This is an optimization exercise on Yosys and OpenROAD, whose aim is small area, not a production implementation.
Function was checked by simulation only, so behaviour that the tests miss may differ from the original.
The series may have gaps, and a smaller design here may also do less where the tests do not look.
Power is estimated from default activity; no workload was simulated.

==> design.v <==
module AluMux (z,x,y,mux_ctrl);
output reg [31:0] z;
input [31:0] x,y;
input mux_ctrl; 
always@ (x or y or mux_ctrl)
begin
if (mux_ctrl ==0)
begin z=x; end 
else if (mux_ctrl ==1)
begin z=y; end 
else 
begin z= 32'bx; end 
end
endmodule
module RegisterFile ( rd1, rd2, rr1, rr2, wr, wd, we, clk);
output reg [31:0] rd1,rd2;
input [4:0] rr1,rr2,wr;
input we,clk;
input [31:0] wd;
reg [31:0] rf [7:0];
always@ (posedge clk)
begin
if (we && wr[4:3] == 2'b00)
begin
rf[wr[2:0]] <= wd;
end
rd1 <= (rr1[4:3] == 2'b00) ? rf[rr1[2:0]] : 32'd0;
rd2 <= (rr2[4:3] == 2'b00) ? rf[rr2[2:0]] : 32'd0;
end
endmodule
module Alu( Result, A, B, op, shamount,sign);
output wire [31:0] Result;
input wire sign;
input wire [31:0] A,B;
input wire [3:0] op;
input wire [3:0] shamount;
assign Result = 
 (op == 4'b 0000) ? A+B 
:(op == 4'b 0001) ? A-B 
:(op == 4'b 0010) ? A&B
:(op == 4'b 0011) ? A|B
:(op == 4'b 0100) ? A<<shamount
:(op == 4'b 0101) ? A>>shamount
:(op == 4'b 0110) ? $signed($signed(A) >>> shamount)
:(op == 4'b 0111 && sign == 0) ? ((A>B)? 1:0)
:(op == 4'b 0111 && sign == 1) ? ((A>B)? 0:1)
:(op == 4'b 1000 && sign == 0) ? ((A<B)? 1:0)
:(op == 4'b 1000 && sign == 1) ? ((A<B)? 0:1)
: 32'b0000 ;
endmodule
module alu_datapath (
    input  wire        clk,
    input  wire        we,
    input  wire        mux_ctrl,
    input  wire [4:0]  rr1,
    input  wire [4:0]  rr2,
    input  wire [4:0]  wr,
    input  wire [31:0] write_data,
    input  wire [3:0]  op,
    input  wire [3:0]  shamount,
    input  wire        sign,
    output wire [31:0] result
);
wire [31:0] rd1, rd2, wd;
Alu          myAlu (result, rd1, rd2, op, shamount, sign);
AluMux       muxx  (wd, write_data, result, mux_ctrl);
RegisterFile RF    (rd1, rd2, rr1, rr2, wr, wd, we, clk);
endmodule
==> run.sh <==
#!/bin/bash
# synth_recipe.tcl (not shown) runs the flow's synth.tcl, then flattens the netlist and writes it again
# the make line also repeats each setting of config.mk as NAME=value (left out here)
make -C /OpenROAD-flow-scripts/flow DESIGN_CONFIG=/design/flow/config.mk WORK_HOME=/design/flow/orfs CLKGATE_MAP_FILE= SYNTH_SCRIPT=/design/flow/synth_recipe.tcl finish
==> config.mk <==
export PLATFORM = sky130hd
export DESIGN_NAME = alu_datapath
export DESIGN_NICKNAME = alu_datapath
export VERILOG_FILES = /design/flow/design.v
export SDC_FILE = /design/flow/constraint.sdc
export NUM_CORES = 4
export LEC_CHECK = 0
export CAP_MARGIN = 20
export CORE_MARGIN = 2
export CORE_UTILIZATION = 40
export SLEW_MARGIN = 20
==> constraint.sdc <==
create_clock -name core_clock -period 10.0 [get_ports {clk}]
set_input_delay 2.0000 -clock core_clock [delete_from_list [all_inputs] [get_ports {clk}]]
set_output_delay 2.0000 -clock core_clock [all_outputs]
set_load 0.01 [all_outputs]
Fig. 1: run 1, close-up of the layout
Bar = 20 um. Window x 34 to 84, y 34 to 84 um. Cells in gray, sequential cells in the stronger gray; small squares are vias.
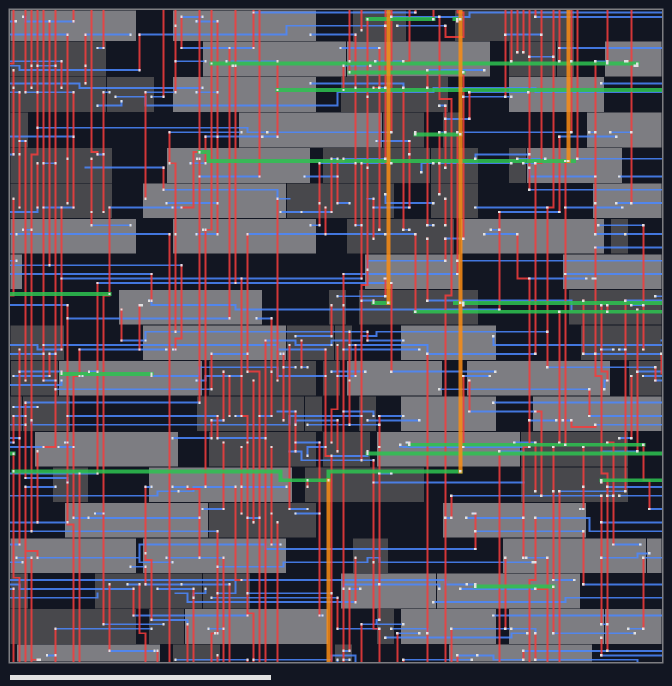
layer	color
metal 3	green
metal 4	orange
metal 1	blue
metal 2	red
most frequent	edfxtp_1 (30), mux4_2 (18), mux2i_1 (11)
sequential cells in the window	39
cells with their middle in the window	89
netlist names of flops here include	RF.rf (30), RF.rd1 (5), RF.rd2 (4)

Fig. 2: run 1, drive-strength map
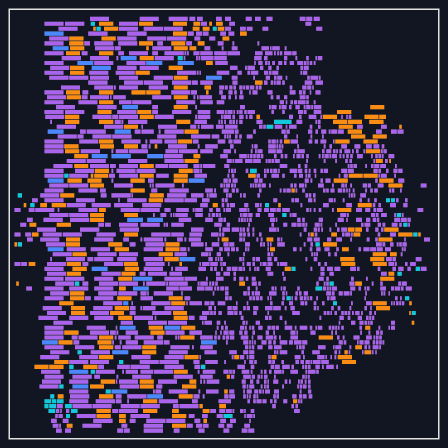
size	color	cells	share
_2 cells	orange	240	12%
_3 and _4 cells	cyan	47	2.4%
_6 and larger	blue	33	1.7%
_0 and _1 cells	purple	1648	84%
Final Cell Area: 24200 um^2
slack of the critical path: 1.82 ns

==> qor.txt, run 1 <==
Post-Place Cells: 2614
H-tree depth: 1
pin count of the biggest net entering global routing: 93
mux cell area share after synthesis: 24.3%
R2R Path End: RF.rf[6][23]
post-synthesis async set-or-reset flop share: 0%
GRT Util Overall: 24.9%
Max Cap Viol: 0
area of the multi-input gates: 11900 um^2
number of global-route vias before repair: 16.4k
# hold bufs at CTS: 0
register area: 8970 um^2
Worst slew margin: 30.9%
Core Box Area: 53800 um^2
hold depth: 3
clock root buffer: clkbuf_16
Power Dens Cells: 137 nW/um^2
CP top delay family: simple AND/OR/NAND/NOR gates
Mapped Cells: 1942
Final period util: 81.8%
Routed Antenna Nets: 0
outcome: complete, no violations
Slew Limit Fails: 0
postcts setup bufs: 0
CP Launch Type: primary input
hold path startpoint: RF.rf[2][23]
sink of the worst hold path: RF.rd2[23]
Die Height: 237 um
Synth Area in Adders: 5.69%
Antenna Cells: 0
latest clock arrival within the worst-skew pair: 0.55 ns
Layout fillers: 4968
Yosys reg bits: 320
CTS tree: yes
DRC: 0
FF-to-FF Start: RF.rd1[10]
critical-path cell list: clkdlybuf4s50_1 -> or4b_2 -> nor2_1 -> nand3_1 -> nand2_1 -> nor2_1 -> nand2_1 -> a221oi_1 -> a211oi_1 -> a2bb2oi_1 -> clkdlybuf4s50_1
Sink Count: 320
actual slew at the worst max-slew pin: 1.03 ns
Post-DP Area: 23200 um^2
EDFF count, synth: 256
Fig. 3: run 1, signal wires on met1
Supply wires on this layer in gray.
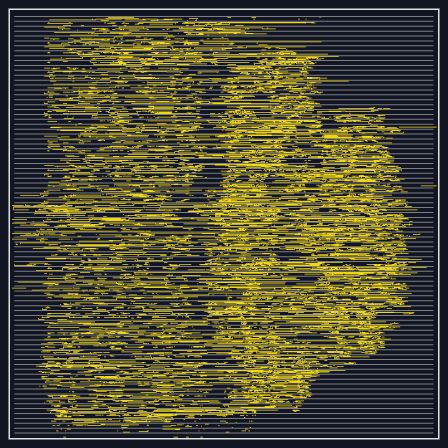
nets with wire on the layer	1938
share of all routed wire	43%
wire length on this layer	30.9 mm
longest straight run	85.1 um
main direction	horizontal
met1 GRT Util: 36.0%
DRT Wirelength: 71.3 mm
vias: 17.0k

-- run 1: registers in the layout, indices dropped and copies added, names as in the netlist --
register / count
RF.rd2: 32
RF.rd1: 32
RF.rf: 256
-- run 1: synthesized netlist by cell type, types with 22 or more instances --
library cell	instances	area, um^2
o21ai_0	129	646
clkbuf_1	90	338
mux4_2	164	3690
nor3_1	34	170
dfxtp_1	64	1280
buf_1	28	105
nand2b_1	23	144
a21oi_1	124	621
ha_1	96	1200
edfxtp_1	256	7690
mux2i_1	120	1200
a211oi_1	24	180
nand2_1	93	349
mux2_2	35	394
inv_1	105	394
nor2_1	211	792
nand3_1	22	110
-- run 1: cells by family after synthesis --
| family | after synthesis |
|---|---|
| AO/OA/AOI/OAI | 496 |
| AND/OR/NAND/NOR | 451 |
| multiplexers | 320 |
| flip-flops | 320 |
| buffers and inverters | 252 |
| adder cells (fa/ha/maj) | 98 |
| XOR/XNOR | 5 |
-- run 1: layout by cell type (no fill, tap or decap), types with 21 or more instances in the layout --
master           synthesis  final
edfxtp_1               256    256
nor2_1                 211    204
mux4_2                 164    164
o21ai_0                129    129
a21oi_1                124    124
mux2i_1                120    120
inv_1                  105    105
ha_1                    96     96
nand2_1                 93     93
clkdlybuf4s50_1          0     78
dfxtp_1                 64     64
mux2_2                  35     35
buf_4                    4     33
nor3_1                  34     30
clkbuf_16                0     27
a211oi_1                24     24
nand2b_1                23     23
nand3_1                 22     22
a21o_1                  21     21
-- run 1: metal layers --
metal / up-vias / wire length (um) / track usage [%]
li1: 7479 / - / -
met1: 8570 / 30900 / 36.0
met2: 791 / 33200 / 40.3
met3: 121 / 5270 / 2.45
met4: 0 / 1960 / 6.73
met5: - / 0 / 0
-- run 1: through the flow --
step / setup slack [ns] / util [%]
final: 1.82 / 44.9
after global routing: 1.75 / 44.9
after detailed placement: 1.76 / 43.2
after global placement: 1.69 / 43.2
after floorplan: 3.88 / -
after CTS: 1.74 / 44.9
-- run 1: worst min-delay path: stages, from the launching register on --
cell and delay [ns]:
edfxtp_1 0.34, mux4_2 0.22, mux2i_1 0.06, nor2_1 0.07
-- run 1: where the power goes --
group          internal [mW]  leakage, nW  switching (mW)  total (mW)
clock                  0.626        0.439           0.465        1.09
sequential              1.48         2.85          0.0315        1.51
combinational          0.277         5.23           0.427       0.704
-- run 1: final cells by class --
cell class | count | area share [%]
Timing Repair Buffer | 121 | 4.47
Inverter | 108 | 1.68
Tap cell | 696 | 3.61
Clock inverter | 18 | 0.927
Clock buffer | 31 | 2.86
Multi-Input combinational cell | 1370 | 49.3
Sequential cell | 320 | 37.1
-- run 1: how the worst max path moves through the flow --
stage | end | slack (ns)
final | result[0] | 1.82
after global routing | result[0] | 1.75
after CTS | result[14] | 1.74
after detailed placement | result[14] | 1.76
after global placement | result[14] | 1.69
after floorplan | result[26] | 3.88
## Run 2: files that changed since run 1, shown whole
==> design.v <==
module AluMux (z, x, y, mux_ctrl);
output wire [31:0] z;
input  wire [31:0] x, y;
input  wire mux_ctrl;
assign z = mux_ctrl ? y : x;
endmodule
module RegisterFile (rd1, rd2, rr1, rr2, wr, wd, we, clk);
output wire [31:0] rd1, rd2;
input  wire [4:0]  rr1, rr2, wr;
input  wire        we, clk;
input  wire [31:0] wd;
reg [31:0] rf [7:0];
reg [7:0]  s1, s2;              
reg [2:0]  wa;                  
reg        wv;                  
reg [31:0] wbuf;                
always @(posedge clk) begin
    if (wv)
        rf[wa] <= wbuf;
    wbuf <= wd;
    wa   <= wr[2:0];
    wv   <= we && wr[4:3] == 2'b00;
    s1   <= (rr1[4:3] == 2'b00) ? (8'd1 << rr1[2:0]) : 8'd0;
    s2   <= (rr2[4:3] == 2'b00) ? (8'd1 << rr2[2:0]) : 8'd0;
end
assign rd1 = ({32{s1[0]}} & rf[0]) | ({32{s1[1]}} & rf[1]) |
             ({32{s1[2]}} & rf[2]) | ({32{s1[3]}} & rf[3]) |
             ({32{s1[4]}} & rf[4]) | ({32{s1[5]}} & rf[5]) |
             ({32{s1[6]}} & rf[6]) | ({32{s1[7]}} & rf[7]);
assign rd2 = ({32{s2[0]}} & rf[0]) | ({32{s2[1]}} & rf[1]) |
             ({32{s2[2]}} & rf[2]) | ({32{s2[3]}} & rf[3]) |
             ({32{s2[4]}} & rf[4]) | ({32{s2[5]}} & rf[5]) |
             ({32{s2[6]}} & rf[6]) | ({32{s2[7]}} & rf[7]);
endmodule
module Alu (Result, A, B, op, shamount, sign);
output wire [31:0] Result; input wire sign; input wire [31:0] A, B; input wire [3:0] op; input wire [3:0] shamount;
wire inv = (op != 4'd0);
wire cin = (op == 4'd1) || (op == 4'd8);
wire [31:0] bx = B ^ {32{inv}};
wire [31:0] p = A ^ bx;
wire [31:0] g = A & bx;
wire n1 = g[0] | (p[0] & cin);
wire n2 = g[1] | (p[1] & n1);
wire n3 = g[3] | (p[3] & g[2]);
wire n4 = p[3] & p[2];
wire n5 = g[5] | (p[5] & g[4]);
wire n6 = p[5] & p[4];
wire n7 = g[7] | (p[7] & g[6]);
wire n8 = p[7] & p[6];
wire n9 = g[9] | (p[9] & g[8]);
wire n10 = p[9] & p[8];
wire n11 = g[11] | (p[11] & g[10]);
wire n12 = p[11] & p[10];
wire n13 = g[13] | (p[13] & g[12]);
wire n14 = p[13] & p[12];
wire n15 = g[15] | (p[15] & g[14]);
wire n16 = p[15] & p[14];
wire n17 = g[17] | (p[17] & g[16]);
wire n18 = p[17] & p[16];
wire n19 = g[19] | (p[19] & g[18]);
wire n20 = p[19] & p[18];
wire n21 = g[21] | (p[21] & g[20]);
wire n22 = p[21] & p[20];
wire n23 = g[23] | (p[23] & g[22]);
wire n24 = p[23] & p[22];
wire n25 = g[25] | (p[25] & g[24]);
wire n26 = p[25] & p[24];
wire n27 = g[27] | (p[27] & g[26]);
wire n28 = p[27] & p[26];
wire n29 = g[29] | (p[29] & g[28]);
wire n30 = p[29] & p[28];
wire n31 = g[31] | (p[31] & g[30]);
wire n32 = p[31] & p[30];
wire n33 = g[2] | (p[2] & n2);
wire n34 = n3 | (n4 & n2);
wire n35 = g[6] | (p[6] & n5);
wire n36 = p[6] & n6;
wire n37 = n7 | (n8 & n5);
wire n38 = n8 & n6;
wire n39 = g[10] | (p[10] & n9);
wire n40 = p[10] & n10;
wire n41 = n11 | (n12 & n9);
wire n42 = n12 & n10;
wire n43 = g[14] | (p[14] & n13);
wire n44 = p[14] & n14;
wire n45 = n15 | (n16 & n13);
wire n46 = n16 & n14;
wire n47 = g[18] | (p[18] & n17);
wire n48 = p[18] & n18;
wire n49 = n19 | (n20 & n17);
wire n50 = n20 & n18;
wire n51 = g[22] | (p[22] & n21);
wire n52 = p[22] & n22;
wire n53 = n23 | (n24 & n21);
wire n54 = n24 & n22;
wire n55 = g[26] | (p[26] & n25);
wire n56 = p[26] & n26;
wire n57 = n27 | (n28 & n25);
wire n58 = n28 & n26;
wire n59 = g[30] | (p[30] & n29);
wire n60 = p[30] & n30;
wire n61 = n31 | (n32 & n29);
wire n62 = n32 & n30;
wire n63 = g[4] | (p[4] & n34);
wire n64 = n5 | (n6 & n34);
wire n65 = n35 | (n36 & n34);
wire n66 = n37 | (n38 & n34);
wire n67 = g[12] | (p[12] & n41);
wire n68 = p[12] & n42;
wire n69 = n13 | (n14 & n41);
wire n70 = n14 & n42;
wire n71 = n43 | (n44 & n41);
wire n72 = n44 & n42;
wire n73 = n45 | (n46 & n41);
wire n74 = n46 & n42;
wire n75 = g[20] | (p[20] & n49);
wire n76 = p[20] & n50;
wire n77 = n21 | (n22 & n49);
wire n78 = n22 & n50;
wire n79 = n51 | (n52 & n49);
wire n80 = n52 & n50;
wire n81 = n53 | (n54 & n49);
wire n82 = n54 & n50;
wire n83 = g[28] | (p[28] & n57);
wire n84 = p[28] & n58;
wire n85 = n29 | (n30 & n57);
wire n86 = n30 & n58;
wire n87 = n59 | (n60 & n57);
wire n88 = n60 & n58;
wire n89 = n61 | (n62 & n57);
wire n90 = n62 & n58;
wire n91 = g[8] | (p[8] & n66);
wire n92 = n9 | (n10 & n66);
wire n93 = n39 | (n40 & n66);
wire n94 = n41 | (n42 & n66);
wire n95 = n67 | (n68 & n66);
wire n96 = n69 | (n70 & n66);
wire n97 = n71 | (n72 & n66);
wire n98 = n73 | (n74 & n66);
wire n99 = g[24] | (p[24] & n81);
wire n100 = p[24] & n82;
wire n101 = n25 | (n26 & n81);
wire n102 = n26 & n82;
wire n103 = n55 | (n56 & n81);
wire n104 = n56 & n82;
wire n105 = n57 | (n58 & n81);
wire n106 = n58 & n82;
wire n107 = n83 | (n84 & n81);
wire n108 = n84 & n82;
wire n109 = n85 | (n86 & n81);
wire n110 = n86 & n82;
wire n111 = n87 | (n88 & n81);
wire n112 = n88 & n82;
wire n113 = n89 | (n90 & n81);
wire n114 = n90 & n82;
wire n115 = g[16] | (p[16] & n98);
wire n116 = n17 | (n18 & n98);
wire n117 = n47 | (n48 & n98);
wire n118 = n49 | (n50 & n98);
wire n119 = n75 | (n76 & n98);
wire n120 = n77 | (n78 & n98);
wire n121 = n79 | (n80 & n98);
wire n122 = n81 | (n82 & n98);
wire n123 = n99 | (n100 & n98);
wire n124 = n101 | (n102 & n98);
wire n125 = n103 | (n104 & n98);
wire n126 = n105 | (n106 & n98);
wire n127 = n107 | (n108 & n98);
wire n128 = n109 | (n110 & n98);
wire n129 = n111 | (n112 & n98);
wire n130 = n113 | (n114 & n98);
wire [32:0] c = {n130, n129, n128, n127, n126, n125, n124, n123, n122, n121, n120, n119, n118, n117, n116, n115, n98, n97, n96, n95, n94, n93, n92, n91, n66, n65, n64, n63, n34, n33, n2, n1, cin};
wire [31:0] sum = p ^ c[31:0];
wire cmp = c[32] ^ sign ^ op[3];
wire        left = (op[1:0] == 2'b00);
wire        fill = op[1] & A[31];
wire [46:0] x = left ? {A, 15'd0} : {{15{fill}}, A};
wire [3:0]  t = shamount ^ {4{left}};
wire [46:0] y = x >> t;
wire [31:0] sh = y[31:0];
wire s_add = (op == 4'd0) || (op == 4'd1);
wire s_and = (op == 4'd2);
wire s_or  = (op == 4'd3);
wire s_sh  = (op == 4'd4) || (op == 4'd5) || (op == 4'd6);
wire s_cmp = (op == 4'd7) || (op == 4'd8);
assign Result = ({32{s_add}} & sum) | ({32{s_and}} & (A & B)) | ({32{s_or}}  & (A | B)) | ({32{s_sh}}  & sh) | {31'd0, s_cmp & cmp};
endmodule
module alu_datapath (
    input  wire        clk,
    input  wire        we,
    input  wire        mux_ctrl,
    input  wire [4:0]  rr1,
    input  wire [4:0]  rr2,
    input  wire [4:0]  wr,
    input  wire [31:0] write_data,
    input  wire [3:0]  op,
    input  wire [3:0]  shamount,
    input  wire        sign,
    output wire [31:0] result
);
wire [31:0] rd1, rd2, wd;
Alu          myAlu (result, rd1, rd2, op, shamount, sign);
AluMux       muxx  (wd, write_data, result, mux_ctrl);
RegisterFile RF    (rd1, rd2, rr1, rr2, wr, wd, we, clk);
endmodule
==> config.mk <==
export PLATFORM = sky130hd
export DESIGN_NAME = alu_datapath
export DESIGN_NICKNAME = alu_datapath
export VERILOG_FILES = /design/flow/design.v
export SDC_FILE = /design/flow/constraint.sdc
export NUM_CORES = 4
export LEC_CHECK = 0
export CAP_MARGIN = 20
export CORE_MARGIN = 2
export CORE_UTILIZATION = 60
export CTS_BUF_LIST = sky130_fd_sc_hd__clkbuf_4 sky130_fd_sc_hd__clkbuf_8
export PLACE_DENSITY = 0.75
export SLEW_MARGIN = 20
Fig. 4: run 2, wire density map
35 x 35 tiles, from black (low) to pale yellow (high), scaled to the fullest tile. Values are wire area over tile area, all layers added.
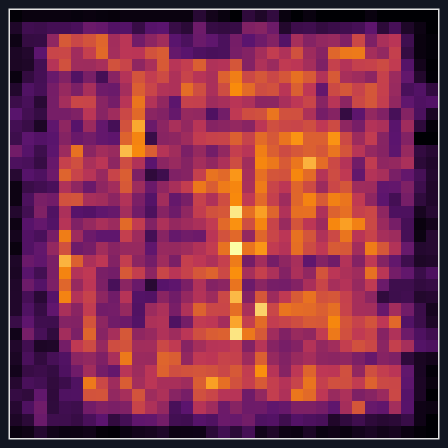
tiles over half the peak	29%
emptiest ninth of the die	bottom left
mean over tiles	0.39
nearly empty tiles	2.3%
densest ninth of the die	middle
GRT Util Overall: 42.5%
routed length per instance: 32.0 um
DRT Wirelength: 64.3 mm

Fig. 5: run 2, congestion heat map
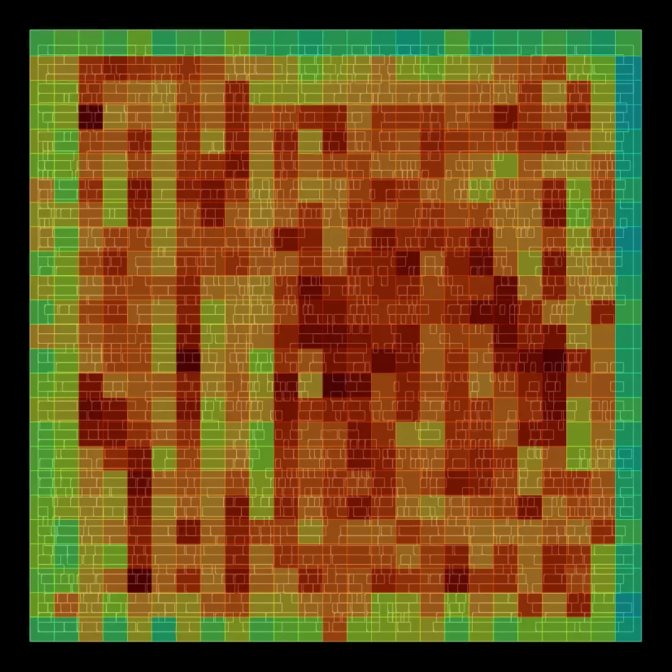
fin util: 69.5%
met1 GRT Util: 57.2%
M3 GR Usage: 14.4%

==> run 2 against run 1 <==
First-iteration DRC count rose by 36%. Clock skew rose by 0.049 ns. Sequential power shrank 3%. Final area fell by 20%. Worst hold slack got worse by 0.18 ns. Die area shrank 47%. Count of clock-buffer cells in the layout grew 45.
==> qor.txt, run 2 <==
Synth top area share: 44.9% (+9.6 points)
dpl ws: 0.623 ns (-1.14 ns)
area leader, netlist: edfxtp_1
Commonest cells post-synth: 258 x a22oi_1, 256 x edfxtp_1, 99 x nor2_1
actual slew at the worst max-slew pin: 1.07 ns (+0.0353 ns)
DRC: 0 (unchanged)
postcts setup bufs: 0 (unchanged)
CTS clk-pin slew, worst paths: 0.06 ns
post-synthesis async set-or-reset flop share: 0% (unchanged)
initial core utilization: 61.3%
# hold bufs at CTS: 0 (unchanged)
HP Class: register to register
IO Pins: 91
commonest non-fill, non-tap cell in the layout: a22oi_1
outcome: complete, no violations
H-tree depth: 2 (+1)
latest clock arrival within the worst-skew pair: 0.63 ns (+0.08 ns)
input/output buffers: 90
Final period util: 95.4% (+14 points)
Die Height: 173 um (-27%)
Routed Antenna Nets: 0 (unchanged)
Area contributors post-synth: edfxtp_1 45%, a22oi_1 11%, dfxtp_1 6.1%
Core Box Area: 27900 um^2 (-48%)
EDFF count, synth: 256 (unchanged)
FF-to-FF Start: RF.s1[1]
number of global-route vias before repair: 14.9k (-9.3%)
total power after layout: 3.12 mW
gr ovfl total: 0
Worst slew margin: 27.9% (-2.9 points)
clock root buffer: clkbuf_8
CP Launch Type: primary input
hold path startpoint: RF.wbuf[13]
unrepaired setup endpoints after global routing: no
total negative setup slack: 0 ns
Die ar.: 29900 um^2
Layout fillers: 2062 (-58%)
Mapped Cells: 1515 (-22%)
Max Cap Viol: 0 (unchanged)
Yosys reg bits: 308 (-3.8%)
pin count of the biggest net entering global routing: 47 (-49%)
Clock Skews: 0.0603 ns
CTS tree: yes
Power Dens Cells: 161 nW/um^2 (+17%)
slack of the critical path: 0.460 ns (-1.36 ns)
most common cell in the netlist: a22oi_1
Largest register FFs: 256 (unchanged)
Slew Limit Fails: 0 (unchanged)
Sink Count: 308 (-3.8%)
most frequent cells in the layout: 258 x a22oi_1, 256 x edfxtp_1, 90 x nor2_1
hold depth: 0 (-3)
Fig. 6: run 2, clock nets
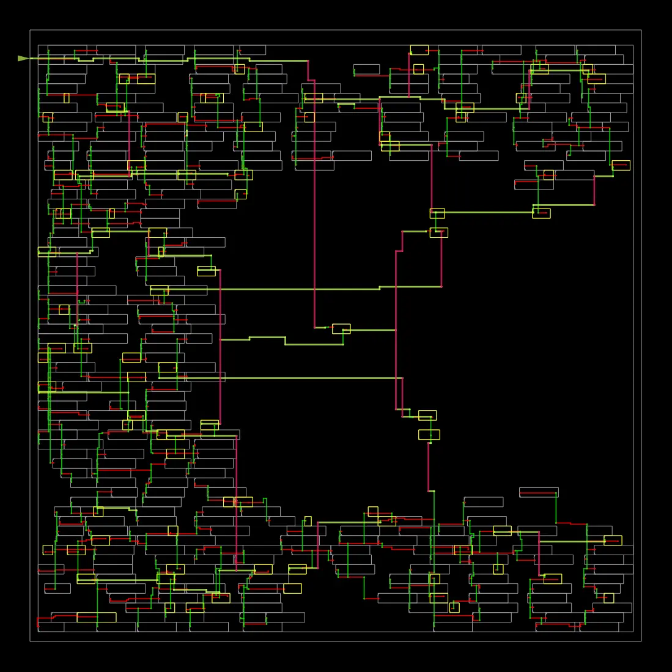
Num CTS Buffers: 48
num sequential: 308

Fig. 7: run 2, signal wires on met1
Supply wires on this layer in gray.
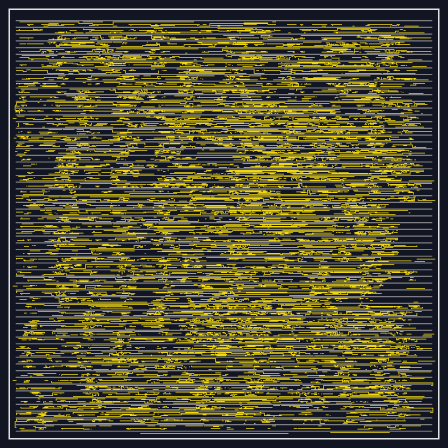
vias: 15.2k

==> run 2: worst paths after layout <==
check | end | slack, ns
worst max-delay path | result[17] | 0.46
worst min-delay path | RF.rf[2][13] | 0.54
worst max register to register | RF.wbuf[30] | 4.48
worst min register to register | RF.rf[2][13] | 0.54
==> run 2: metal layers <==
metal	wire [um]	part of all wire [%]	vias to the layer above	GRT usage (%)
met1	22800	35	7221	57.2
li1	-	-	6240	-
met5	10	0.016	-	0
met2	27100	42	1436	60.9
met4	3740	5.8	2	23.2
met3	10600	17	301	14.4
==> run 2: critical path: stages <==
cell             delay, ns
clkdlybuf4s50_1       0.52
or2_2                 0.48
nor2_4                0.17
buf_4                 0.52
xor2_1                0.18
fa_1                  0.46
nand2b_1              0.18
a21oi_1               0.32
o211ai_1              0.25
o21ai_1               0.40
inv_1                 0.36
fa_1                  0.51
xor2_1                0.15
nand2_1               0.07
o21ai_0               0.11
o22ai_2               0.24
clkdlybuf4s50_1       0.58
==> run 2: logic make-up after synthesis <==
group | synth area share, %
compound gates | 21.8
simple gates | 10.4
flops | 51.0
buf+inv | 3.82
mux | 6.08
fa+ha+maj | 4.35
xor+xnor | 2.61
==> run 2: cell type report <==
class | instances | area [um^2] | share of cell area, %
Antenna cell | 2 | 5.00 | 0.0258
Inverter | 48 | 180 | 0.928
Clock inverter | 12 | 105 | 0.542
Clock buffer | 76 | 896 | 4.62
Timing Repair Buffer | 133 | 1210 | 6.23
Multi-Input combinational cell | 1056 | 7810 | 40.2
Sequential cell | 308 | 8730 | 45.0
Tap cell | 378 | 473 | 2.44
==> run 2: power by group <==
part           internal [mW]  leakage [nW]  switching [mW]
Combinational          0.207          3.14           0.345
Clock                  0.598         0.528           0.501
Sequential              1.43          2.76          0.0326
==> run 2: through the flow <==
step	cell area, um^2	hold WS, ns	std cells	utilization (%)
after floorplan	17100	0.507	1515	-
after global placement	18400	0.533	1923	65.9
after detailed placement	18400	0.538	1923	65.9
after CTS	19400	0.536	2011	69.5
after global routing	19400	0.561	2011	69.5
final	19400	0.536	2013	69.5
## Run 3: what changed since run 2
--- a/config.mk
+++ b/config.mk
@@ -7,7 +7,5 @@
 export LEC_CHECK = 0
 export CAP_MARGIN = 20
 export CORE_MARGIN = 2
-export CORE_UTILIZATION = 60
-export CTS_BUF_LIST = sky130_fd_sc_hd__clkbuf_4 sky130_fd_sc_hd__clkbuf_8
-export PLACE_DENSITY = 0.75
+export CORE_UTILIZATION = 40
 export SLEW_MARGIN = 20
==> run 3 against run 2 <==
Still clean on timing, DRC and antenna. Sequential cell count stayed put. Power is 8.4% higher. Sequential share of layout area is 1.0 points lower. Critical path depth stayed put. Die area is 49% higher. Largest cell class unchanged. Largest power group unchanged.
==> qor.txt, run 3 <==
CP top delay family: buffers and inverters
Final #Nets: 1680
Clock Path Buffers: 3
Die Width: 211 um
post_cts resized: 0
# hold bufs at CTS: 0 (unchanged)
power share of the sequential group: 43.4% (-3.6 points)
sequential share of the synthesized area: 51.0%
Setup-failing EPs final: 0
clock share of power: 40.1% (+4.8 points)
Synth Area in Simple Gates: 10.4% (unchanged)
Layout Cells excl Fill: 2149 (+6.8%)
Core Box Area: 42100 um^2 (+51%)
post-synthesis async set-or-reset flop share: 0% (unchanged)
dpl ws: 0.742 ns (+0.119 ns)
share of layout cells above drive strength 1: 11.8%
actual slew at the worst max-slew pin: 1.15 ns (+0.0833 ns)
CTS clk-pin slew, worst paths: 0.06 ns (about the same)
gp weighted congestion: 1.03
Die Height: 211 um (+22%)
HP Class: register to register
Final min period: 9.28 ns
most common cell in the netlist: a22oi_1
warnings from Yosys: 1
H-tree depth: 2 (unchanged)
synth unique cells: 74
CTS tree: yes
Post-Place Cells: 2088 (+8.6%)
complex-gate fraction of the synthesized area: 21.8% (unchanged)
Mapped Nets: 1610
number of global-route vias before repair: 14.4k (-3.4%)
Mapped Cells: 1515 (unchanged)
CP max-delay cell: clkdlybuf4s50_1
Max Cap Viol: 0 (unchanged)
Post-DP HPWL: 44.5 mm
CP Launch Type: primary input
Logic pwr share: 16.6% (-1.1 points)
crit path max fanout: 31
commonest non-fill, non-tap cell in the layout: a22oi_1
Worst slew margin: 22.3% (-5.6 points)
first-pass GRT wire length: 96.6 mm
vias per cell: 6.79
Static Leak: 6.52 nW
Area contributors post-synth: edfxtp_1 45%, a22oi_1 11%, dfxtp_1 6.1%
post-synth design cell area: 17100 um^2
initial core utilization: 40.6% (-21 points)
internal power: 2.47 mW (+11%)
Synth Area in Adders: 4.35% (unchanged)
FP Rows: 75
unrepaired setup endpoints after global routing: no
Commonest cells post-synth: 258 x a22oi_1, 256 x edfxtp_1, 99 x nor2_1
input/output buffers: 90 (unchanged)
gr ovfl total: 0 (unchanged)
Slew Limit Fails: 0 (unchanged)
area leader, netlist: edfxtp_1
dominant synthesized flop cell: edfxtp_1
most frequent cells in the layout: 258 x a22oi_1, 256 x edfxtp_1, 91 x nor2_1
Largest register FFs: 256 (unchanged)
mux cell area share after synthesis: 6.08% (unchanged)
Layout fillers: 3790 (+84%)
Switching Power: 0.906 mW (+3.0%)
clock root buffer: clkbuf_16
Sink Count: 308 (unchanged)
postcts setup bufs: 0 (unchanged)
largest family of logic cells by synthesized area: compound AO/OA/AOI/OAI gates
Setup CP Type: primary input to output pin
Max rail drop VDD: 90.5 uV
first-pass iteration count of the detailed router: 6
DRC: 0 (unchanged)
worst path required time: 8.00 ns
Routed Antenna Nets: 0 (unchanged)
EDFF count, synth: 256 (unchanged)
Synth top area share: 44.9% (unchanged)
Die ar.: 44500 um^2 (+49%)
fmax: 0.108 GHz
max incr delay on CP: 0.54 ns (-0.04 ns)
IO Pins: 91 (unchanged)
outcome: complete, no violations
Clock Skews: 0.0190 ns (-0.0413 ns)
initial antenna violation count: 3
critical-path cell list: clkdlybuf4s50_1 -> or2_2 -> nor2_4 -> buf_4 -> xor2_1 -> fa_1 -> nand2b_1 -> a21oi_1 -> o211ai_1 -> o21ai_1 -> buf_4 -> inv_1 -> nor3_1 -> o21ai_0 -> mux2i_1 -> nand2_1 -> clkdlybuf4s50_1
Hold Fails Final Rpt: 0
number of buffers and inverters on the critical path: 5 (+1)
Num CTS Buffers: 34 (-29%)
total negative setup slack: 0 ns (unchanged)
CP arrival: 7.28 ns
DRT iter0 DRCs: 1979
Antenna Cells: 0 (-2)
syn_area_per_cell: 11.3 um^2
Post-DP Area: 18600 um^2 (+1.2%)
crit path capture type: output pin
sw frac: 26.8% (-1.4 points)
Yosys reg bits: 308 (unchanged)
XOR/XNOR share of the synthesized area: 2.61% (unchanged)
Power Dens Cells: 170 nW/um^2 (+5.9%)
fin util: 47.2% (-22 points)
Final period util: 92.8% (-2.6 points)
pin count of the biggest net entering global routing: 48 (+2.1%)
## run 3: worst paths after layout
check / end / startpoint / slack [ns] / depth (start not counted)
worst max-delay path: result[0] / op[3] / 0.72 / 17
worst min-delay path: RF.rf[0][13] / RF.wbuf[13] / 0.54 / 0
worst max register to register: RF.wbuf[30] / RF.s1[3] / 4.93 / 16
worst min register to register: RF.rf[0][13] / RF.wbuf[13] / 0.54 / 0
## run 3: power by group through the flow
stage	Sequential [mW]	Combinational (mW)	Clock, mW
after floorplan	1.48	0.333	0
after global placement	1.49	0.544	0
after detailed placement	1.49	0.542	0
after CTS	1.46	0.545	1.37
after global routing	1.47	0.593	1.42
final	1.46	0.561	1.35
## run 3: through the flow
stage,hold slack (ns),total power [mW]
final,0.539,3.38
after global placement,0.537,2.04
after detailed placement,0.541,2.03
after CTS,0.541,3.38
after floorplan,0.507,1.81
after global routing,0.569,3.48
## run 3: kinds of logic after synthesis
family,count (synthesis)
compound gates,525
xor+xnor,51
flops,308
simple gates,353
fa+ha+maj,61
mux,66
buf+inv,151
## run 3: cell type report
class | instances | area (um^2) | area share [%]
Sequential cell | 308 | 8730 | 43.9
Multi-Input combinational cell | 1056 | 7810 | 39.3
Timing Repair Buffer | 137 | 1240 | 6.23
Clock buffer | 45 | 983 | 4.95
Tap cell | 539 | 674 | 3.39
Clock inverter | 16 | 254 | 1.28
Inverter | 48 | 180 | 0.907
## run 3: layer usage
layer / global-route usage [%] / up-vias / share of wire [%]
met1: 42.5 / 7190 / 41
met4: 10.9 / 0 / 3.6
met5: 0 / - / 0
met2: 45.5 / 1007 / 44
li1: - / 6207 / -
met3: 5.62 / 178 / 11
## run 3: worst reg2reg max path, cell delays in order (launching register included)
cell,delay (ns)
dfxtp_1,0.32
buf_4,0.54
a22oi_1,0.24
nand4_1,0.25
inv_1,0.13
fa_1,0.41
fa_1,0.51
nand2b_1,0.19
a21oi_1,0.28
o211ai_1,0.23
o21ai_1,0.21
buf_4,0.17
inv_1,0.18
nor3_1,0.37
o21ai_0,0.41
nand3_1,0.23
a31oi_1,0.20
Fig. 8: run 3, drive-strength map
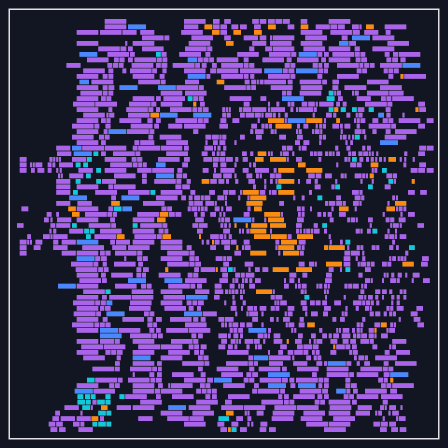
size	color	cells	share
_0 and _1 cells	purple	1420	88%
_6 and larger	blue	51	3.2%
_3 and _4 cells	cyan	58	3.6%
_2 cells	orange	81	5.0%
Non-clock buffers: 137
Final Cell Area: 19900 um^2
slack of the critical path: 0.721 ns
Area Overhead vs Synth: 16.0%

Fig. 9: run 3, wire density map
21 x 21 tiles, from black (low) to pale yellow (high), scaled to the fullest tile. Values are wire area over tile area, all layers added.
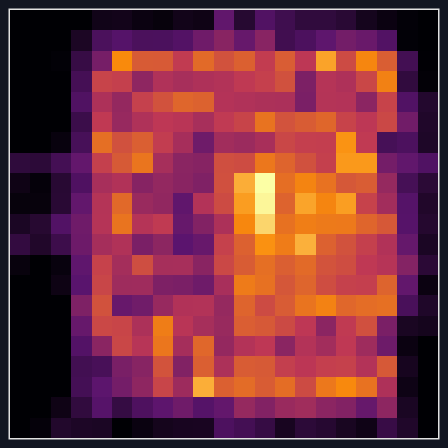
emptiest ninth of the die	bottom left
nearly empty tiles	13%
tiles over half the peak	34%
densest ninth of the die	middle
fullest tile	0.71
mean over tiles	0.25
DRT Wirelength: 66.6 mm
vias: 14.6k
routed length per instance: 31.0 um
GRT Util Overall: 29.9%

Fig. 10: run 3, signal wires on met1
Supply wires on this layer in gray.
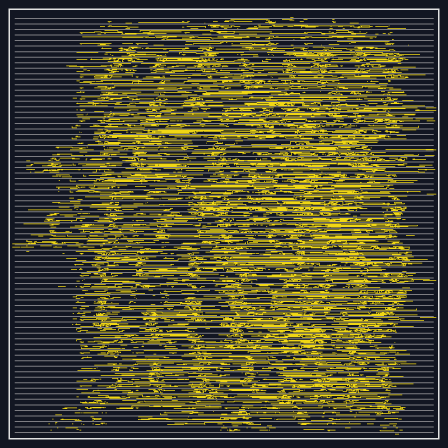
met1 GRT Util: 42.5%

Fig. 11: run 3, clock nets
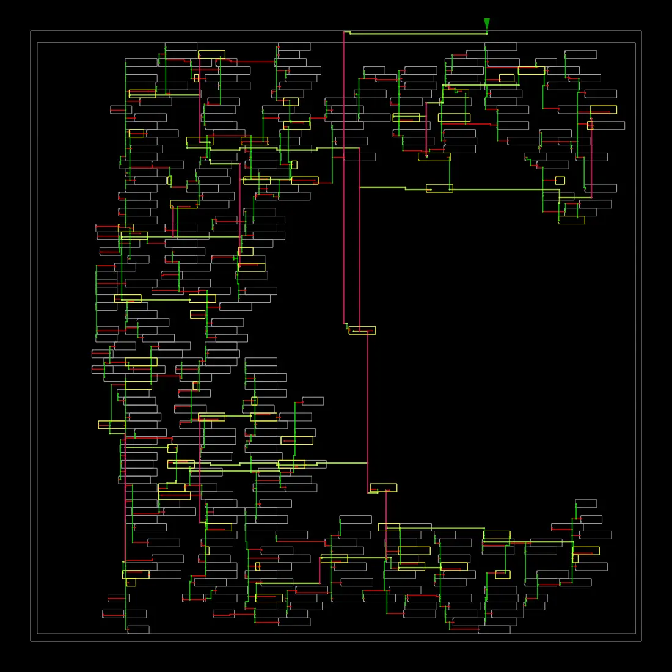
latest clock arrival within the worst-skew pair: 0.56 ns
Clock buffer cells: 45
P_clk: 1.35 mW

## Run 4: what changed since run 3
--- a/config.mk
+++ b/config.mk
@@ -5,7 +5,9 @@
 export SDC_FILE = /design/flow/constraint.sdc
 export NUM_CORES = 4
 export LEC_CHECK = 0
-export CAP_MARGIN = 20
+export CAP_MARGIN = 5
 export CORE_MARGIN = 2
 export CORE_UTILIZATION = 40
-export SLEW_MARGIN = 20
+export CTS_BUF_LIST = sky130_fd_sc_hd__clkbuf_8
+export CTS_CLUSTER_SIZE = 30
+export SLEW_MARGIN = 5
Fig. 12: run 4, drive-strength map
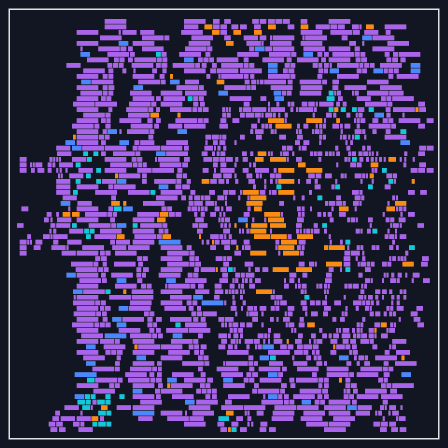
Area Overhead vs Synth: 15.1%
Final Cell Area: 19700 um^2

Fig. 13: run 4, congestion heat map
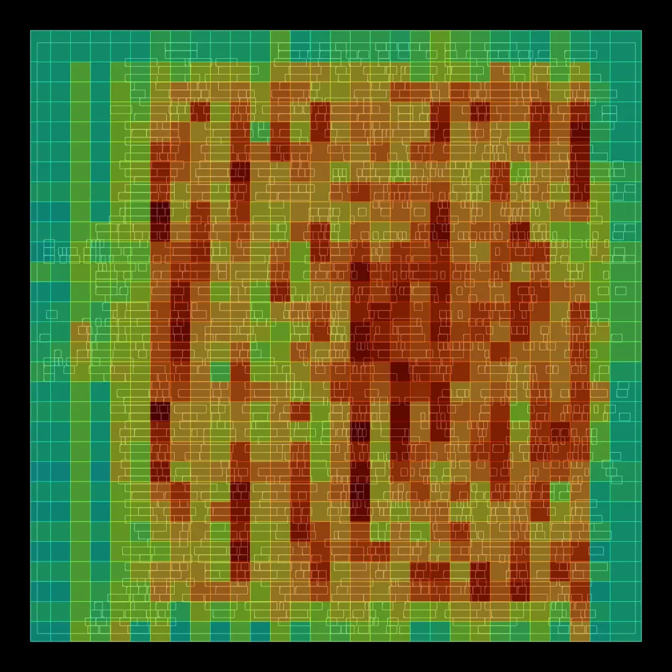
GRT busiest layer: met2
fin util: 46.8%
M3 GR Usage: 6.13%
met1 GRT Util: 41.6%
GRT Util Overall: 29.8%

==> run 4 against run 3 <==
Register-to-register slack worse by 0.05 ns. Non-clock buffer count stayed put. Combinational power hardly changed. First-iteration DRC count is 2.9% lower. Sequential power hardly changed. Die area stayed put. Via count is 0.47% higher. Maximum frequency is 0.45% lower. Synthesized area stayed put. Count of clock-buffer cells in the layout is 10 higher. Critical path type unchanged. Critical endpoint unchanged. Largest cell class unchanged. Highest routed layer unchanged.
==> qor.txt, run 4 <==
Largest register FFs: 256 (unchanged)
Sink Count: 308 (unchanged)
fmax: 0.107 GHz (-0.45%)
first-pass GRT wire length: 96.4 mm (-0.21%)
CP top delay family: buffers and inverters
Final min period: 9.32 ns (+0.0415 ns)
Die Height: 211 um (unchanged)
Worst slew margin: 26.8% (+4.5 points)
most frequent cells in the layout: 258 x a22oi_1, 256 x edfxtp_1, 91 x nor2_1
initial core utilization: 40.6% (unchanged)
sequential share of the synthesized area: 51.0% (unchanged)
Max Cap Viol: 0 (unchanged)
hold depth: 0 (unchanged)
Worst path depth: 17 (unchanged)
input/output buffers: 90 (unchanged)
CP max-delay cell: clkdlybuf4s50_1
number of buffers and inverters on the critical path: 5 (unchanged)
share of layout cells above drive strength 1: 12.7% (+0.92 points)
synth unique cells: 74 (unchanged)
warnings from Yosys: 1 (unchanged)
syn_area_per_cell: 11.3 um^2 (unchanged)
IO Pins: 91 (unchanged)
post_cts resized: 0 (unchanged)
EDFF count, synth: 256 (unchanged)
gp weighted congestion: 1.03 (unchanged)
Final #Nets: 1696 (+0.95%)
HP Class: register to register
Setup-failing EPs final: 0 (unchanged)
Synth top area share: 44.9% (unchanged)
outcome: complete, no violations
total negative setup slack: 0 ns (unchanged)
gr ovfl total: 0 (unchanged)
DRC: 0 (unchanged)
Hold Fails Final Rpt: 0 (unchanged)
actual slew at the worst max-slew pin: 1.09 ns (-0.0666 ns)
Commonest cells post-synth: 258 x a22oi_1, 256 x edfxtp_1, 99 x nor2_1
Num CTS Buffers: 50 (+47%)
Mapped Cells: 1515 (unchanged)
crit path capture type: output pin
Routed Antenna Nets: 0 (unchanged)
first-pass iteration count of the detailed router: 5 (-1)
Max rail drop VDD: 73.8 uV (-18%)
commonest non-fill, non-tap cell in the layout: a22oi_1
initial antenna violation count: 3 (unchanged)
Final period util: 93.2% (+0.42 points)
Core Box Area: 42100 um^2 (unchanged)
Post-DP HPWL: 44.5 mm (unchanged)
most common cell in the netlist: a22oi_1
post-synth design cell area: 17100 um^2 (unchanged)
Area contributors post-synth: edfxtp_1 45%, a22oi_1 11%, dfxtp_1 6.1%
total power after layout: 3.19 mW (-5.7%)
Mapped Nets: 1610 (unchanged)
number of global-route vias before repair: 14.4k (+0.30%)
post-synthesis async set-or-reset flop share: 0% (unchanged)
CP arrival: 7.32 ns (+0.04 ns)
Setup CP Type: primary input to output pin
Power Dens Cells: 162 nW/um^2 (-5.0%)
postcts setup bufs: 0 (unchanged)
Hold Slack: 0.539 ns (-0.000682 ns)
pin count of the biggest net entering global routing: 48 (unchanged)
Post-DP Area: 18600 um^2 (unchanged)
# hold bufs at CTS: 0 (unchanged)
CTS tree: yes
Clock Skews: 0.0341 ns (+0.0151 ns)
worst path required time: 8.00 ns (about the same)
Yosys reg bits: 308 (unchanged)
dominant synthesized flop cell: edfxtp_1
clock root buffer: clkbuf_8
Clock Path Buffers: 3 (unchanged)
area leader, netlist: edfxtp_1
DRT Wirelength: 66.5 mm (-0.20%)
routed length per instance: 30.4 um (-1.8%)
vias: 14.7k (+0.47%)
Fig. 14: run 4, close-up of the layout
Bar = 20 um. Window x 28 to 78, y 28 to 78 um. Cells in gray, sequential cells in the stronger gray; small squares are vias.
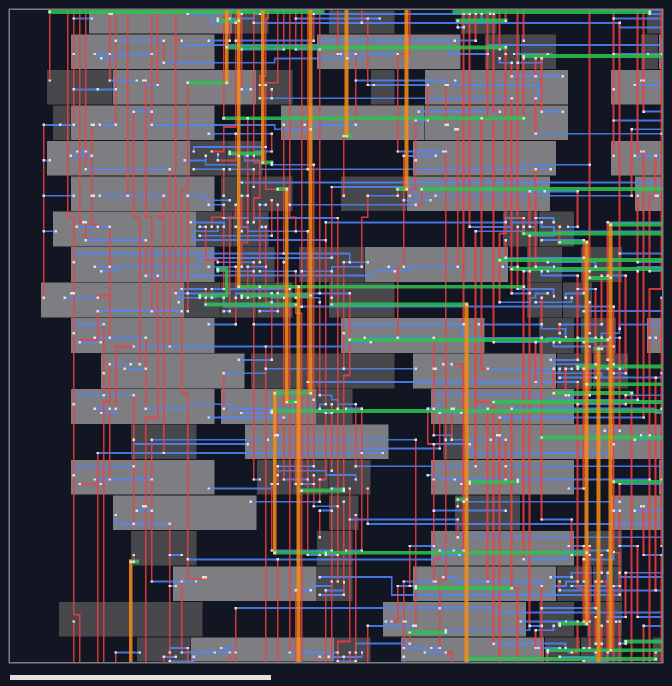
layer	color
metal 2	red
metal 4	orange
metal 3	green
metal 1	blue
netlist names of flops here include	RF.rf (33), RF.wbuf (1)
cells with their middle in the window	89
sequential cells in the window	34
most frequent	edfxtp_1 (33), a22oi_1 (31), clkbuf_8 (8)

Fig. 15: run 4, clock nets
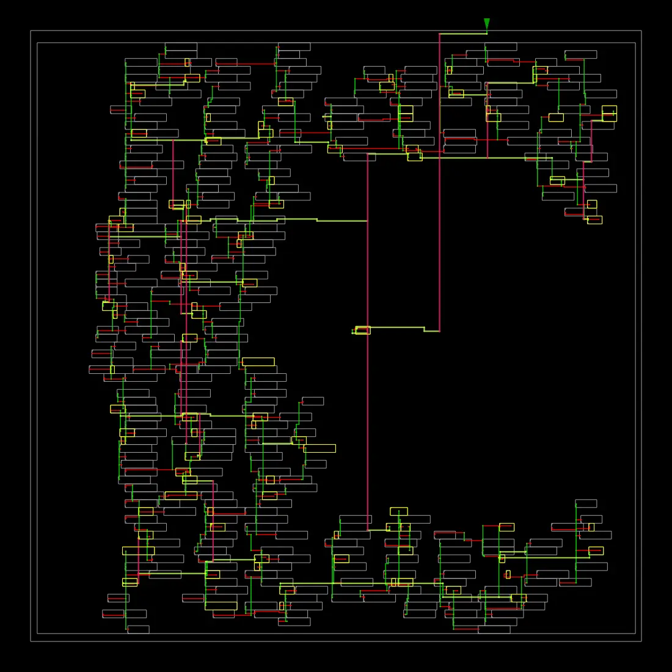
Clock buffer cells: 55
latest clock arrival within the worst-skew pair: 0.64 ns

run 4: cell counts after synthesis:
No cell type changed its count.
run 4: routing by layer:
metal / part of all wire, % / global-route usage (%) / vias up
met1: 41 / 41.6 / 7196
met5: 0 / 0 / -
met2: 44 / 45.0 / 1034
met3: 11 / 6.13 / 174
met4: 3.9 / 12.7 / 0
li1: - / - / 6247
run 4: worst paths after layout:
| check | startpoint | slack, ns | end |
|---|---|---|---|
| worst max-delay path | op[3] | 0.68 | result[0] |
| worst min-delay path | RF.wbuf[22] | 0.54 | RF.rf[7][22] |
| worst max register to register | RF.s1[3] | 4.88 | RF.wbuf[30] |
| worst min register to register | RF.wbuf[22] | 0.54 | RF.rf[7][22] |
run 4: layout make-up:
| class | instances | area (um^2) |
|---|---|---|
| Multi-Input combinational cell | 1056 | 7810 |
| Inverter | 48 | 180 |
| Fill cell | 3840 | 22400 |
| Clock inverter | 39 | 324 |
| Timing Repair Buffer | 137 | 1240 |
| Tap cell | 539 | 674 |
| Antenna cell | 1 | 2.50 |
| Sequential cell | 308 | 8730 |
| Clock buffer | 55 | 757 |
run 4: kinds of logic (layout without fill, tap and decap cells):
family / Yosys count / after routing / share of synthesized area, %
AOI/OAI and AO/OA: 525 / 525 / 21.8
xor gates and xnor gates: 51 / 51 / 2.61
adders and majority gates: 61 / 61 / 4.35
buffers and inverters: 151 / 279 / 3.82
DFF: 308 / 308 / 51.0
muxes: 66 / 66 / 6.08
other: 0 / 1 / 0
and+or+nand+nor: 353 / 353 / 10.4
run 4: through the flow:
stage | std cells | setup WS (ns)
3_5_place_dp | 2088 | 0.742
3_3_place_gp | 2088 | 0.801
5_1_grt | 2182 | 0.501
6_report | 2183 | 0.680
4_1_cts | 2182 | 0.734
2_1_floorplan | 1515 | 1.74
run 4: power breakdown:
part | total (mW) | leakage [nW] | internal, mW | switching (mW)
Clock | 1.16 | 0.606 | 0.645 | 0.516
Sequential | 1.47 | 2.76 | 1.43 | 0.0329
Combinational | 0.560 | 3.16 | 0.209 | 0.351
run 4: worst reg2reg max path: cells and delay by family, from the launching register on:
| family | cells | cell delay (ns) |
|---|---|---|
| simple gates | 4 | 1.26 |
| compound gates | 5 | 1.81 |
| flops | 1 | 0.30 |
| fa+ha+maj | 1 | 0.42 |
| buf+inv | 5 | 1.19 |
## Run 5: what changed since run 4
==> flow/run.sh (new file) <==
#!/bin/bash
# Standard layout, except that ABC maps the logic with an area-oriented
# script (flow/area.abc) instead of ORFS's speed script. Everything else,
# registers included, comes from the standard synthesis and flow.
set -euo pipefail
W=$(pwd)
cat > "$W/own_synth.tcl" <<EOT
proc own_abc_script {n1 n2 op} {
  global abc_args
  set i [lsearch -exact \$abc_args -script]
  if {\$i >= 0} { lset abc_args [expr {\$i + 1}] {$W/flow/area.abc} }
}
trace add variable ::abc_args write own_abc_script
source {$W/synth_recipe.tcl}
EOT
bash "$W/standard.sh" "SYNTH_SCRIPT=$W/own_synth.tcl" finish > "$W/flow.log" 2>&1
==> flow/area.abc (new file) <==
strash
&get -n
&dch -f
&nf -R 1000
&put
==> standard.sh (new file) <==
#!/bin/bash
# synth_recipe.tcl (not shown) runs the flow's synth.tcl, then flattens the netlist and writes it again
# the make line also repeats each setting of config.mk as NAME=value (left out here)
make -C /OpenROAD-flow-scripts/flow DESIGN_CONFIG=/design/flow/config.mk WORK_HOME=/design/flow/orfs CLKGATE_MAP_FILE= SYNTH_SCRIPT=/design/flow/synth_recipe.tcl "${@:-finish}"
==> config.mk (replaced) <==
export PLATFORM = sky130hd
export DESIGN_NAME = alu_datapath
export DESIGN_NICKNAME = alu_datapath
export VERILOG_FILES = /design/flow/design.v
export SDC_FILE = /design/flow/constraint.sdc
export NUM_CORES = 4
export LEC_CHECK = 0
export CAP_MARGIN = 20
export CORE_MARGIN = 2
export CORE_UTILIZATION = 40
export SLEW_MARGIN = 20
removed: run.sh
Fig. 16: run 5, congestion heat map
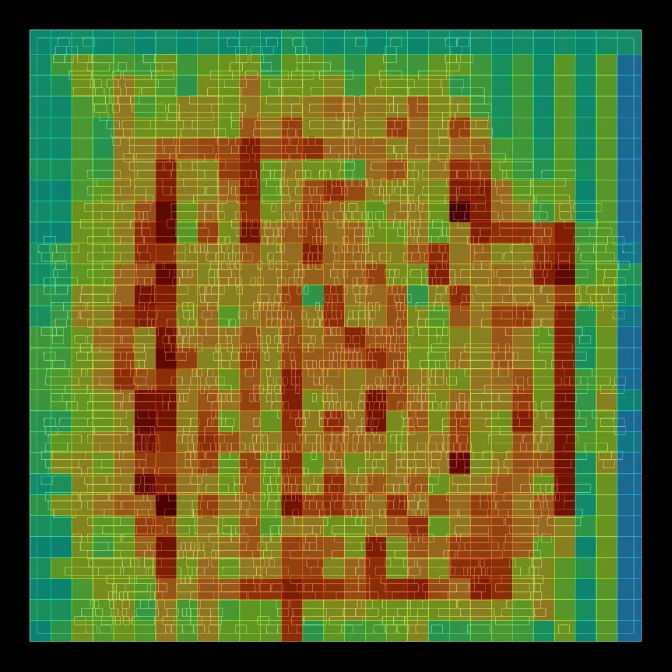
GRT Util Overall: 26.2%
M3 GR Usage: 4.37%
routed length per instance: 25.7 um
fin util: 48.9%

Fig. 17: run 5, close-up of the layout
Bar = 20 um. Window x 25 to 75, y 25 to 75 um. Cells in gray, sequential cells in the stronger gray; small squares are vias.
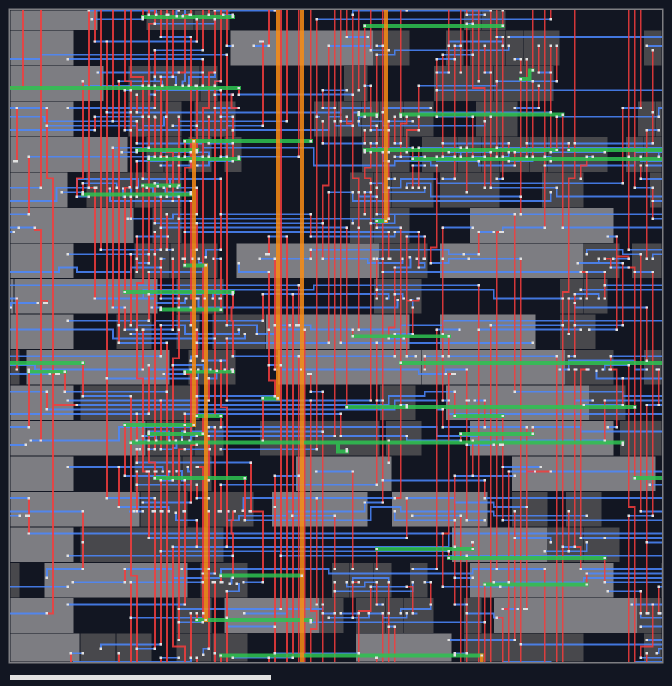
layer	color
metal 4	orange
metal 1	blue
metal 2	red
metal 3	green
cells with their middle in the window	126
netlist names of flops here include	RF.rf (21), RF.s1 (6)
most frequent	edfxtp_1 (21), a222oi_1 (16), buf_4 (11)
sequential cells in the window	28

==> run 5 against run 4 <==
Still clean. Clock skew fell by 0.012 ns. Worst hold slack improved by 0.0072 ns. Sequential power is essentially flat. Synthesized area is 9.2% lower. Sequential share of layout area grew 2.2 points. Count of clock-buffer cells in the layout fell by 16. Utilization rose by 2.1 points. Setup slack worse by 0.27 ns. Wire length fell by 19%. First-iteration DRC count grew 10%. Die area shrank 9.0%. Power up 1.9%. Critical path type unchanged.
==> qor.txt, run 5 <==
post-synth design cell area: 15600 um^2 (-9.2%)
Core Box Area: 38500 um^2 (-8.7%)
most frequent cells in the layout: 256 x edfxtp_1, 156 x nand2_1, 124 x o21ai_0
met2 wire length: 24.7 mm (-15%)
FF-to-FF Start: RF.s2[1]
sequential share of the synthesized area: 56.1% (+5.2 points)
Power Dens Cells: 173 nW/um^2 (+6.8%)
CTS tree: yes
crit path capture type: output pin
Die Height: 201 um (-4.6%)
Setup-failing EPs final: 0 (unchanged)
dominant synthesized flop cell: edfxtp_1
internal power: 2.41 mW (+5.3%)
commonest non-fill, non-tap cell in the layout: edfxtp_1
IO Pins: 91 (unchanged)
Layout fillers: 3518 (-8.4%)
Largest register FFs: 256 (unchanged)
first-pass GRT wire length: 80.1 mm (-17%)
Worst slew margin: 26.5% (-0.29 points)
Synth top area share: 49.4% (+4.5 points)
Clock Path Buffers: 3 (unchanged)
latest clock arrival within the worst-skew pair: 0.54 ns (-0.10 ns)
DRC: 0 (unchanged)
Antenna Cells: 0 (-1)
Clock Skews: 0.0223 ns (-0.0118 ns)
dpl ws: 0.175 ns (-0.567 ns)
warnings from Yosys: 1 (unchanged)
first-pass iteration count of the detailed router: 7 (+2)
syn_area_per_cell: 11.3 um^2 (-0.32%)
total negative setup slack: 0 ns (unchanged)
Logic pwr share: 15.1% (-2.5 points)
Final #Nets: 1656 (-2.4%)
Final period util: 95.9% (+2.7 points)
Post-DP Area: 17600 um^2 (-5.4%)
Final Cell Area: 18800 um^2 (-4.6%)
Post-DP HPWL: 35.8 mm (-19%)
Setup CP Type: primary input to output pin
Mapped Cells: 1380 (-8.9%)
crit path max fanout: 31
worst path required time: 8.00 ns (about the same)
Max rail drop VDD: 117 uV (+58%)
hold path startpoint: RF.wbuf[4]
post-synthesis async set-or-reset flop share: 0% (unchanged)
input/output buffers: 90 (unchanged)
WL met1: 22.5 mm (-18%)
share of layout cells above drive strength 1: 8.20% (-4.5 points)
Routed Antenna Nets: 0 (unchanged)
number of global-route vias before repair: 12.9k (-11%)
Post-Place Cells: 2043 (-2.2%)
top sig layer: met4
unrepaired setup endpoints after global routing: no
Yosys reg bits: 308 (unchanged)
Final min period: 9.59 ns (+0.274 ns)
power share of the sequential group: 45.3% (-0.7 points)
Hold Fails Final Rpt: 0 (unchanged)
Worst Setup SP: op[3]
FP Rows: 72
fmax: 0.104 GHz (-2.9%)
gr ovfl total: 0 (unchanged)
Num CTS Buffers: 34 (-32%)
actual slew at the worst max-slew pin: 1.10 ns (+0.0158 ns)
Layout Cells excl Fill: 2104 (-3.6%)
Switching Power: 0.839 mW (-6.8%)
synth unique cells: 48 (-35%)
most common cell in the netlist: edfxtp_1
initial antenna violation count: 0 (-3)
outcome: complete, no violations
area leader, netlist: edfxtp_1
Sink Count: 308 (unchanged)
Area Overhead vs Synth: 20.9%
routed length on met3: 5.38 mm (-29%)
Commonest cells post-synth: 256 x edfxtp_1, 156 x nand2_1, 125 x o21ai_0
CP arrival: 7.59 ns (+0.27 ns)
Max Cap Viol: 0 (unchanged)
Area contributors post-synth: edfxtp_1 49%, a222oi_1 7.2%, dfxtp_1 6.7%
pin count of the biggest net entering global routing: 47 (-2.1%)
initial core utilization: 40.4% (-0.22 points)
sw frac: 25.8% (-2.4 points)
gp weighted congestion: 1.00 (-2.7%)
Mapped Nets: 1475 (-8.4%)
CTS clk-pin slew, worst paths: 0.06 ns
clock share of power: 39.6% (+3.2 points)
slack of the critical path: 0.406 ns (-0.274 ns)
clock root buffer: clkbuf_16
# hold bufs at CTS: 0 (unchanged)
HP Class: register to register
EDFF count, synth: 256 (unchanged)
Fig. 18: run 5, signal wires on met1
Supply wires on this layer in gray.
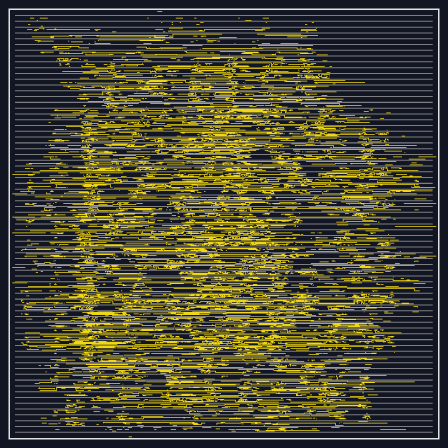
vias: 13.6k
DRT Wirelength: 54.1 mm

Fig. 19: run 5, wire density map
20 x 20 tiles, from black (low) to pale yellow (high), scaled to the fullest tile. Values are wire area over tile area, all layers added.
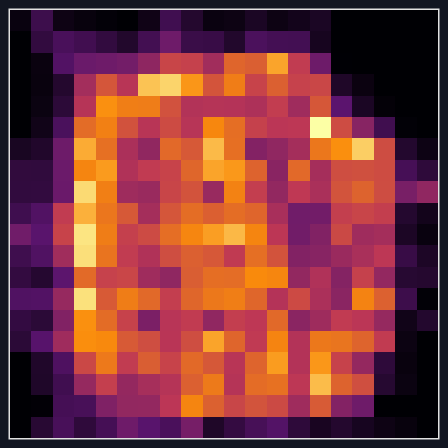
fullest tile	0.57
emptiest ninth of the die	top right
densest ninth of the die	middle
tiles over half the peak	40%
nearly empty tiles	11%

## run 5: cell types whose count changed after synthesis, sizes merged, moves of 48 or more
cell,previous run,this run
a22oi,262,56
a222oi,0,112
nand2,86,156
o21ai,58,125
clkbuf,52,0
buf,51,0
a21oi,63,113
inv,48,0
## run 5: worst paths after layout
kind                 end  slack [ns]  cells past startpoint
max           result[29]        0.41                     23
min          RF.rf[4][4]        0.55                      0
max reg2reg  RF.wbuf[28]        4.25                     22
min reg2reg  RF.rf[4][4]        0.55                      0
## run 5: routing by layer
metal | vias up | global-route usage [%]
li1 | 6017 | -
met1 | 6654 | 36.7
met2 | 806 | 40.8
met3 | 100 | 4.37
met4 | 0 | 10.1
met5 | - | 0
## run 5: metrics by stage
step	hold WS, ns	power [mW]
floorplan	0.507	1.78
global placement	0.540	1.97
detailed placement	0.544	1.98
CTS	0.550	3.26
global route	0.571	3.36
finish	0.546	3.25
## run 5: logic make-up (layout without fill, tap and decap cells)
| family | Yosys count | count (layout) | share of synthesized area (%) |
|---|---|---|---|
| flops | 308 | 308 | 56.1 |
| compound gates | 490 | 490 | 21.8 |
| xor+xnor | 53 | 53 | 2.98 |
| buf+inv | 21 | 227 | 0.507 |
| fa+ha+maj | 36 | 36 | 3.19 |
| mux | 50 | 50 | 3.47 |
| simple gates | 422 | 422 | 11.9 |
## run 5: area by class of cell
cell class              instances  area (um^2)  share of cell area, %
clock inverters                22          254                   1.35
well taps                     518          648                   3.45
inverters                      21         78.8                  0.419
flip-flops and latches        308         8730                   46.4
clock buffers                  39          901                   4.79
repair buffers                145         1310                   6.98
multi-input cells            1051         6880                   36.6
## run 5: worst max-delay path, stage by stage
cell and delay [ns]:
clkdlybuf4s50_1 0.55, nor2_2 0.23, nand2_1 0.13, nor2_4 0.12
buf_6 0.37, xnor2_1 0.14, ha_1 0.35, nand2_1 0.07
nor2_1 0.04, a211oi_1 0.40, o21ai_1 0.24, nand3_1 0.15
and3b_1 0.24, o31ai_1 0.10, buf_4 0.17, a21oi_1 0.50
o41ai_1 0.14, buf_4 0.18, and3_1 0.18, a211oi_1 0.25
xor2_1 0.10, o211ai_1 0.31, clkdlybuf4s50_1 0.61
## run 5: what timing repair did
item,4_1_cts,5_1_grt
setup endpoints to repair,0,10
gates resized for setup,0,3
setup buffers,0,0
## run 5: power by group through the flow
stage | clock [mW] | sequential (mW) | combinational [mW]
after floorplan | 0 | 1.49 | 0.288
after global placement | 0 | 1.50 | 0.477
after detailed placement | 0 | 1.50 | 0.479
after CTS | 1.30 | 1.47 | 0.482
after global routing | 1.35 | 1.48 | 0.531
final | 1.29 | 1.47 | 0.490
--- run 6 (changed files replaced; the others as in run 5) ---
==> design.v <==
module AluMux (z, x, y, mux_ctrl);
output wire [31:0] z;
input  wire [31:0] x, y;
input  wire mux_ctrl;
assign z = mux_ctrl ? y : x;
endmodule
module RegisterFile (rd1, rd2, rr1, rr2, wr, wd, we, clk);
output wire [31:0] rd1, rd2;
input  wire [4:0]  rr1, rr2, wr;
input  wire        we, clk;
input  wire [31:0] wd;
reg [31:0] rf [7:0];
reg [2:0]  ra1, ra2, wa;        
reg        rv1, rv2, wv;        
reg [31:0] wbuf;                
always @(posedge clk) begin
    if (wv)
        rf[wa] <= wbuf;
    wbuf <= wd;
    wa   <= wr[2:0];
    wv   <= we && wr[4:3] == 2'b00;
    ra1  <= rr1[2:0];
    rv1  <= rr1[4:3] == 2'b00;
    ra2  <= rr2[2:0];
    rv2  <= rr2[4:3] == 2'b00;
end
wire [7:0] s1 = {8{rv1}} & (8'd1 << ra1);
wire [7:0] s2 = {8{rv2}} & (8'd1 << ra2);
assign rd1 = ({32{s1[0]}} & rf[0]) | ({32{s1[1]}} & rf[1]) |
             ({32{s1[2]}} & rf[2]) | ({32{s1[3]}} & rf[3]) |
             ({32{s1[4]}} & rf[4]) | ({32{s1[5]}} & rf[5]) |
             ({32{s1[6]}} & rf[6]) | ({32{s1[7]}} & rf[7]);
assign rd2 = ({32{s2[0]}} & rf[0]) | ({32{s2[1]}} & rf[1]) |
             ({32{s2[2]}} & rf[2]) | ({32{s2[3]}} & rf[3]) |
             ({32{s2[4]}} & rf[4]) | ({32{s2[5]}} & rf[5]) |
             ({32{s2[6]}} & rf[6]) | ({32{s2[7]}} & rf[7]);
endmodule
module Alu (Result, A, B, op, shamount, sign);
output wire [31:0] Result;
input  wire        sign;
input  wire [31:0] A, B;
input  wire [3:0]  op;
input  wire [3:0]  shamount;
wire        inv = (op == 4'd1) || (op == 4'd7) || (op == 4'd8);
wire        cin = (op == 4'd1) || (op == 4'd8);
wire [31:0] bx  = B ^ {32{inv}};
wire [31:0] p   = A ^ bx;
wire [31:0] g   = A & bx;
wire [31:0] G [0:5];
wire [31:0] P [0:5];
assign G[0] = {g[31:1], g[0] | (p[0] & cin)};
assign P[0] = p;
genvar k, i;
generate
    for (k = 0; k < 5; k = k + 1) begin : g_lvl
        for (i = 0; i < 32; i = i + 1) begin : g_bit
            if ((i >> k) & 1) begin : g_op
                localparam integer J = ((i >> (k + 1)) << (k + 1)) + (1 << k) - 1;
                assign G[k+1][i] = G[k][i] | (P[k][i] & G[k][J]);
                assign P[k+1][i] = P[k][i] & P[k][J];
            end else begin : g_pass
                assign G[k+1][i] = G[k][i];
                assign P[k+1][i] = P[k][i];
            end
        end
    end
endgenerate
wire [32:0] c   = {G[5], cin};
wire [31:0] sum = p ^ c[31:0];
wire        cmp = c[32] ^ sign ^ op[3];
wire        left = (op[1:0] == 2'b00);
wire        fill = op[1] & A[31];
wire [46:0] x  = left ? {A, 15'd0} : {{15{fill}}, A};
wire [3:0]  t  = shamount ^ {4{left}};
wire [38:0] y3 = t[3] ? x[46:8]  : x[38:0];
wire [34:0] y2 = t[2] ? y3[38:4] : y3[34:0];
wire [32:0] y1 = t[1] ? y2[34:2] : y2[32:0];
wire [31:0] sh = t[0] ? y1[32:1] : y1[31:0];
wire s_add = (op == 4'd0) || (op == 4'd1);
wire s_and = (op == 4'd2);
wire s_or  = (op == 4'd3);
wire s_sh  = (op == 4'd4) || (op == 4'd5) || (op == 4'd6);
wire s_cmp = (op == 4'd7) || (op == 4'd8);
assign Result = ({32{s_add}}        & sum) |
                ({32{s_and | s_or}} & g)   |
                ({32{s_or}}         & p)   |
                ({32{s_sh}}         & sh)  |
                {31'd0, s_cmp & cmp};
endmodule
module alu_datapath (
    input  wire        clk,
    input  wire        we,
    input  wire        mux_ctrl,
    input  wire [4:0]  rr1,
    input  wire [4:0]  rr2,
    input  wire [4:0]  wr,
    input  wire [31:0] write_data,
    input  wire [3:0]  op,
    input  wire [3:0]  shamount,
    input  wire        sign,
    output wire [31:0] result
);
wire [31:0] rd1, rd2, wd;
Alu          myAlu (result, rd1, rd2, op, shamount, sign);
AluMux       muxx  (wd, write_data, result, mux_ctrl);
RegisterFile RF    (rd1, rd2, rr1, rr2, wr, wd, we, clk);
endmodule
==> flow/run.sh <==
#!/bin/bash
# Standard layout (standard.sh) with three changes:
#  - ABC maps the logic with an area-oriented script (flow/area.abc) instead
#    of ORFS's speed script; registers come from the standard synthesis;
#  - every port still gets a buffer, but a sky130_fd_sc_hd__buf_1;
#  - clock tree sinks are clustered in larger groups, without dummy loads.
set -euo pipefail
W=$(pwd)
cat > "$W/own_synth.tcl" <<EOT
proc own_abc_script {n1 n2 op} {
  global abc_args
  set i [lsearch -exact \$abc_args -script]
  if {\$i >= 0} { lset abc_args [expr {\$i + 1}] {$W/flow/area.abc} }
}
trace add variable ::abc_args write own_abc_script
source {$W/synth_recipe.tcl}
EOT
bash "$W/standard.sh" \
  "SYNTH_SCRIPT=$W/own_synth.tcl" \
  "BUFFER_PORTS_ARGS=-buffer_cell sky130_fd_sc_hd__buf_1" \
  "CTS_ARGS=-sink_clustering_enable -repair_clock_nets -sink_clustering_size 16 -sink_clustering_max_diameter 60 -buf_list sky130_fd_sc_hd__clkbuf_8 -dont_use_dummy_load" \
  finish > "$W/flow.log" 2>&1
Fig. 20: run 6, signal wires on met1
Supply wires on this layer in gray.
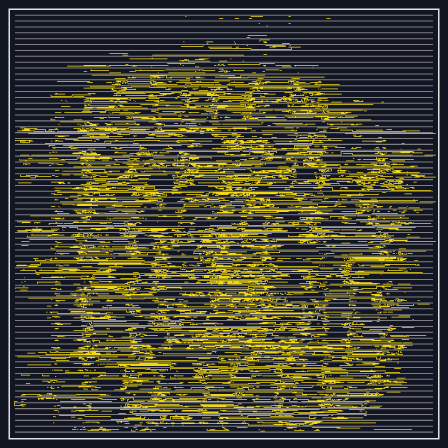
main direction	horizontal
longest straight run	59.8 um
share of all routed wire	41%
wire length on this layer	20.6 mm
nets with wire on the layer	1443

Fig. 21: run 6, congestion heat map
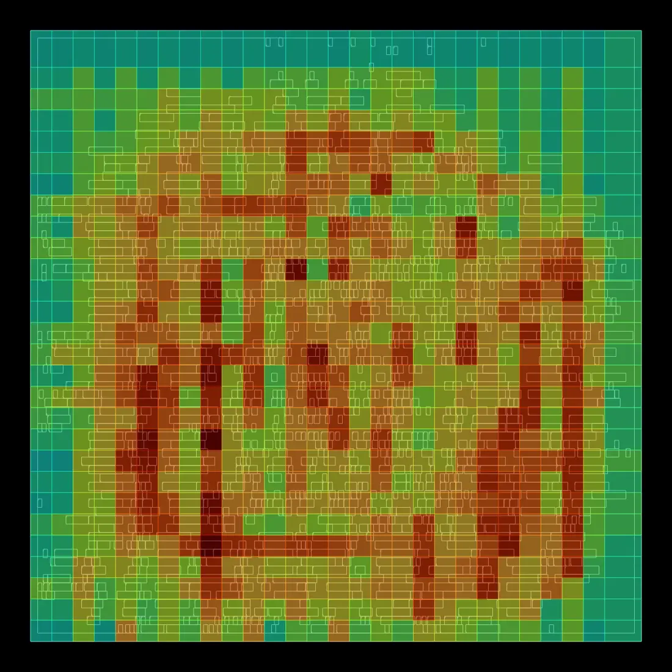
met1 GRT Util: 34.6%
GRT Util Overall: 25.4%
routed length per instance: 25.4 um

Fig. 22: run 6, clock nets
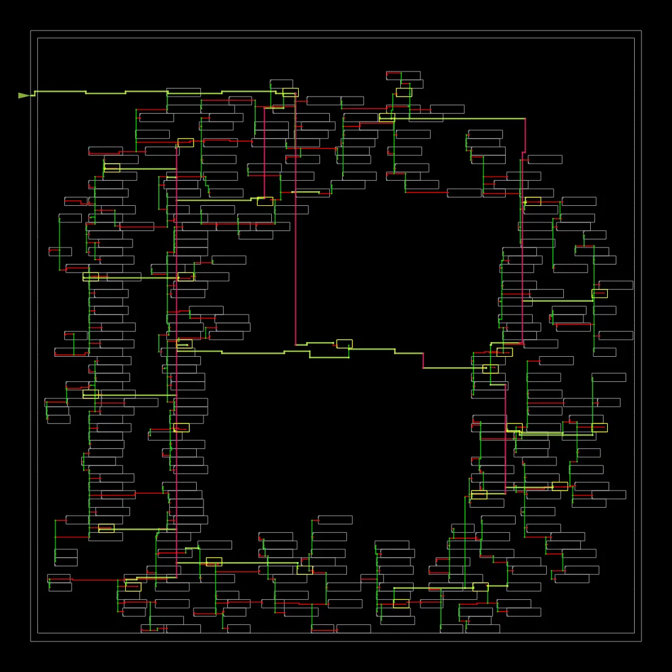
Sink Count: 300
Clock Skews: 0.0851 ns

Fig. 23: run 6, drive-strength map
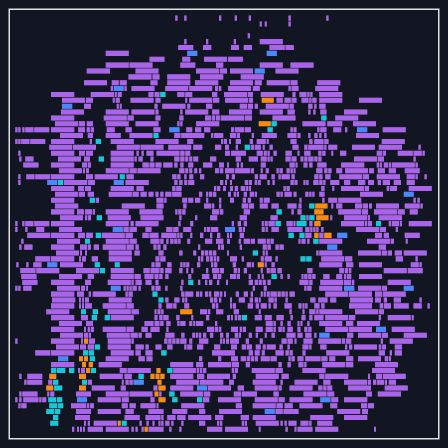
Final Cell Area: 17000 um^2
Non-clock buffers: 148

==> run 6 against run 5 <==
Still clean. Via count fell by 7.6%. Worst hold slack got worse by 0.059 ns. Utilization fell by 3.3 points. Register-to-register slack got worse by 0.98 ns. Critical path depth rose by 4. Sequential cell count fell by 8. Clock power fell by 53%. Highest routed layer unchanged.
==> qor.txt, run 6 <==
post-synth design cell area: 15100 um^2 (-3.0%)
Commonest cells post-synth: 256 x edfxtp_1, 161 x nand2_1, 104 x a21oi_1
Hold Fails Final Rpt: 0 (unchanged)
Mapped Cells: 1292 (-6.4%)
syn_area_per_cell: 11.7 um^2 (+3.7%)
complex-gate fraction of the synthesized area: 20.5% (-1.4 points)
most common cell in the netlist: edfxtp_1
Yosys reg bits: 300 (-2.6%)
total negative setup slack: 0 ns (unchanged)
Core Box Area: 37400 um^2 (-2.8%)
commonest non-fill, non-tap cell in the layout: edfxtp_1
EDFF count, synth: 256 (unchanged)
Routed Antenna Nets: 0 (unchanged)
latest clock arrival within the worst-skew pair: 0.61 ns (+0.07 ns)
first-pass iteration count of the detailed router: 8 (+1)
crit path capture type: output pin
unrepaired setup endpoints after global routing: no
Post-DP HPWL: 33.4 mm (-6.8%)
CP max-delay cell: fa_1
share of layout cells above drive strength 1: 8.25% (+0.057 points)
dpl ws: 0.184 ns (+0.00930 ns)
Mapped Nets: 1389 (-5.8%)
fin util: 45.5% (-3.3 points)
largest family of logic cells by synthesized area: compound AO/OA/AOI/OAI gates
Max rail drop VDD: 101 uV (-13%)
initial core utilization: 40.4% (-0.074 points)
slack of the critical path: 0.554 ns (+0.148 ns)
Area contributors post-synth: edfxtp_1 51%, a222oi_1 6.0%, dfxtp_1 5.8%
area leader, netlist: edfxtp_1
fmax: 0.106 GHz (+1.6%)
Antenna Cells: 0 (unchanged)
first-pass GRT wire length: 74.1 mm (-7.5%)
sequential share of the synthesized area: 56.8% (+0.65 points)
gp weighted congestion: 0.946 (-5.7%)
gr ovfl total: 0 (unchanged)
Die Height: 198 um (-1.5%)
Final min period: 9.45 ns (-0.148 ns)
CTS clk-pin slew, worst paths: 0.09 ns (+0.03 ns)
Post-Place Cells: 1951 (-4.5%)
Worst slew margin: 26.5% (-0.043 points)
Area Overhead vs Synth: 12.9%
outcome: complete, no violations
worst path required time: 8.00 ns (about the same)
dominant synthesized flop cell: edfxtp_1
vias: 12.5k (-7.6%)
Final period util: 94.5% (-1.5 points)
initial antenna violation count: 0 (unchanged)
Clock Path Buffers: 3 (unchanged)
Final #Nets: 1565 (-5.5%)
actual slew at the worst max-slew pin: 1.10 ns (+0.000644 ns)
clock root buffer: clkbuf_8
HP Class: register to register
XOR/XNOR share of the synthesized area: 2.84% (-0.14 points)
Post-DP Area: 16700 um^2 (-5.5%)
mux cell area share after synthesis: 4.62% (+1.2 points)
Setup-failing EPs final: 0 (unchanged)
Synth top area share: 50.9% (+1.5 points)
max incr delay on CP: 0.50 ns (-0.11 ns)
DRT Wirelength: 50.2 mm (-7.2%)
pin count of the biggest net entering global routing: 57 (+21%)
Setup CP Type: primary input to output pin
number of global-route vias before repair: 12.2k (-4.9%)
CTS tree: yes
-- run 6: changes by cell type after synthesis, moves of 14 or more --
cell	delta
o21ai_0	-48
o211ai_1	+20
nor2_1	-34
a222oi_1	-22
a221oi_1	+23
a22oi_1	-21
a22o_1	+14
-- run 6: cell type report --
type                       instances  area [um^2]
fill                            3517        20400
sequential                       300         8570
tap                              511          639
timing repair buffer             148          776
multi-input combinational        969         6610
inverter                          23         86.3
clock buffer                      26          358
-- run 6: path summary, 6_finish.rpt --
kind                                  from     endpoint  slack, ns  depth (start not counted)
worst max-delay path                 op[1]    result[0]       0.55                         27
worst min-delay path            RF.wbuf[4]  RF.rf[5][4]       0.49                          0
worst max register to register   RF.ra2[1]   RF.wbuf[0]       3.27                         27
worst min register to register  RF.wbuf[4]  RF.rf[5][4]       0.49                          0
-- run 6: what timing repair did --
action                                  CTS  global route
gates resized for setup                   0             5
buffers inserted                          0             0
endpoints found under the setup margin    0             8
-- run 6: metrics by stage --
stage                     hold WS, ns  power, mW
after global placement          0.535       1.86
after floorplan                 0.507       1.72
after global routing            0.510       2.55
final                           0.487       2.44
after detailed placement        0.537       1.86
after CTS                       0.492       2.45
-- run 6: critical path, delay by kind of cell --
| family | cells | cell delay, ns |
|---|---|---|
| AO/OA/AOI/OAI | 7 | 1.67 |
| XOR/XNOR | 2 | 0.27 |
| adder cells (fa/ha/maj) | 2 | 0.98 |
| buffers and inverters | 4 | 0.79 |
| AND/OR/NAND/NOR | 12 | 1.70 |
-- run 6: cell families after synthesis --
group / Yosys count
AND/OR/NAND/NOR: 385
multiplexers: 65
buffers and inverters: 23
AO/OA/AOI/OAI: 432
XOR/XNOR: 49
flip-flops: 300
adder cells (fa/ha/maj): 38
-- run 6: per-layer routing --
| layer | wire length [um] | GRT usage [%] |
|---|---|---|
| met1 | 20600 | 34.6 |
| met4 | 1290 | 7.85 |
| met2 | 23000 | 41.1 |
| met3 | 5290 | 4.96 |
| met5 | 0 | 0 |
-- run 6: power by group --
group	switching, mW	internal [mW]
logic	0.261	0.147
registers	0.0344	1.40
clock network	0.370	0.231
total	0.665	1.78
--- run 7: outline of the changes from run 6 ---
design.v: 107 -> 130 lines; modules unchanged: 2
  RegisterFile: edited, 31 -> 25 lines
  ReadPort: new, 9 lines
  ShiftCore: new, 24 lines
  Alu: edited, 52 -> 48 lines
==> module ShiftCore as of run 7 <==
module ShiftCore (sh, a, fill, left, amt, en);
output wire [31:0] sh;
input  wire [31:0] a;
input  wire        fill, left, en;
input  wire [3:0]  amt;
wire [31:0] s [0:4];
assign s[0] = a;
genvar m, n;
generate
    for (m = 0; m < 4; m = m + 1) begin : g_st
        for (n = 0; n < 32; n = n + 1) begin : g_b
            wire up = (n + (1 << m) > 31) ? fill : s[m][(n + (1 << m)) % 32];
            wire dn = (n < (1 << m)) ? 1'b0 : s[m][(n + 32 - (1 << m)) % 32];
            wire v = amt[m] ? (left ? dn : up) : s[m][n];
            if (m == 0) begin : g_en
                assign s[m+1][n] = en & v;
            end else begin : g_pass
                assign s[m+1][n] = v;
            end
        end
    end
endgenerate
assign sh = s[4];
endmodule
==> module Alu as of run 7 <==
module Alu (Result, A, B, op, shamount, sign);
output wire [31:0] Result;
input  wire        sign;
input  wire [31:0] A, B;
input  wire [3:0]  op;
input  wire [3:0]  shamount;
wire        inv = (op == 4'd1) || (op == 4'd7) || (op == 4'd8);
wire        cin = (op == 4'd1) || (op == 4'd8);
wire [31:0] bx  = B ^ {32{inv}};
wire [31:0] p   = A ^ bx;
wire [31:0] g   = A & bx;
wire [31:0] G [0:5];
wire [31:0] P [0:5];
assign G[0] = {g[31:1], g[0] | (p[0] & cin)};
assign P[0] = p;
genvar k, i;
generate
    for (k = 0; k < 5; k = k + 1) begin : g_lvl
        for (i = 0; i < 32; i = i + 1) begin : g_bit
            if ((i >> k) & 1) begin : g_op
                localparam integer J = ((i >> (k + 1)) << (k + 1)) + (1 << k) - 1;
                assign G[k+1][i] = G[k][i] | (P[k][i] & G[k][J]);
                assign P[k+1][i] = P[k][i] & P[k][J];
            end else begin : g_pass
                assign G[k+1][i] = G[k][i];
                assign P[k+1][i] = P[k][i];
            end
        end
    end
endgenerate
wire [32:0] c   = {G[5], cin};
wire [31:0] sum = p ^ c[31:0];
wire        cmp = c[32] ^ sign ^ op[3];
wire        left = (op[1:0] == 2'b00);
wire        fill = (op == 4'd6) & A[31];
wire        s_sh = (op == 4'd4) || (op == 4'd5) || (op == 4'd6);
wire [31:0] sh;
ShiftCore shifter (sh, A, fill, left, shamount, s_sh);
wire s_add = (op == 4'd0) || (op == 4'd1);
wire s_and = (op == 4'd2);
wire s_or  = (op == 4'd3);
wire s_cmp = (op == 4'd7) || (op == 4'd8);
assign Result = ({32{s_add}}        & sum) |
                ({32{s_and | s_or}} & g)   |
                ({32{s_or}}         & p)   |
                sh                         |
                {31'd0, s_cmp & cmp};
endmodule
==> module ReadPort as of run 7 <==
module ReadPort (y, sel, r0, r1, r2, r3, r4, r5, r6, r7);
output wire [31:0] y;
input  wire [7:0]  sel;
input  wire [31:0] r0, r1, r2, r3, r4, r5, r6, r7;
assign y = ({32{sel[0]}} & r0) | ({32{sel[1]}} & r1) |
           ({32{sel[2]}} & r2) | ({32{sel[3]}} & r3) |
           ({32{sel[4]}} & r4) | ({32{sel[5]}} & r5) |
           ({32{sel[6]}} & r6) | ({32{sel[7]}} & r7);
endmodule
==> module RegisterFile as of run 7 <==
module RegisterFile (rd1, rd2, rr1, rr2, wr, wd, we, clk);
output wire [31:0] rd1, rd2;
input  wire [4:0]  rr1, rr2, wr;
input  wire        we, clk;
input  wire [31:0] wd;
reg [31:0] rf [7:0];
reg [2:0]  ra1, ra2, wa;        
reg        rv1, rv2, wv;        
reg [31:0] wbuf;                
always @(posedge clk) begin
    if (wv)
        rf[wa] <= wbuf;
    wbuf <= wd;
    wa   <= wr[2:0];
    wv   <= we && wr[4:3] == 2'b00;
    ra1  <= rr1[2:0];
    rv1  <= rr1[4:3] == 2'b00;
    ra2  <= rr2[2:0];
    rv2  <= rr2[4:3] == 2'b00;
end
wire [7:0] s1 = {8{rv1}} & (8'd1 << ra1);
wire [7:0] s2 = {8{rv2}} & (8'd1 << ra2);
ReadPort port1 (rd1, s1, rf[0], rf[1], rf[2], rf[3], rf[4], rf[5], rf[6], rf[7]);
ReadPort port2 (rd2, s2, rf[0], rf[1], rf[2], rf[3], rf[4], rf[5], rf[6], rf[7]);
endmodule
changed, not shown: flow/run.sh
new, not shown: flow/mapped.v
--- a/config.mk
+++ b/config.mk
@@ -7,4 +7,6 @@
 export LEC_CHECK = 0
 export CAP_MARGIN = 20
+export CELL_PAD_IN_SITES_DETAIL_PLACEMENT = 1
+export CELL_PAD_IN_SITES_GLOBAL_PLACEMENT = 1
 export CORE_MARGIN = 2
 export CORE_UTILIZATION = 40
Fig. 24: run 7, wire density map
39 x 39 tiles, from black (low) to pale yellow (high), scaled to the fullest tile. Values are wire area over tile area, all layers added.
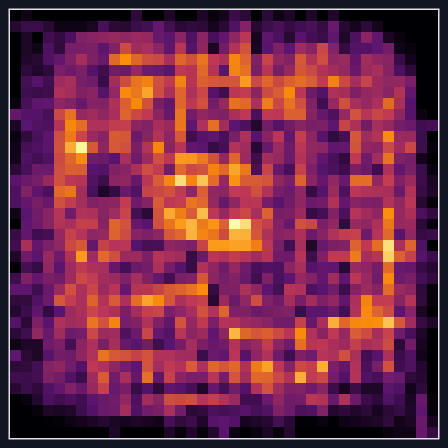
fullest tile	0.67
nearly empty tiles	7.0%
tiles over half the peak	22%
densest ninth of the die	middle
mean over tiles	0.23

Fig. 25: run 7, congestion heat map
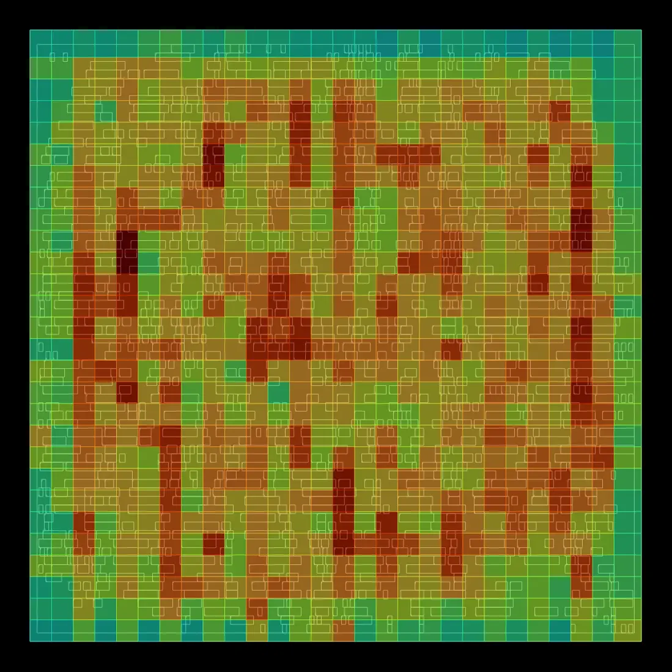
met1 GRT Util: 37.8%
GRT Util Overall: 28.0%

Fig. 26: run 7, drive-strength map
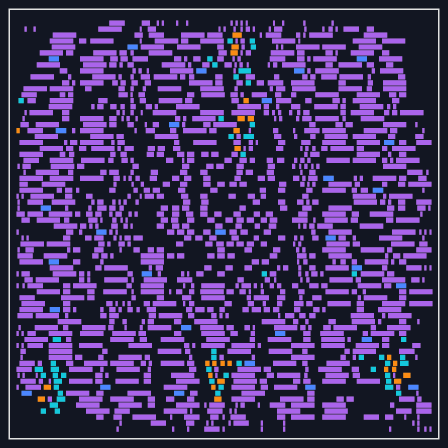
size	color	cells	share
_0 and _1 cells	purple	1118	92%
_2 cells	orange	25	2.0%
_3 and _4 cells	cyan	49	4.0%
_6 and larger	blue	29	2.4%
Area Overhead vs Synth: 12.1%
Final Cell Area: 16400 um^2
slack of the critical path: 1.13 ns
Non-clock buffers: 129

Fig. 27: run 7, signal wires on met1
Supply wires on this layer in gray.
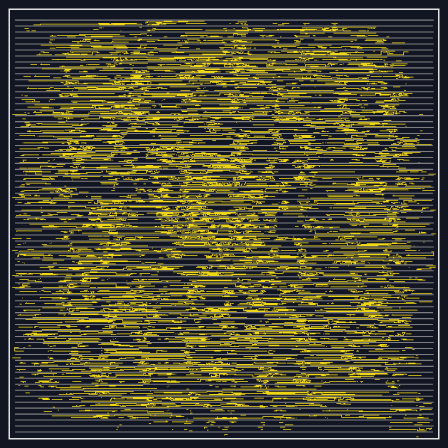
main direction	horizontal
nets with wire on the layer	1246
wire length on this layer	22.6 mm
DRT Wirelength: 54.6 mm
vias: 12.3k

==> run 7 against run 6 <==
Synthesized area decreased by 3.3%. First-iteration DRC count grew 16%. Setup slack improved by 0.57 ns. Critical path depth shrank 8. Wire length rose by 8.7%. Sequential cell count stayed put. Register-to-register slack improved by 1.4 ns. Largest cell class unchanged.
==> qor.txt, run 7 <==
Routed Antenna Nets: 0 (unchanged)
Final min period: 8.87 ns (-0.574 ns)
Core Box Area: 35700 um^2 (-4.4%)
Sink Count: 300 (unchanged)
input/output buffers: 90
number of buffers and inverters on the critical path: 3 (-1)
Die Height: 195 um (-1.6%)
worst path required time: 8.00 ns (about the same)
postcts setup bufs: 0 (unchanged)
outcome: complete, no violations
R2R Path End: RF.wbuf[0]
initial core utilization: 40.8% (+0.48 points)
Final #Nets: 1320 (-16%)
fmax: 0.113 GHz (+6.5%)
Mapped Cells: 1063 (-18%)
CTS clk-pin slew, worst paths: 0.10 ns (about the same)
Setup CP Type: primary input to output pin
Synth top area share: 52.7% (+1.7 points)
Commonest cells post-synth: 256 x edfxtp_1, 241 x a222oi_1, 73 x a22oi_1
first-pass iteration count of the detailed router: 11 (+3)
Worst R2R Setup Slack: 4.62 ns (+1.35 ns)
max incr delay on CP: 0.60 ns (+0.10 ns)
initial antenna violation count: 0 (unchanged)
HP Class: register to register
Worst slew margin: 23.9% (-2.6 points)
latest clock arrival within the worst-skew pair: 0.65 ns (+0.04 ns)
Post-DP HPWL: 33.0 mm (-1.2%)
sequential share of the synthesized area: 58.7% (+1.9 points)
Clock Skews: 0.0769 ns (-0.00824 ns)
dpl ws: 1.28 ns (+1.09 ns)
IO Pins: 91
largest family of logic cells by synthesized area: compound AO/OA/AOI/OAI gates
number of global-route vias before repair: 12.3k (+0.42%)
actual slew at the worst max-slew pin: 1.14 ns (+0.0387 ns)
dominant synthesized flop cell: edfxtp_1
Mapped Nets: 1160 (-16%)
mux cell area share after synthesis: 2.08% (-2.5 points)
first-pass GRT wire length: 80.0 mm (+8.0%)
Setup-failing EPs final: 0 (unchanged)
XOR/XNOR share of the synthesized area: 3.18% (+0.34 points)
unrepaired setup endpoints after global routing: no
Hold Fails Final Rpt: 0 (unchanged)
post-synth design cell area: 14600 um^2 (-3.3%)
complex-gate fraction of the synthesized area: 25.7% (+5.2 points)
Antenna Cells: 0 (unchanged)
Hold Slack: 0.512 ns (+0.0255 ns)
Max rail drop VDD: 108 uV (+6.9%)
gr ovfl total: 0 (unchanged)
fin util: 45.8% (+0.23 points)
Area contributors post-synth: edfxtp_1 53%, a222oi_1 17%, dfxtp_1 6.0%
Final period util: 88.7% (-5.7 points)
syn_area_per_cell: 13.7 um^2 (+18%)
FF-to-FF Start: RF.ra1[1]
pin count of the biggest net entering global routing: 38 (-33%)
hold depth: 0 (unchanged)
CTS tree: yes
Yosys reg bits: 300 (unchanged)
gp weighted congestion: 0.872 (-7.9%)
clock root buffer: clkbuf_8
commonest non-fill, non-tap cell in the layout: edfxtp_1
Static Leak: 5.20 nW
hold path startpoint: RF.wbuf[19]
post_cts resized: 0 (unchanged)
most common cell in the netlist: edfxtp_1
EDFF count, synth: 256 (unchanged)
reg2reg path depth: 19 (-30%)
area leader, netlist: edfxtp_1
Clock Path Buffers: 3 (unchanged)
## run 7: layout make-up
type,count,area (um^2)
fill,3694,19400
sequential,300,8570
multi-input combinational,753,6150
timing repair buffer,129,632
tap,461,577
clock buffer,29,399
inverter,10,37.5
## run 7: report_power, final
group          internal [mW]  switching, mW
clock network          0.256          0.391
logic                  0.123          0.235
registers               1.41         0.0389
## run 7: cell families after synthesis
group | Yosys count
xor gates and xnor gates | 53
buffers and inverters | 10
DFF | 300
and+or+nand+nor | 199
muxes | 27
AOI/OAI and AO/OA | 436
adders and majority gates | 38
## run 7: worst max path at each step
stage | from | slack (ns) | end | depth (start not counted)
after CTS | op[0] | 1.23 | result[25] | 19
after global routing | op[0] | 0.75 | result[28] | 19
after detailed placement | op[0] | 1.28 | result[25] | 19
final | op[0] | 1.13 | result[25] | 19
after global placement | op[0] | 1.30 | result[0] | 20
after floorplan | op[0] | 0.12 | result[0] | 17
## run 7: metrics by stage
step,instances,total power [mW]
after CTS,1682,2.47
final,1682,2.45
after detailed placement,1653,1.83
after floorplan,1063,1.69
after global placement,1653,1.82
after global routing,1682,2.55
## run 7: metal layers
metal  up-vias  GRT usage (%)  wire (um)  part of all wire [%]
li1       5254              -          -                     -
met1      6332           37.8      22600                    41
met2       585           47.9      26700                    49
met3        87           3.47       3950                   7.2
met4         0           7.32       1270                   2.3
met5         -              0          0                     0
## Run 8: what changed since run 7
--- a/flow/run.sh
+++ b/flow/run.sh
@@ -31,5 +31,5 @@
   "VERILOG_FILES=$W/design_own.v" \
   "SYNTH_SCRIPT=$W/own_synth.tcl" \
   "BUFFER_PORTS_ARGS=-buffer_cell sky130_fd_sc_hd__buf_1" \
-  "CTS_ARGS=-sink_clustering_enable -repair_clock_nets -sink_clustering_size 16 -sink_clustering_max_diameter 60 -buf_list sky130_fd_sc_hd__clkbuf_8 -dont_use_dummy_load" \
+  "CTS_ARGS=-sink_clustering_enable -repair_clock_nets -sink_clustering_size 18 -sink_clustering_max_diameter 70 -buf_list sky130_fd_sc_hd__clkbuf_8 -dont_use_dummy_load" \
   finish > "$W/flow.log" 2>&1
Fig. 28: run 8, signal wires on met1
Supply wires on this layer in gray.
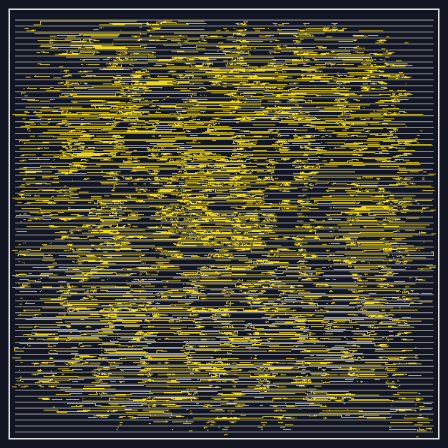
vias: 12.2k
DRT Wirelength: 54.5 mm

Fig. 29: run 8, close-up of the layout
Bar = 20 um. Window x 24 to 74, y 24 to 74 um. Cells in gray, sequential cells in the stronger gray; small squares are vias.
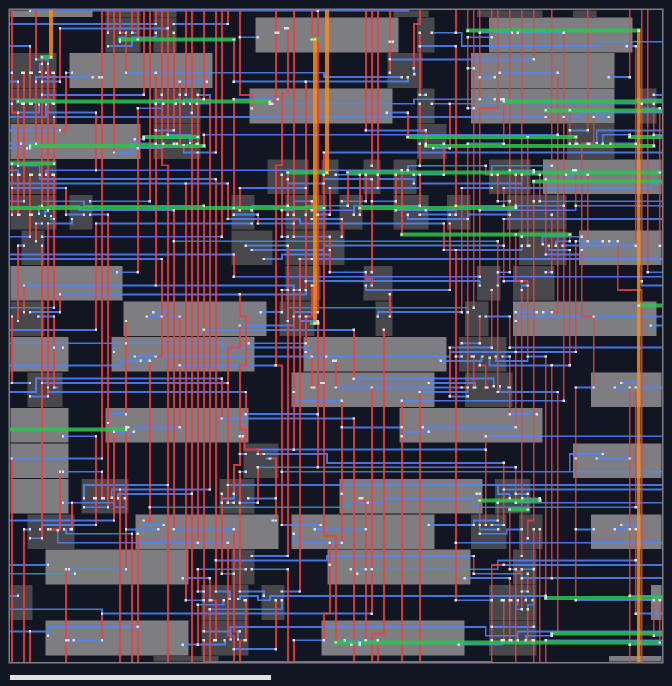
layer	color
metal 1	blue
metal 4	orange
metal 2	red
metal 3	green
netlist names of flops here include	RF.rf (25)
most frequent	edfxtp_1 (25), a222oi_1 (16)
sequential cells in the window	25
cells with their middle in the window	81

Fig. 30: run 8, wire density map
39 x 39 tiles, from black (low) to pale yellow (high), scaled to the fullest tile. Values are wire area over tile area, all layers added.
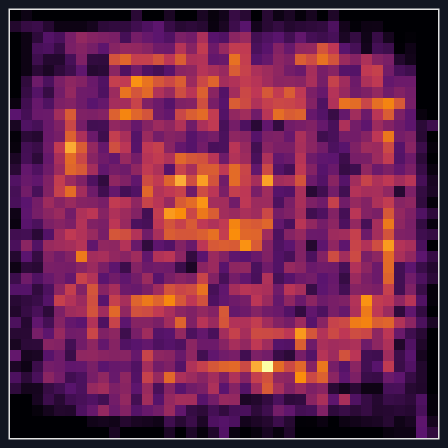
densest ninth of the die	middle
tiles over half the peak	16%
mean over tiles	0.23
fullest tile	0.75
GRT Util Overall: 28.0%
routed length per instance: 32.5 um

Fig. 31: run 8, congestion heat map
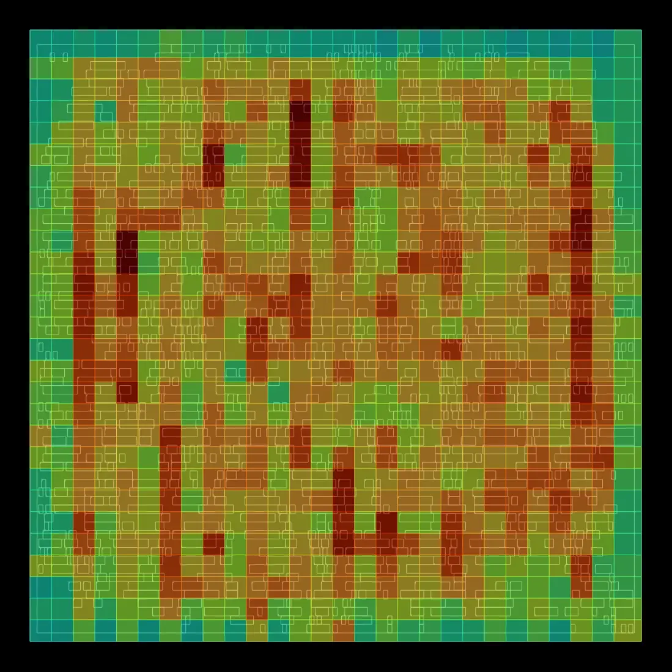
grt met2 use: 47.8%
met1 GRT Util: 37.9%
M3 GR Usage: 3.26%
fin util: 45.7%

==> run 8 against run 7 <==
Still clean on timing, DRC and antenna. Sequential share of layout area grew 0.13 points. Utilization shrank 0.12 points. Maximum frequency shrank 0.31%. Synthesized cell count is the same. Highest routed layer unchanged.
==> qor.txt, run 8 <==
sequential share of the synthesized area: 58.7% (unchanged)
critical-path cell list: buf_1 -> nor2_1 -> nand3b_1 -> o21ai_0 -> a21oi_4 -> xnor2_1 -> fa_1 -> fa_1 -> nand3_1 -> nand2_1 -> a21oi_1 -> nor3_1 -> a311oi_1 -> buf_4 -> o21ai_0 -> a21oi_1 -> xor2_1 -> o21ai_0 -> buf_1
Hold Fails Final Rpt: 0 (unchanged)
input/output buffers: 90 (unchanged)
share of layout cells above drive strength 1: 8.21%
latest clock arrival within the worst-skew pair: 0.62 ns (-0.03 ns)
Worst slew margin: 25.8% (+1.9 points)
gr ovfl total: 0 (unchanged)
Slew Limit Fails: 0
syn_area_per_cell: 13.7 um^2 (unchanged)
vias per cell: 7.26
Clock Path Buffers: 3 (unchanged)
post-synthesis async set-or-reset flop share: 0%
Synth top area share: 52.7% (unchanged)
Final min period: 8.90 ns (+0.0271 ns)
post-synth design cell area: 14600 um^2 (unchanged)
Routed Antenna Nets: 0 (unchanged)
actual slew at the worst max-slew pin: 1.11 ns (-0.0289 ns)
unrepaired setup endpoints after global routing: no
Final #Nets: 1317 (-0.23%)
dominant synthesized flop cell: edfxtp_1
area leader, netlist: edfxtp_1
CP dominant cell by count: o21ai_0
Area Overhead vs Synth: 11.8%
initial core utilization: 40.8% (unchanged)
max incr delay on CP: 0.60 ns (about the same)
Final period util: 89.0% (+0.27 points)
dpl ws: 1.28 ns (unchanged)
H-tree depth: 1
Clock Skews: 0.0552 ns (-0.0217 ns)
postcts setup bufs: 0 (unchanged)
synth unique cells: 39
Max rail drop VDD: 110 uV (+1.5%)
Die ar.: 38000 um^2
pin count of the biggest net entering global routing: 38 (unchanged)
IO Pins: 91 (unchanged)
total power after layout: 2.43 mW (-1.0%)
worst path required time: 8.00 ns (about the same)
number of global-route vias before repair: 12.2k (-0.59%)
commonest non-fill, non-tap cell in the layout: edfxtp_1
CTS clk-pin slew, worst paths: 0.11 ns (about the same)
Antenna Cells: 0 (unchanged)
Die Height: 195 um (unchanged)
Yosys reg bits: 300 (unchanged)
gp weighted congestion: 0.872 (unchanged)
CTS tree: yes
Post-DP HPWL: 33.0 mm (unchanged)
HP Class: register to register
post_cts resized: 0 (unchanged)
Area contributors post-synth: edfxtp_1 53%, a222oi_1 17%, dfxtp_1 6.0%
first-pass iteration count of the detailed router: 14 (+3)
most common cell in the netlist: edfxtp_1
Mapped Cells: 1063 (unchanged)
initial antenna violation count: 0 (unchanged)
Sink Count: 300 (unchanged)
CP Launch Type: primary input
slack of the critical path: 1.10 ns (-0.0271 ns)
fmax: 0.112 GHz (-0.31%)
Setup-failing EPs final: 0 (unchanged)
first-pass GRT wire length: 79.8 mm (-0.23%)
FP Rows: 69
Setup CP Type: primary input to output pin
Mapped Nets: 1160 (unchanged)
EDFF count, synth: 256 (unchanged)
clock root buffer: clkbuf_8
Commonest cells post-synth: 256 x edfxtp_1, 241 x a222oi_1, 73 x a22oi_1
Core Box Area: 35700 um^2 (unchanged)
Static Leak: 5.18 nW (-0.41%)
number of buffers and inverters on the critical path: 3 (unchanged)
outcome: complete, no violations
[run 8: cells by family after synthesis]
kind of cell             Yosys count  synth area share [%]
flip-flops                       300                  58.7
multiplexers                      27                  2.08
XOR/XNOR                          53                  3.18
adder cells (fa/ha/maj)           38                  3.57
AO/OA/AOI/OAI                    436                  25.7
AND/OR/NAND/NOR                  199                  6.51
buffers and inverters             10                 0.257
[run 8: layer usage]
layer / vias up / global-route usage [%] / wire (um)
met5: - / 0 / 0
met4: 0 / 7.58 / 1280
met3: 83 / 3.26 / 4200
met2: 619 / 47.8 / 26700
met1: 6245 / 37.9 / 22300
li1: 5250 / - / -
[run 8: final timing paths]
kind | from | cells after the start | slack, ns | to
setup / recovery | op[0] | 19 | 1.10 | result[25]
hold / removal | RF.wbuf[8] | 0 | 0.51 | RF.rf[5][8]
setup reg to reg | RF.ra2[2] | 20 | 4.58 | RF.wbuf[0]
hold reg to reg | RF.wbuf[8] | 0 | 0.51 | RF.rf[5][8]
[run 8: cell type report]
cell class	count	area, um^2
clock buffer	26	358
tap	461	577
sequential	300	8570
fill	3696	19400
inverter	10	37.5
timing repair buffer	129	632
multi-input combinational	753	6150
[run 8: per-stage QoR]
stage / instances / hold WS [ns] / area [um^2] / util [%]
after floorplan: 1063 / 0.507 / 14600 / -
after global placement: 1653 / 0.541 / 16000 / 44.6
after detailed placement: 1653 / 0.542 / 16000 / 44.6
after CTS: 1679 / 0.514 / 16300 / 45.6
after global routing: 1679 / 0.542 / 16300 / 45.7
final: 1679 / 0.508 / 16300 / 45.7
[run 8: report_power, final]
part	switching [mW]	internal (mW)	leakage, nW
registers	0.0388	1.41	2.68
logic	0.235	0.123	2.31
clock network	0.392	0.231	0.187

==> gallery <==
Drive-strength map.
(a)
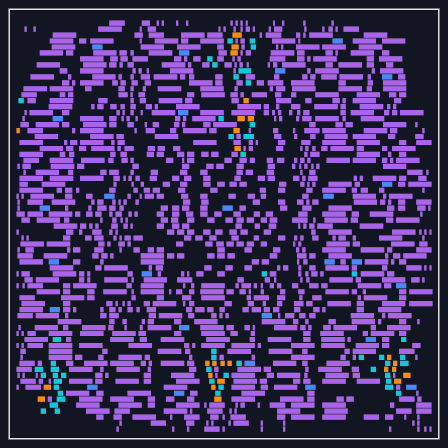
(b)
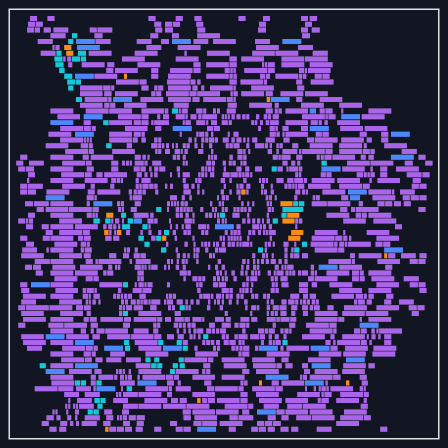
(c)
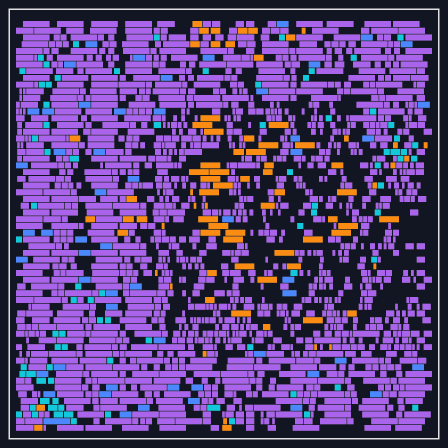
For run 8, see (a).
For run 5, see (b).
For run 2, see (c).
Of these, fewest cells: (a)


==> gallery <==
Wire density map.
panel A
21 x 21 tiles, from black (low) to pale yellow (high), scaled to the fullest tile. Values are wire area over tile area, all layers added.
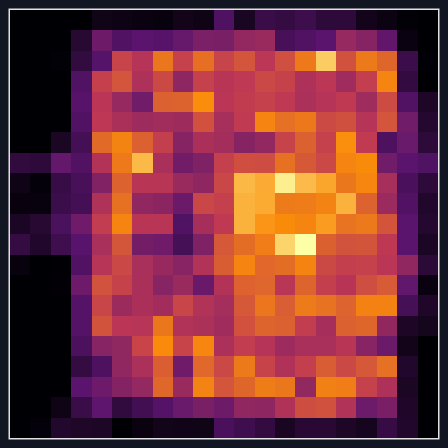
panel B
24 x 24 tiles, from black (low) to pale yellow (high), scaled to the fullest tile. Values are wire area over tile area, all layers added.
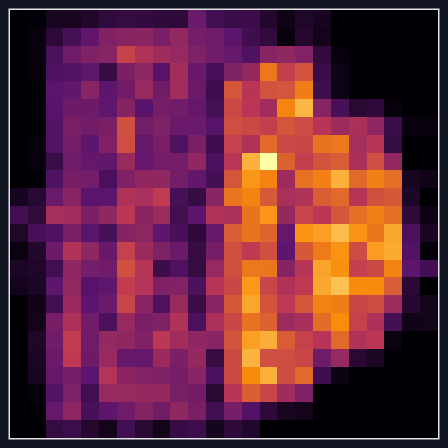
panel C
40 x 40 tiles, from black (low) to pale yellow (high), scaled to the fullest tile. Values are wire area over tile area, all layers added.
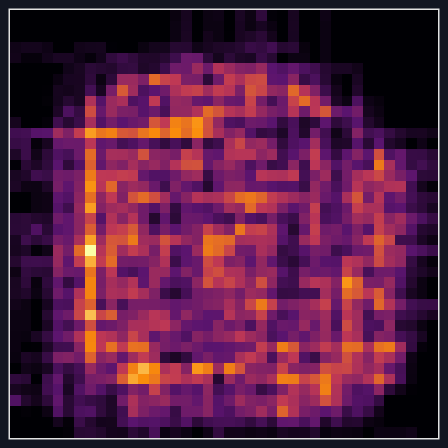
- panel C = run 6
- panel B = run 1
- panel A = run 4

-- port drivers added, routing unchanged --
How much do the figures lean on ideal ports? The routed layouts below were timed once more, with nothing changed but the port constraints. Step 1: set_driving_cell puts a clkbuf_16 on clk and a buf_2 on each other input, an assumption about the parent block. Step 2 moves the port delays by t, midway between the first and last clock arrival at a register: inputs arrive t later, outputs are due t later. That takes back most of the time a late clock gives input paths. Slacks: no drivers / after step 1 / after step 2; pairs: no drivers / after step 1.
| run | shift t [ns] | setup WS [ns] | worst setup path after step 2 | slew at the worst register clock pin (ns) | cell pins on the clock port's net |
|---|---|---|---|---|---|
| run 1 | 0.605 | 1.815 / 1.790 / 1.790 | input to output | 0.07 / 0.07 | 1 |
| run 2 | 0.648 | 0.460 / 0.433 / 0.433 | input to output | 0.07 / 0.07 | 1 |
| run 3 | 0.601 | 0.721 / 0.699 / 0.699 | input to output | 0.06 / 0.06 | 1 |
| run 4 | 0.671 | 0.680 / 0.658 / 0.658 | input to output | 0.07 / 0.07 | 1 |
| run 5 | 0.585 | 0.406 / 0.379 / 0.379 | input to output | 0.06 / 0.06 | 1 |
| run 6 | 0.622 | 0.554 / 0.523 / 0.523 | input to output | 0.10 / 0.10 | 1 |
| run 7 | 0.658 | 1.128 / 1.107 / 1.107 | input to output | 0.10 / 0.10 | 1 |
| run 8 | 0.651 | 1.101 / 1.080 / 1.080 | input to output | 0.11 / 0.11 | 1 |
After both steps every run listed still meets setup and hold. The setup slack of run 6, which loses most, moves by -0.031 ns with the drivers and by -0.031 ns with both steps.
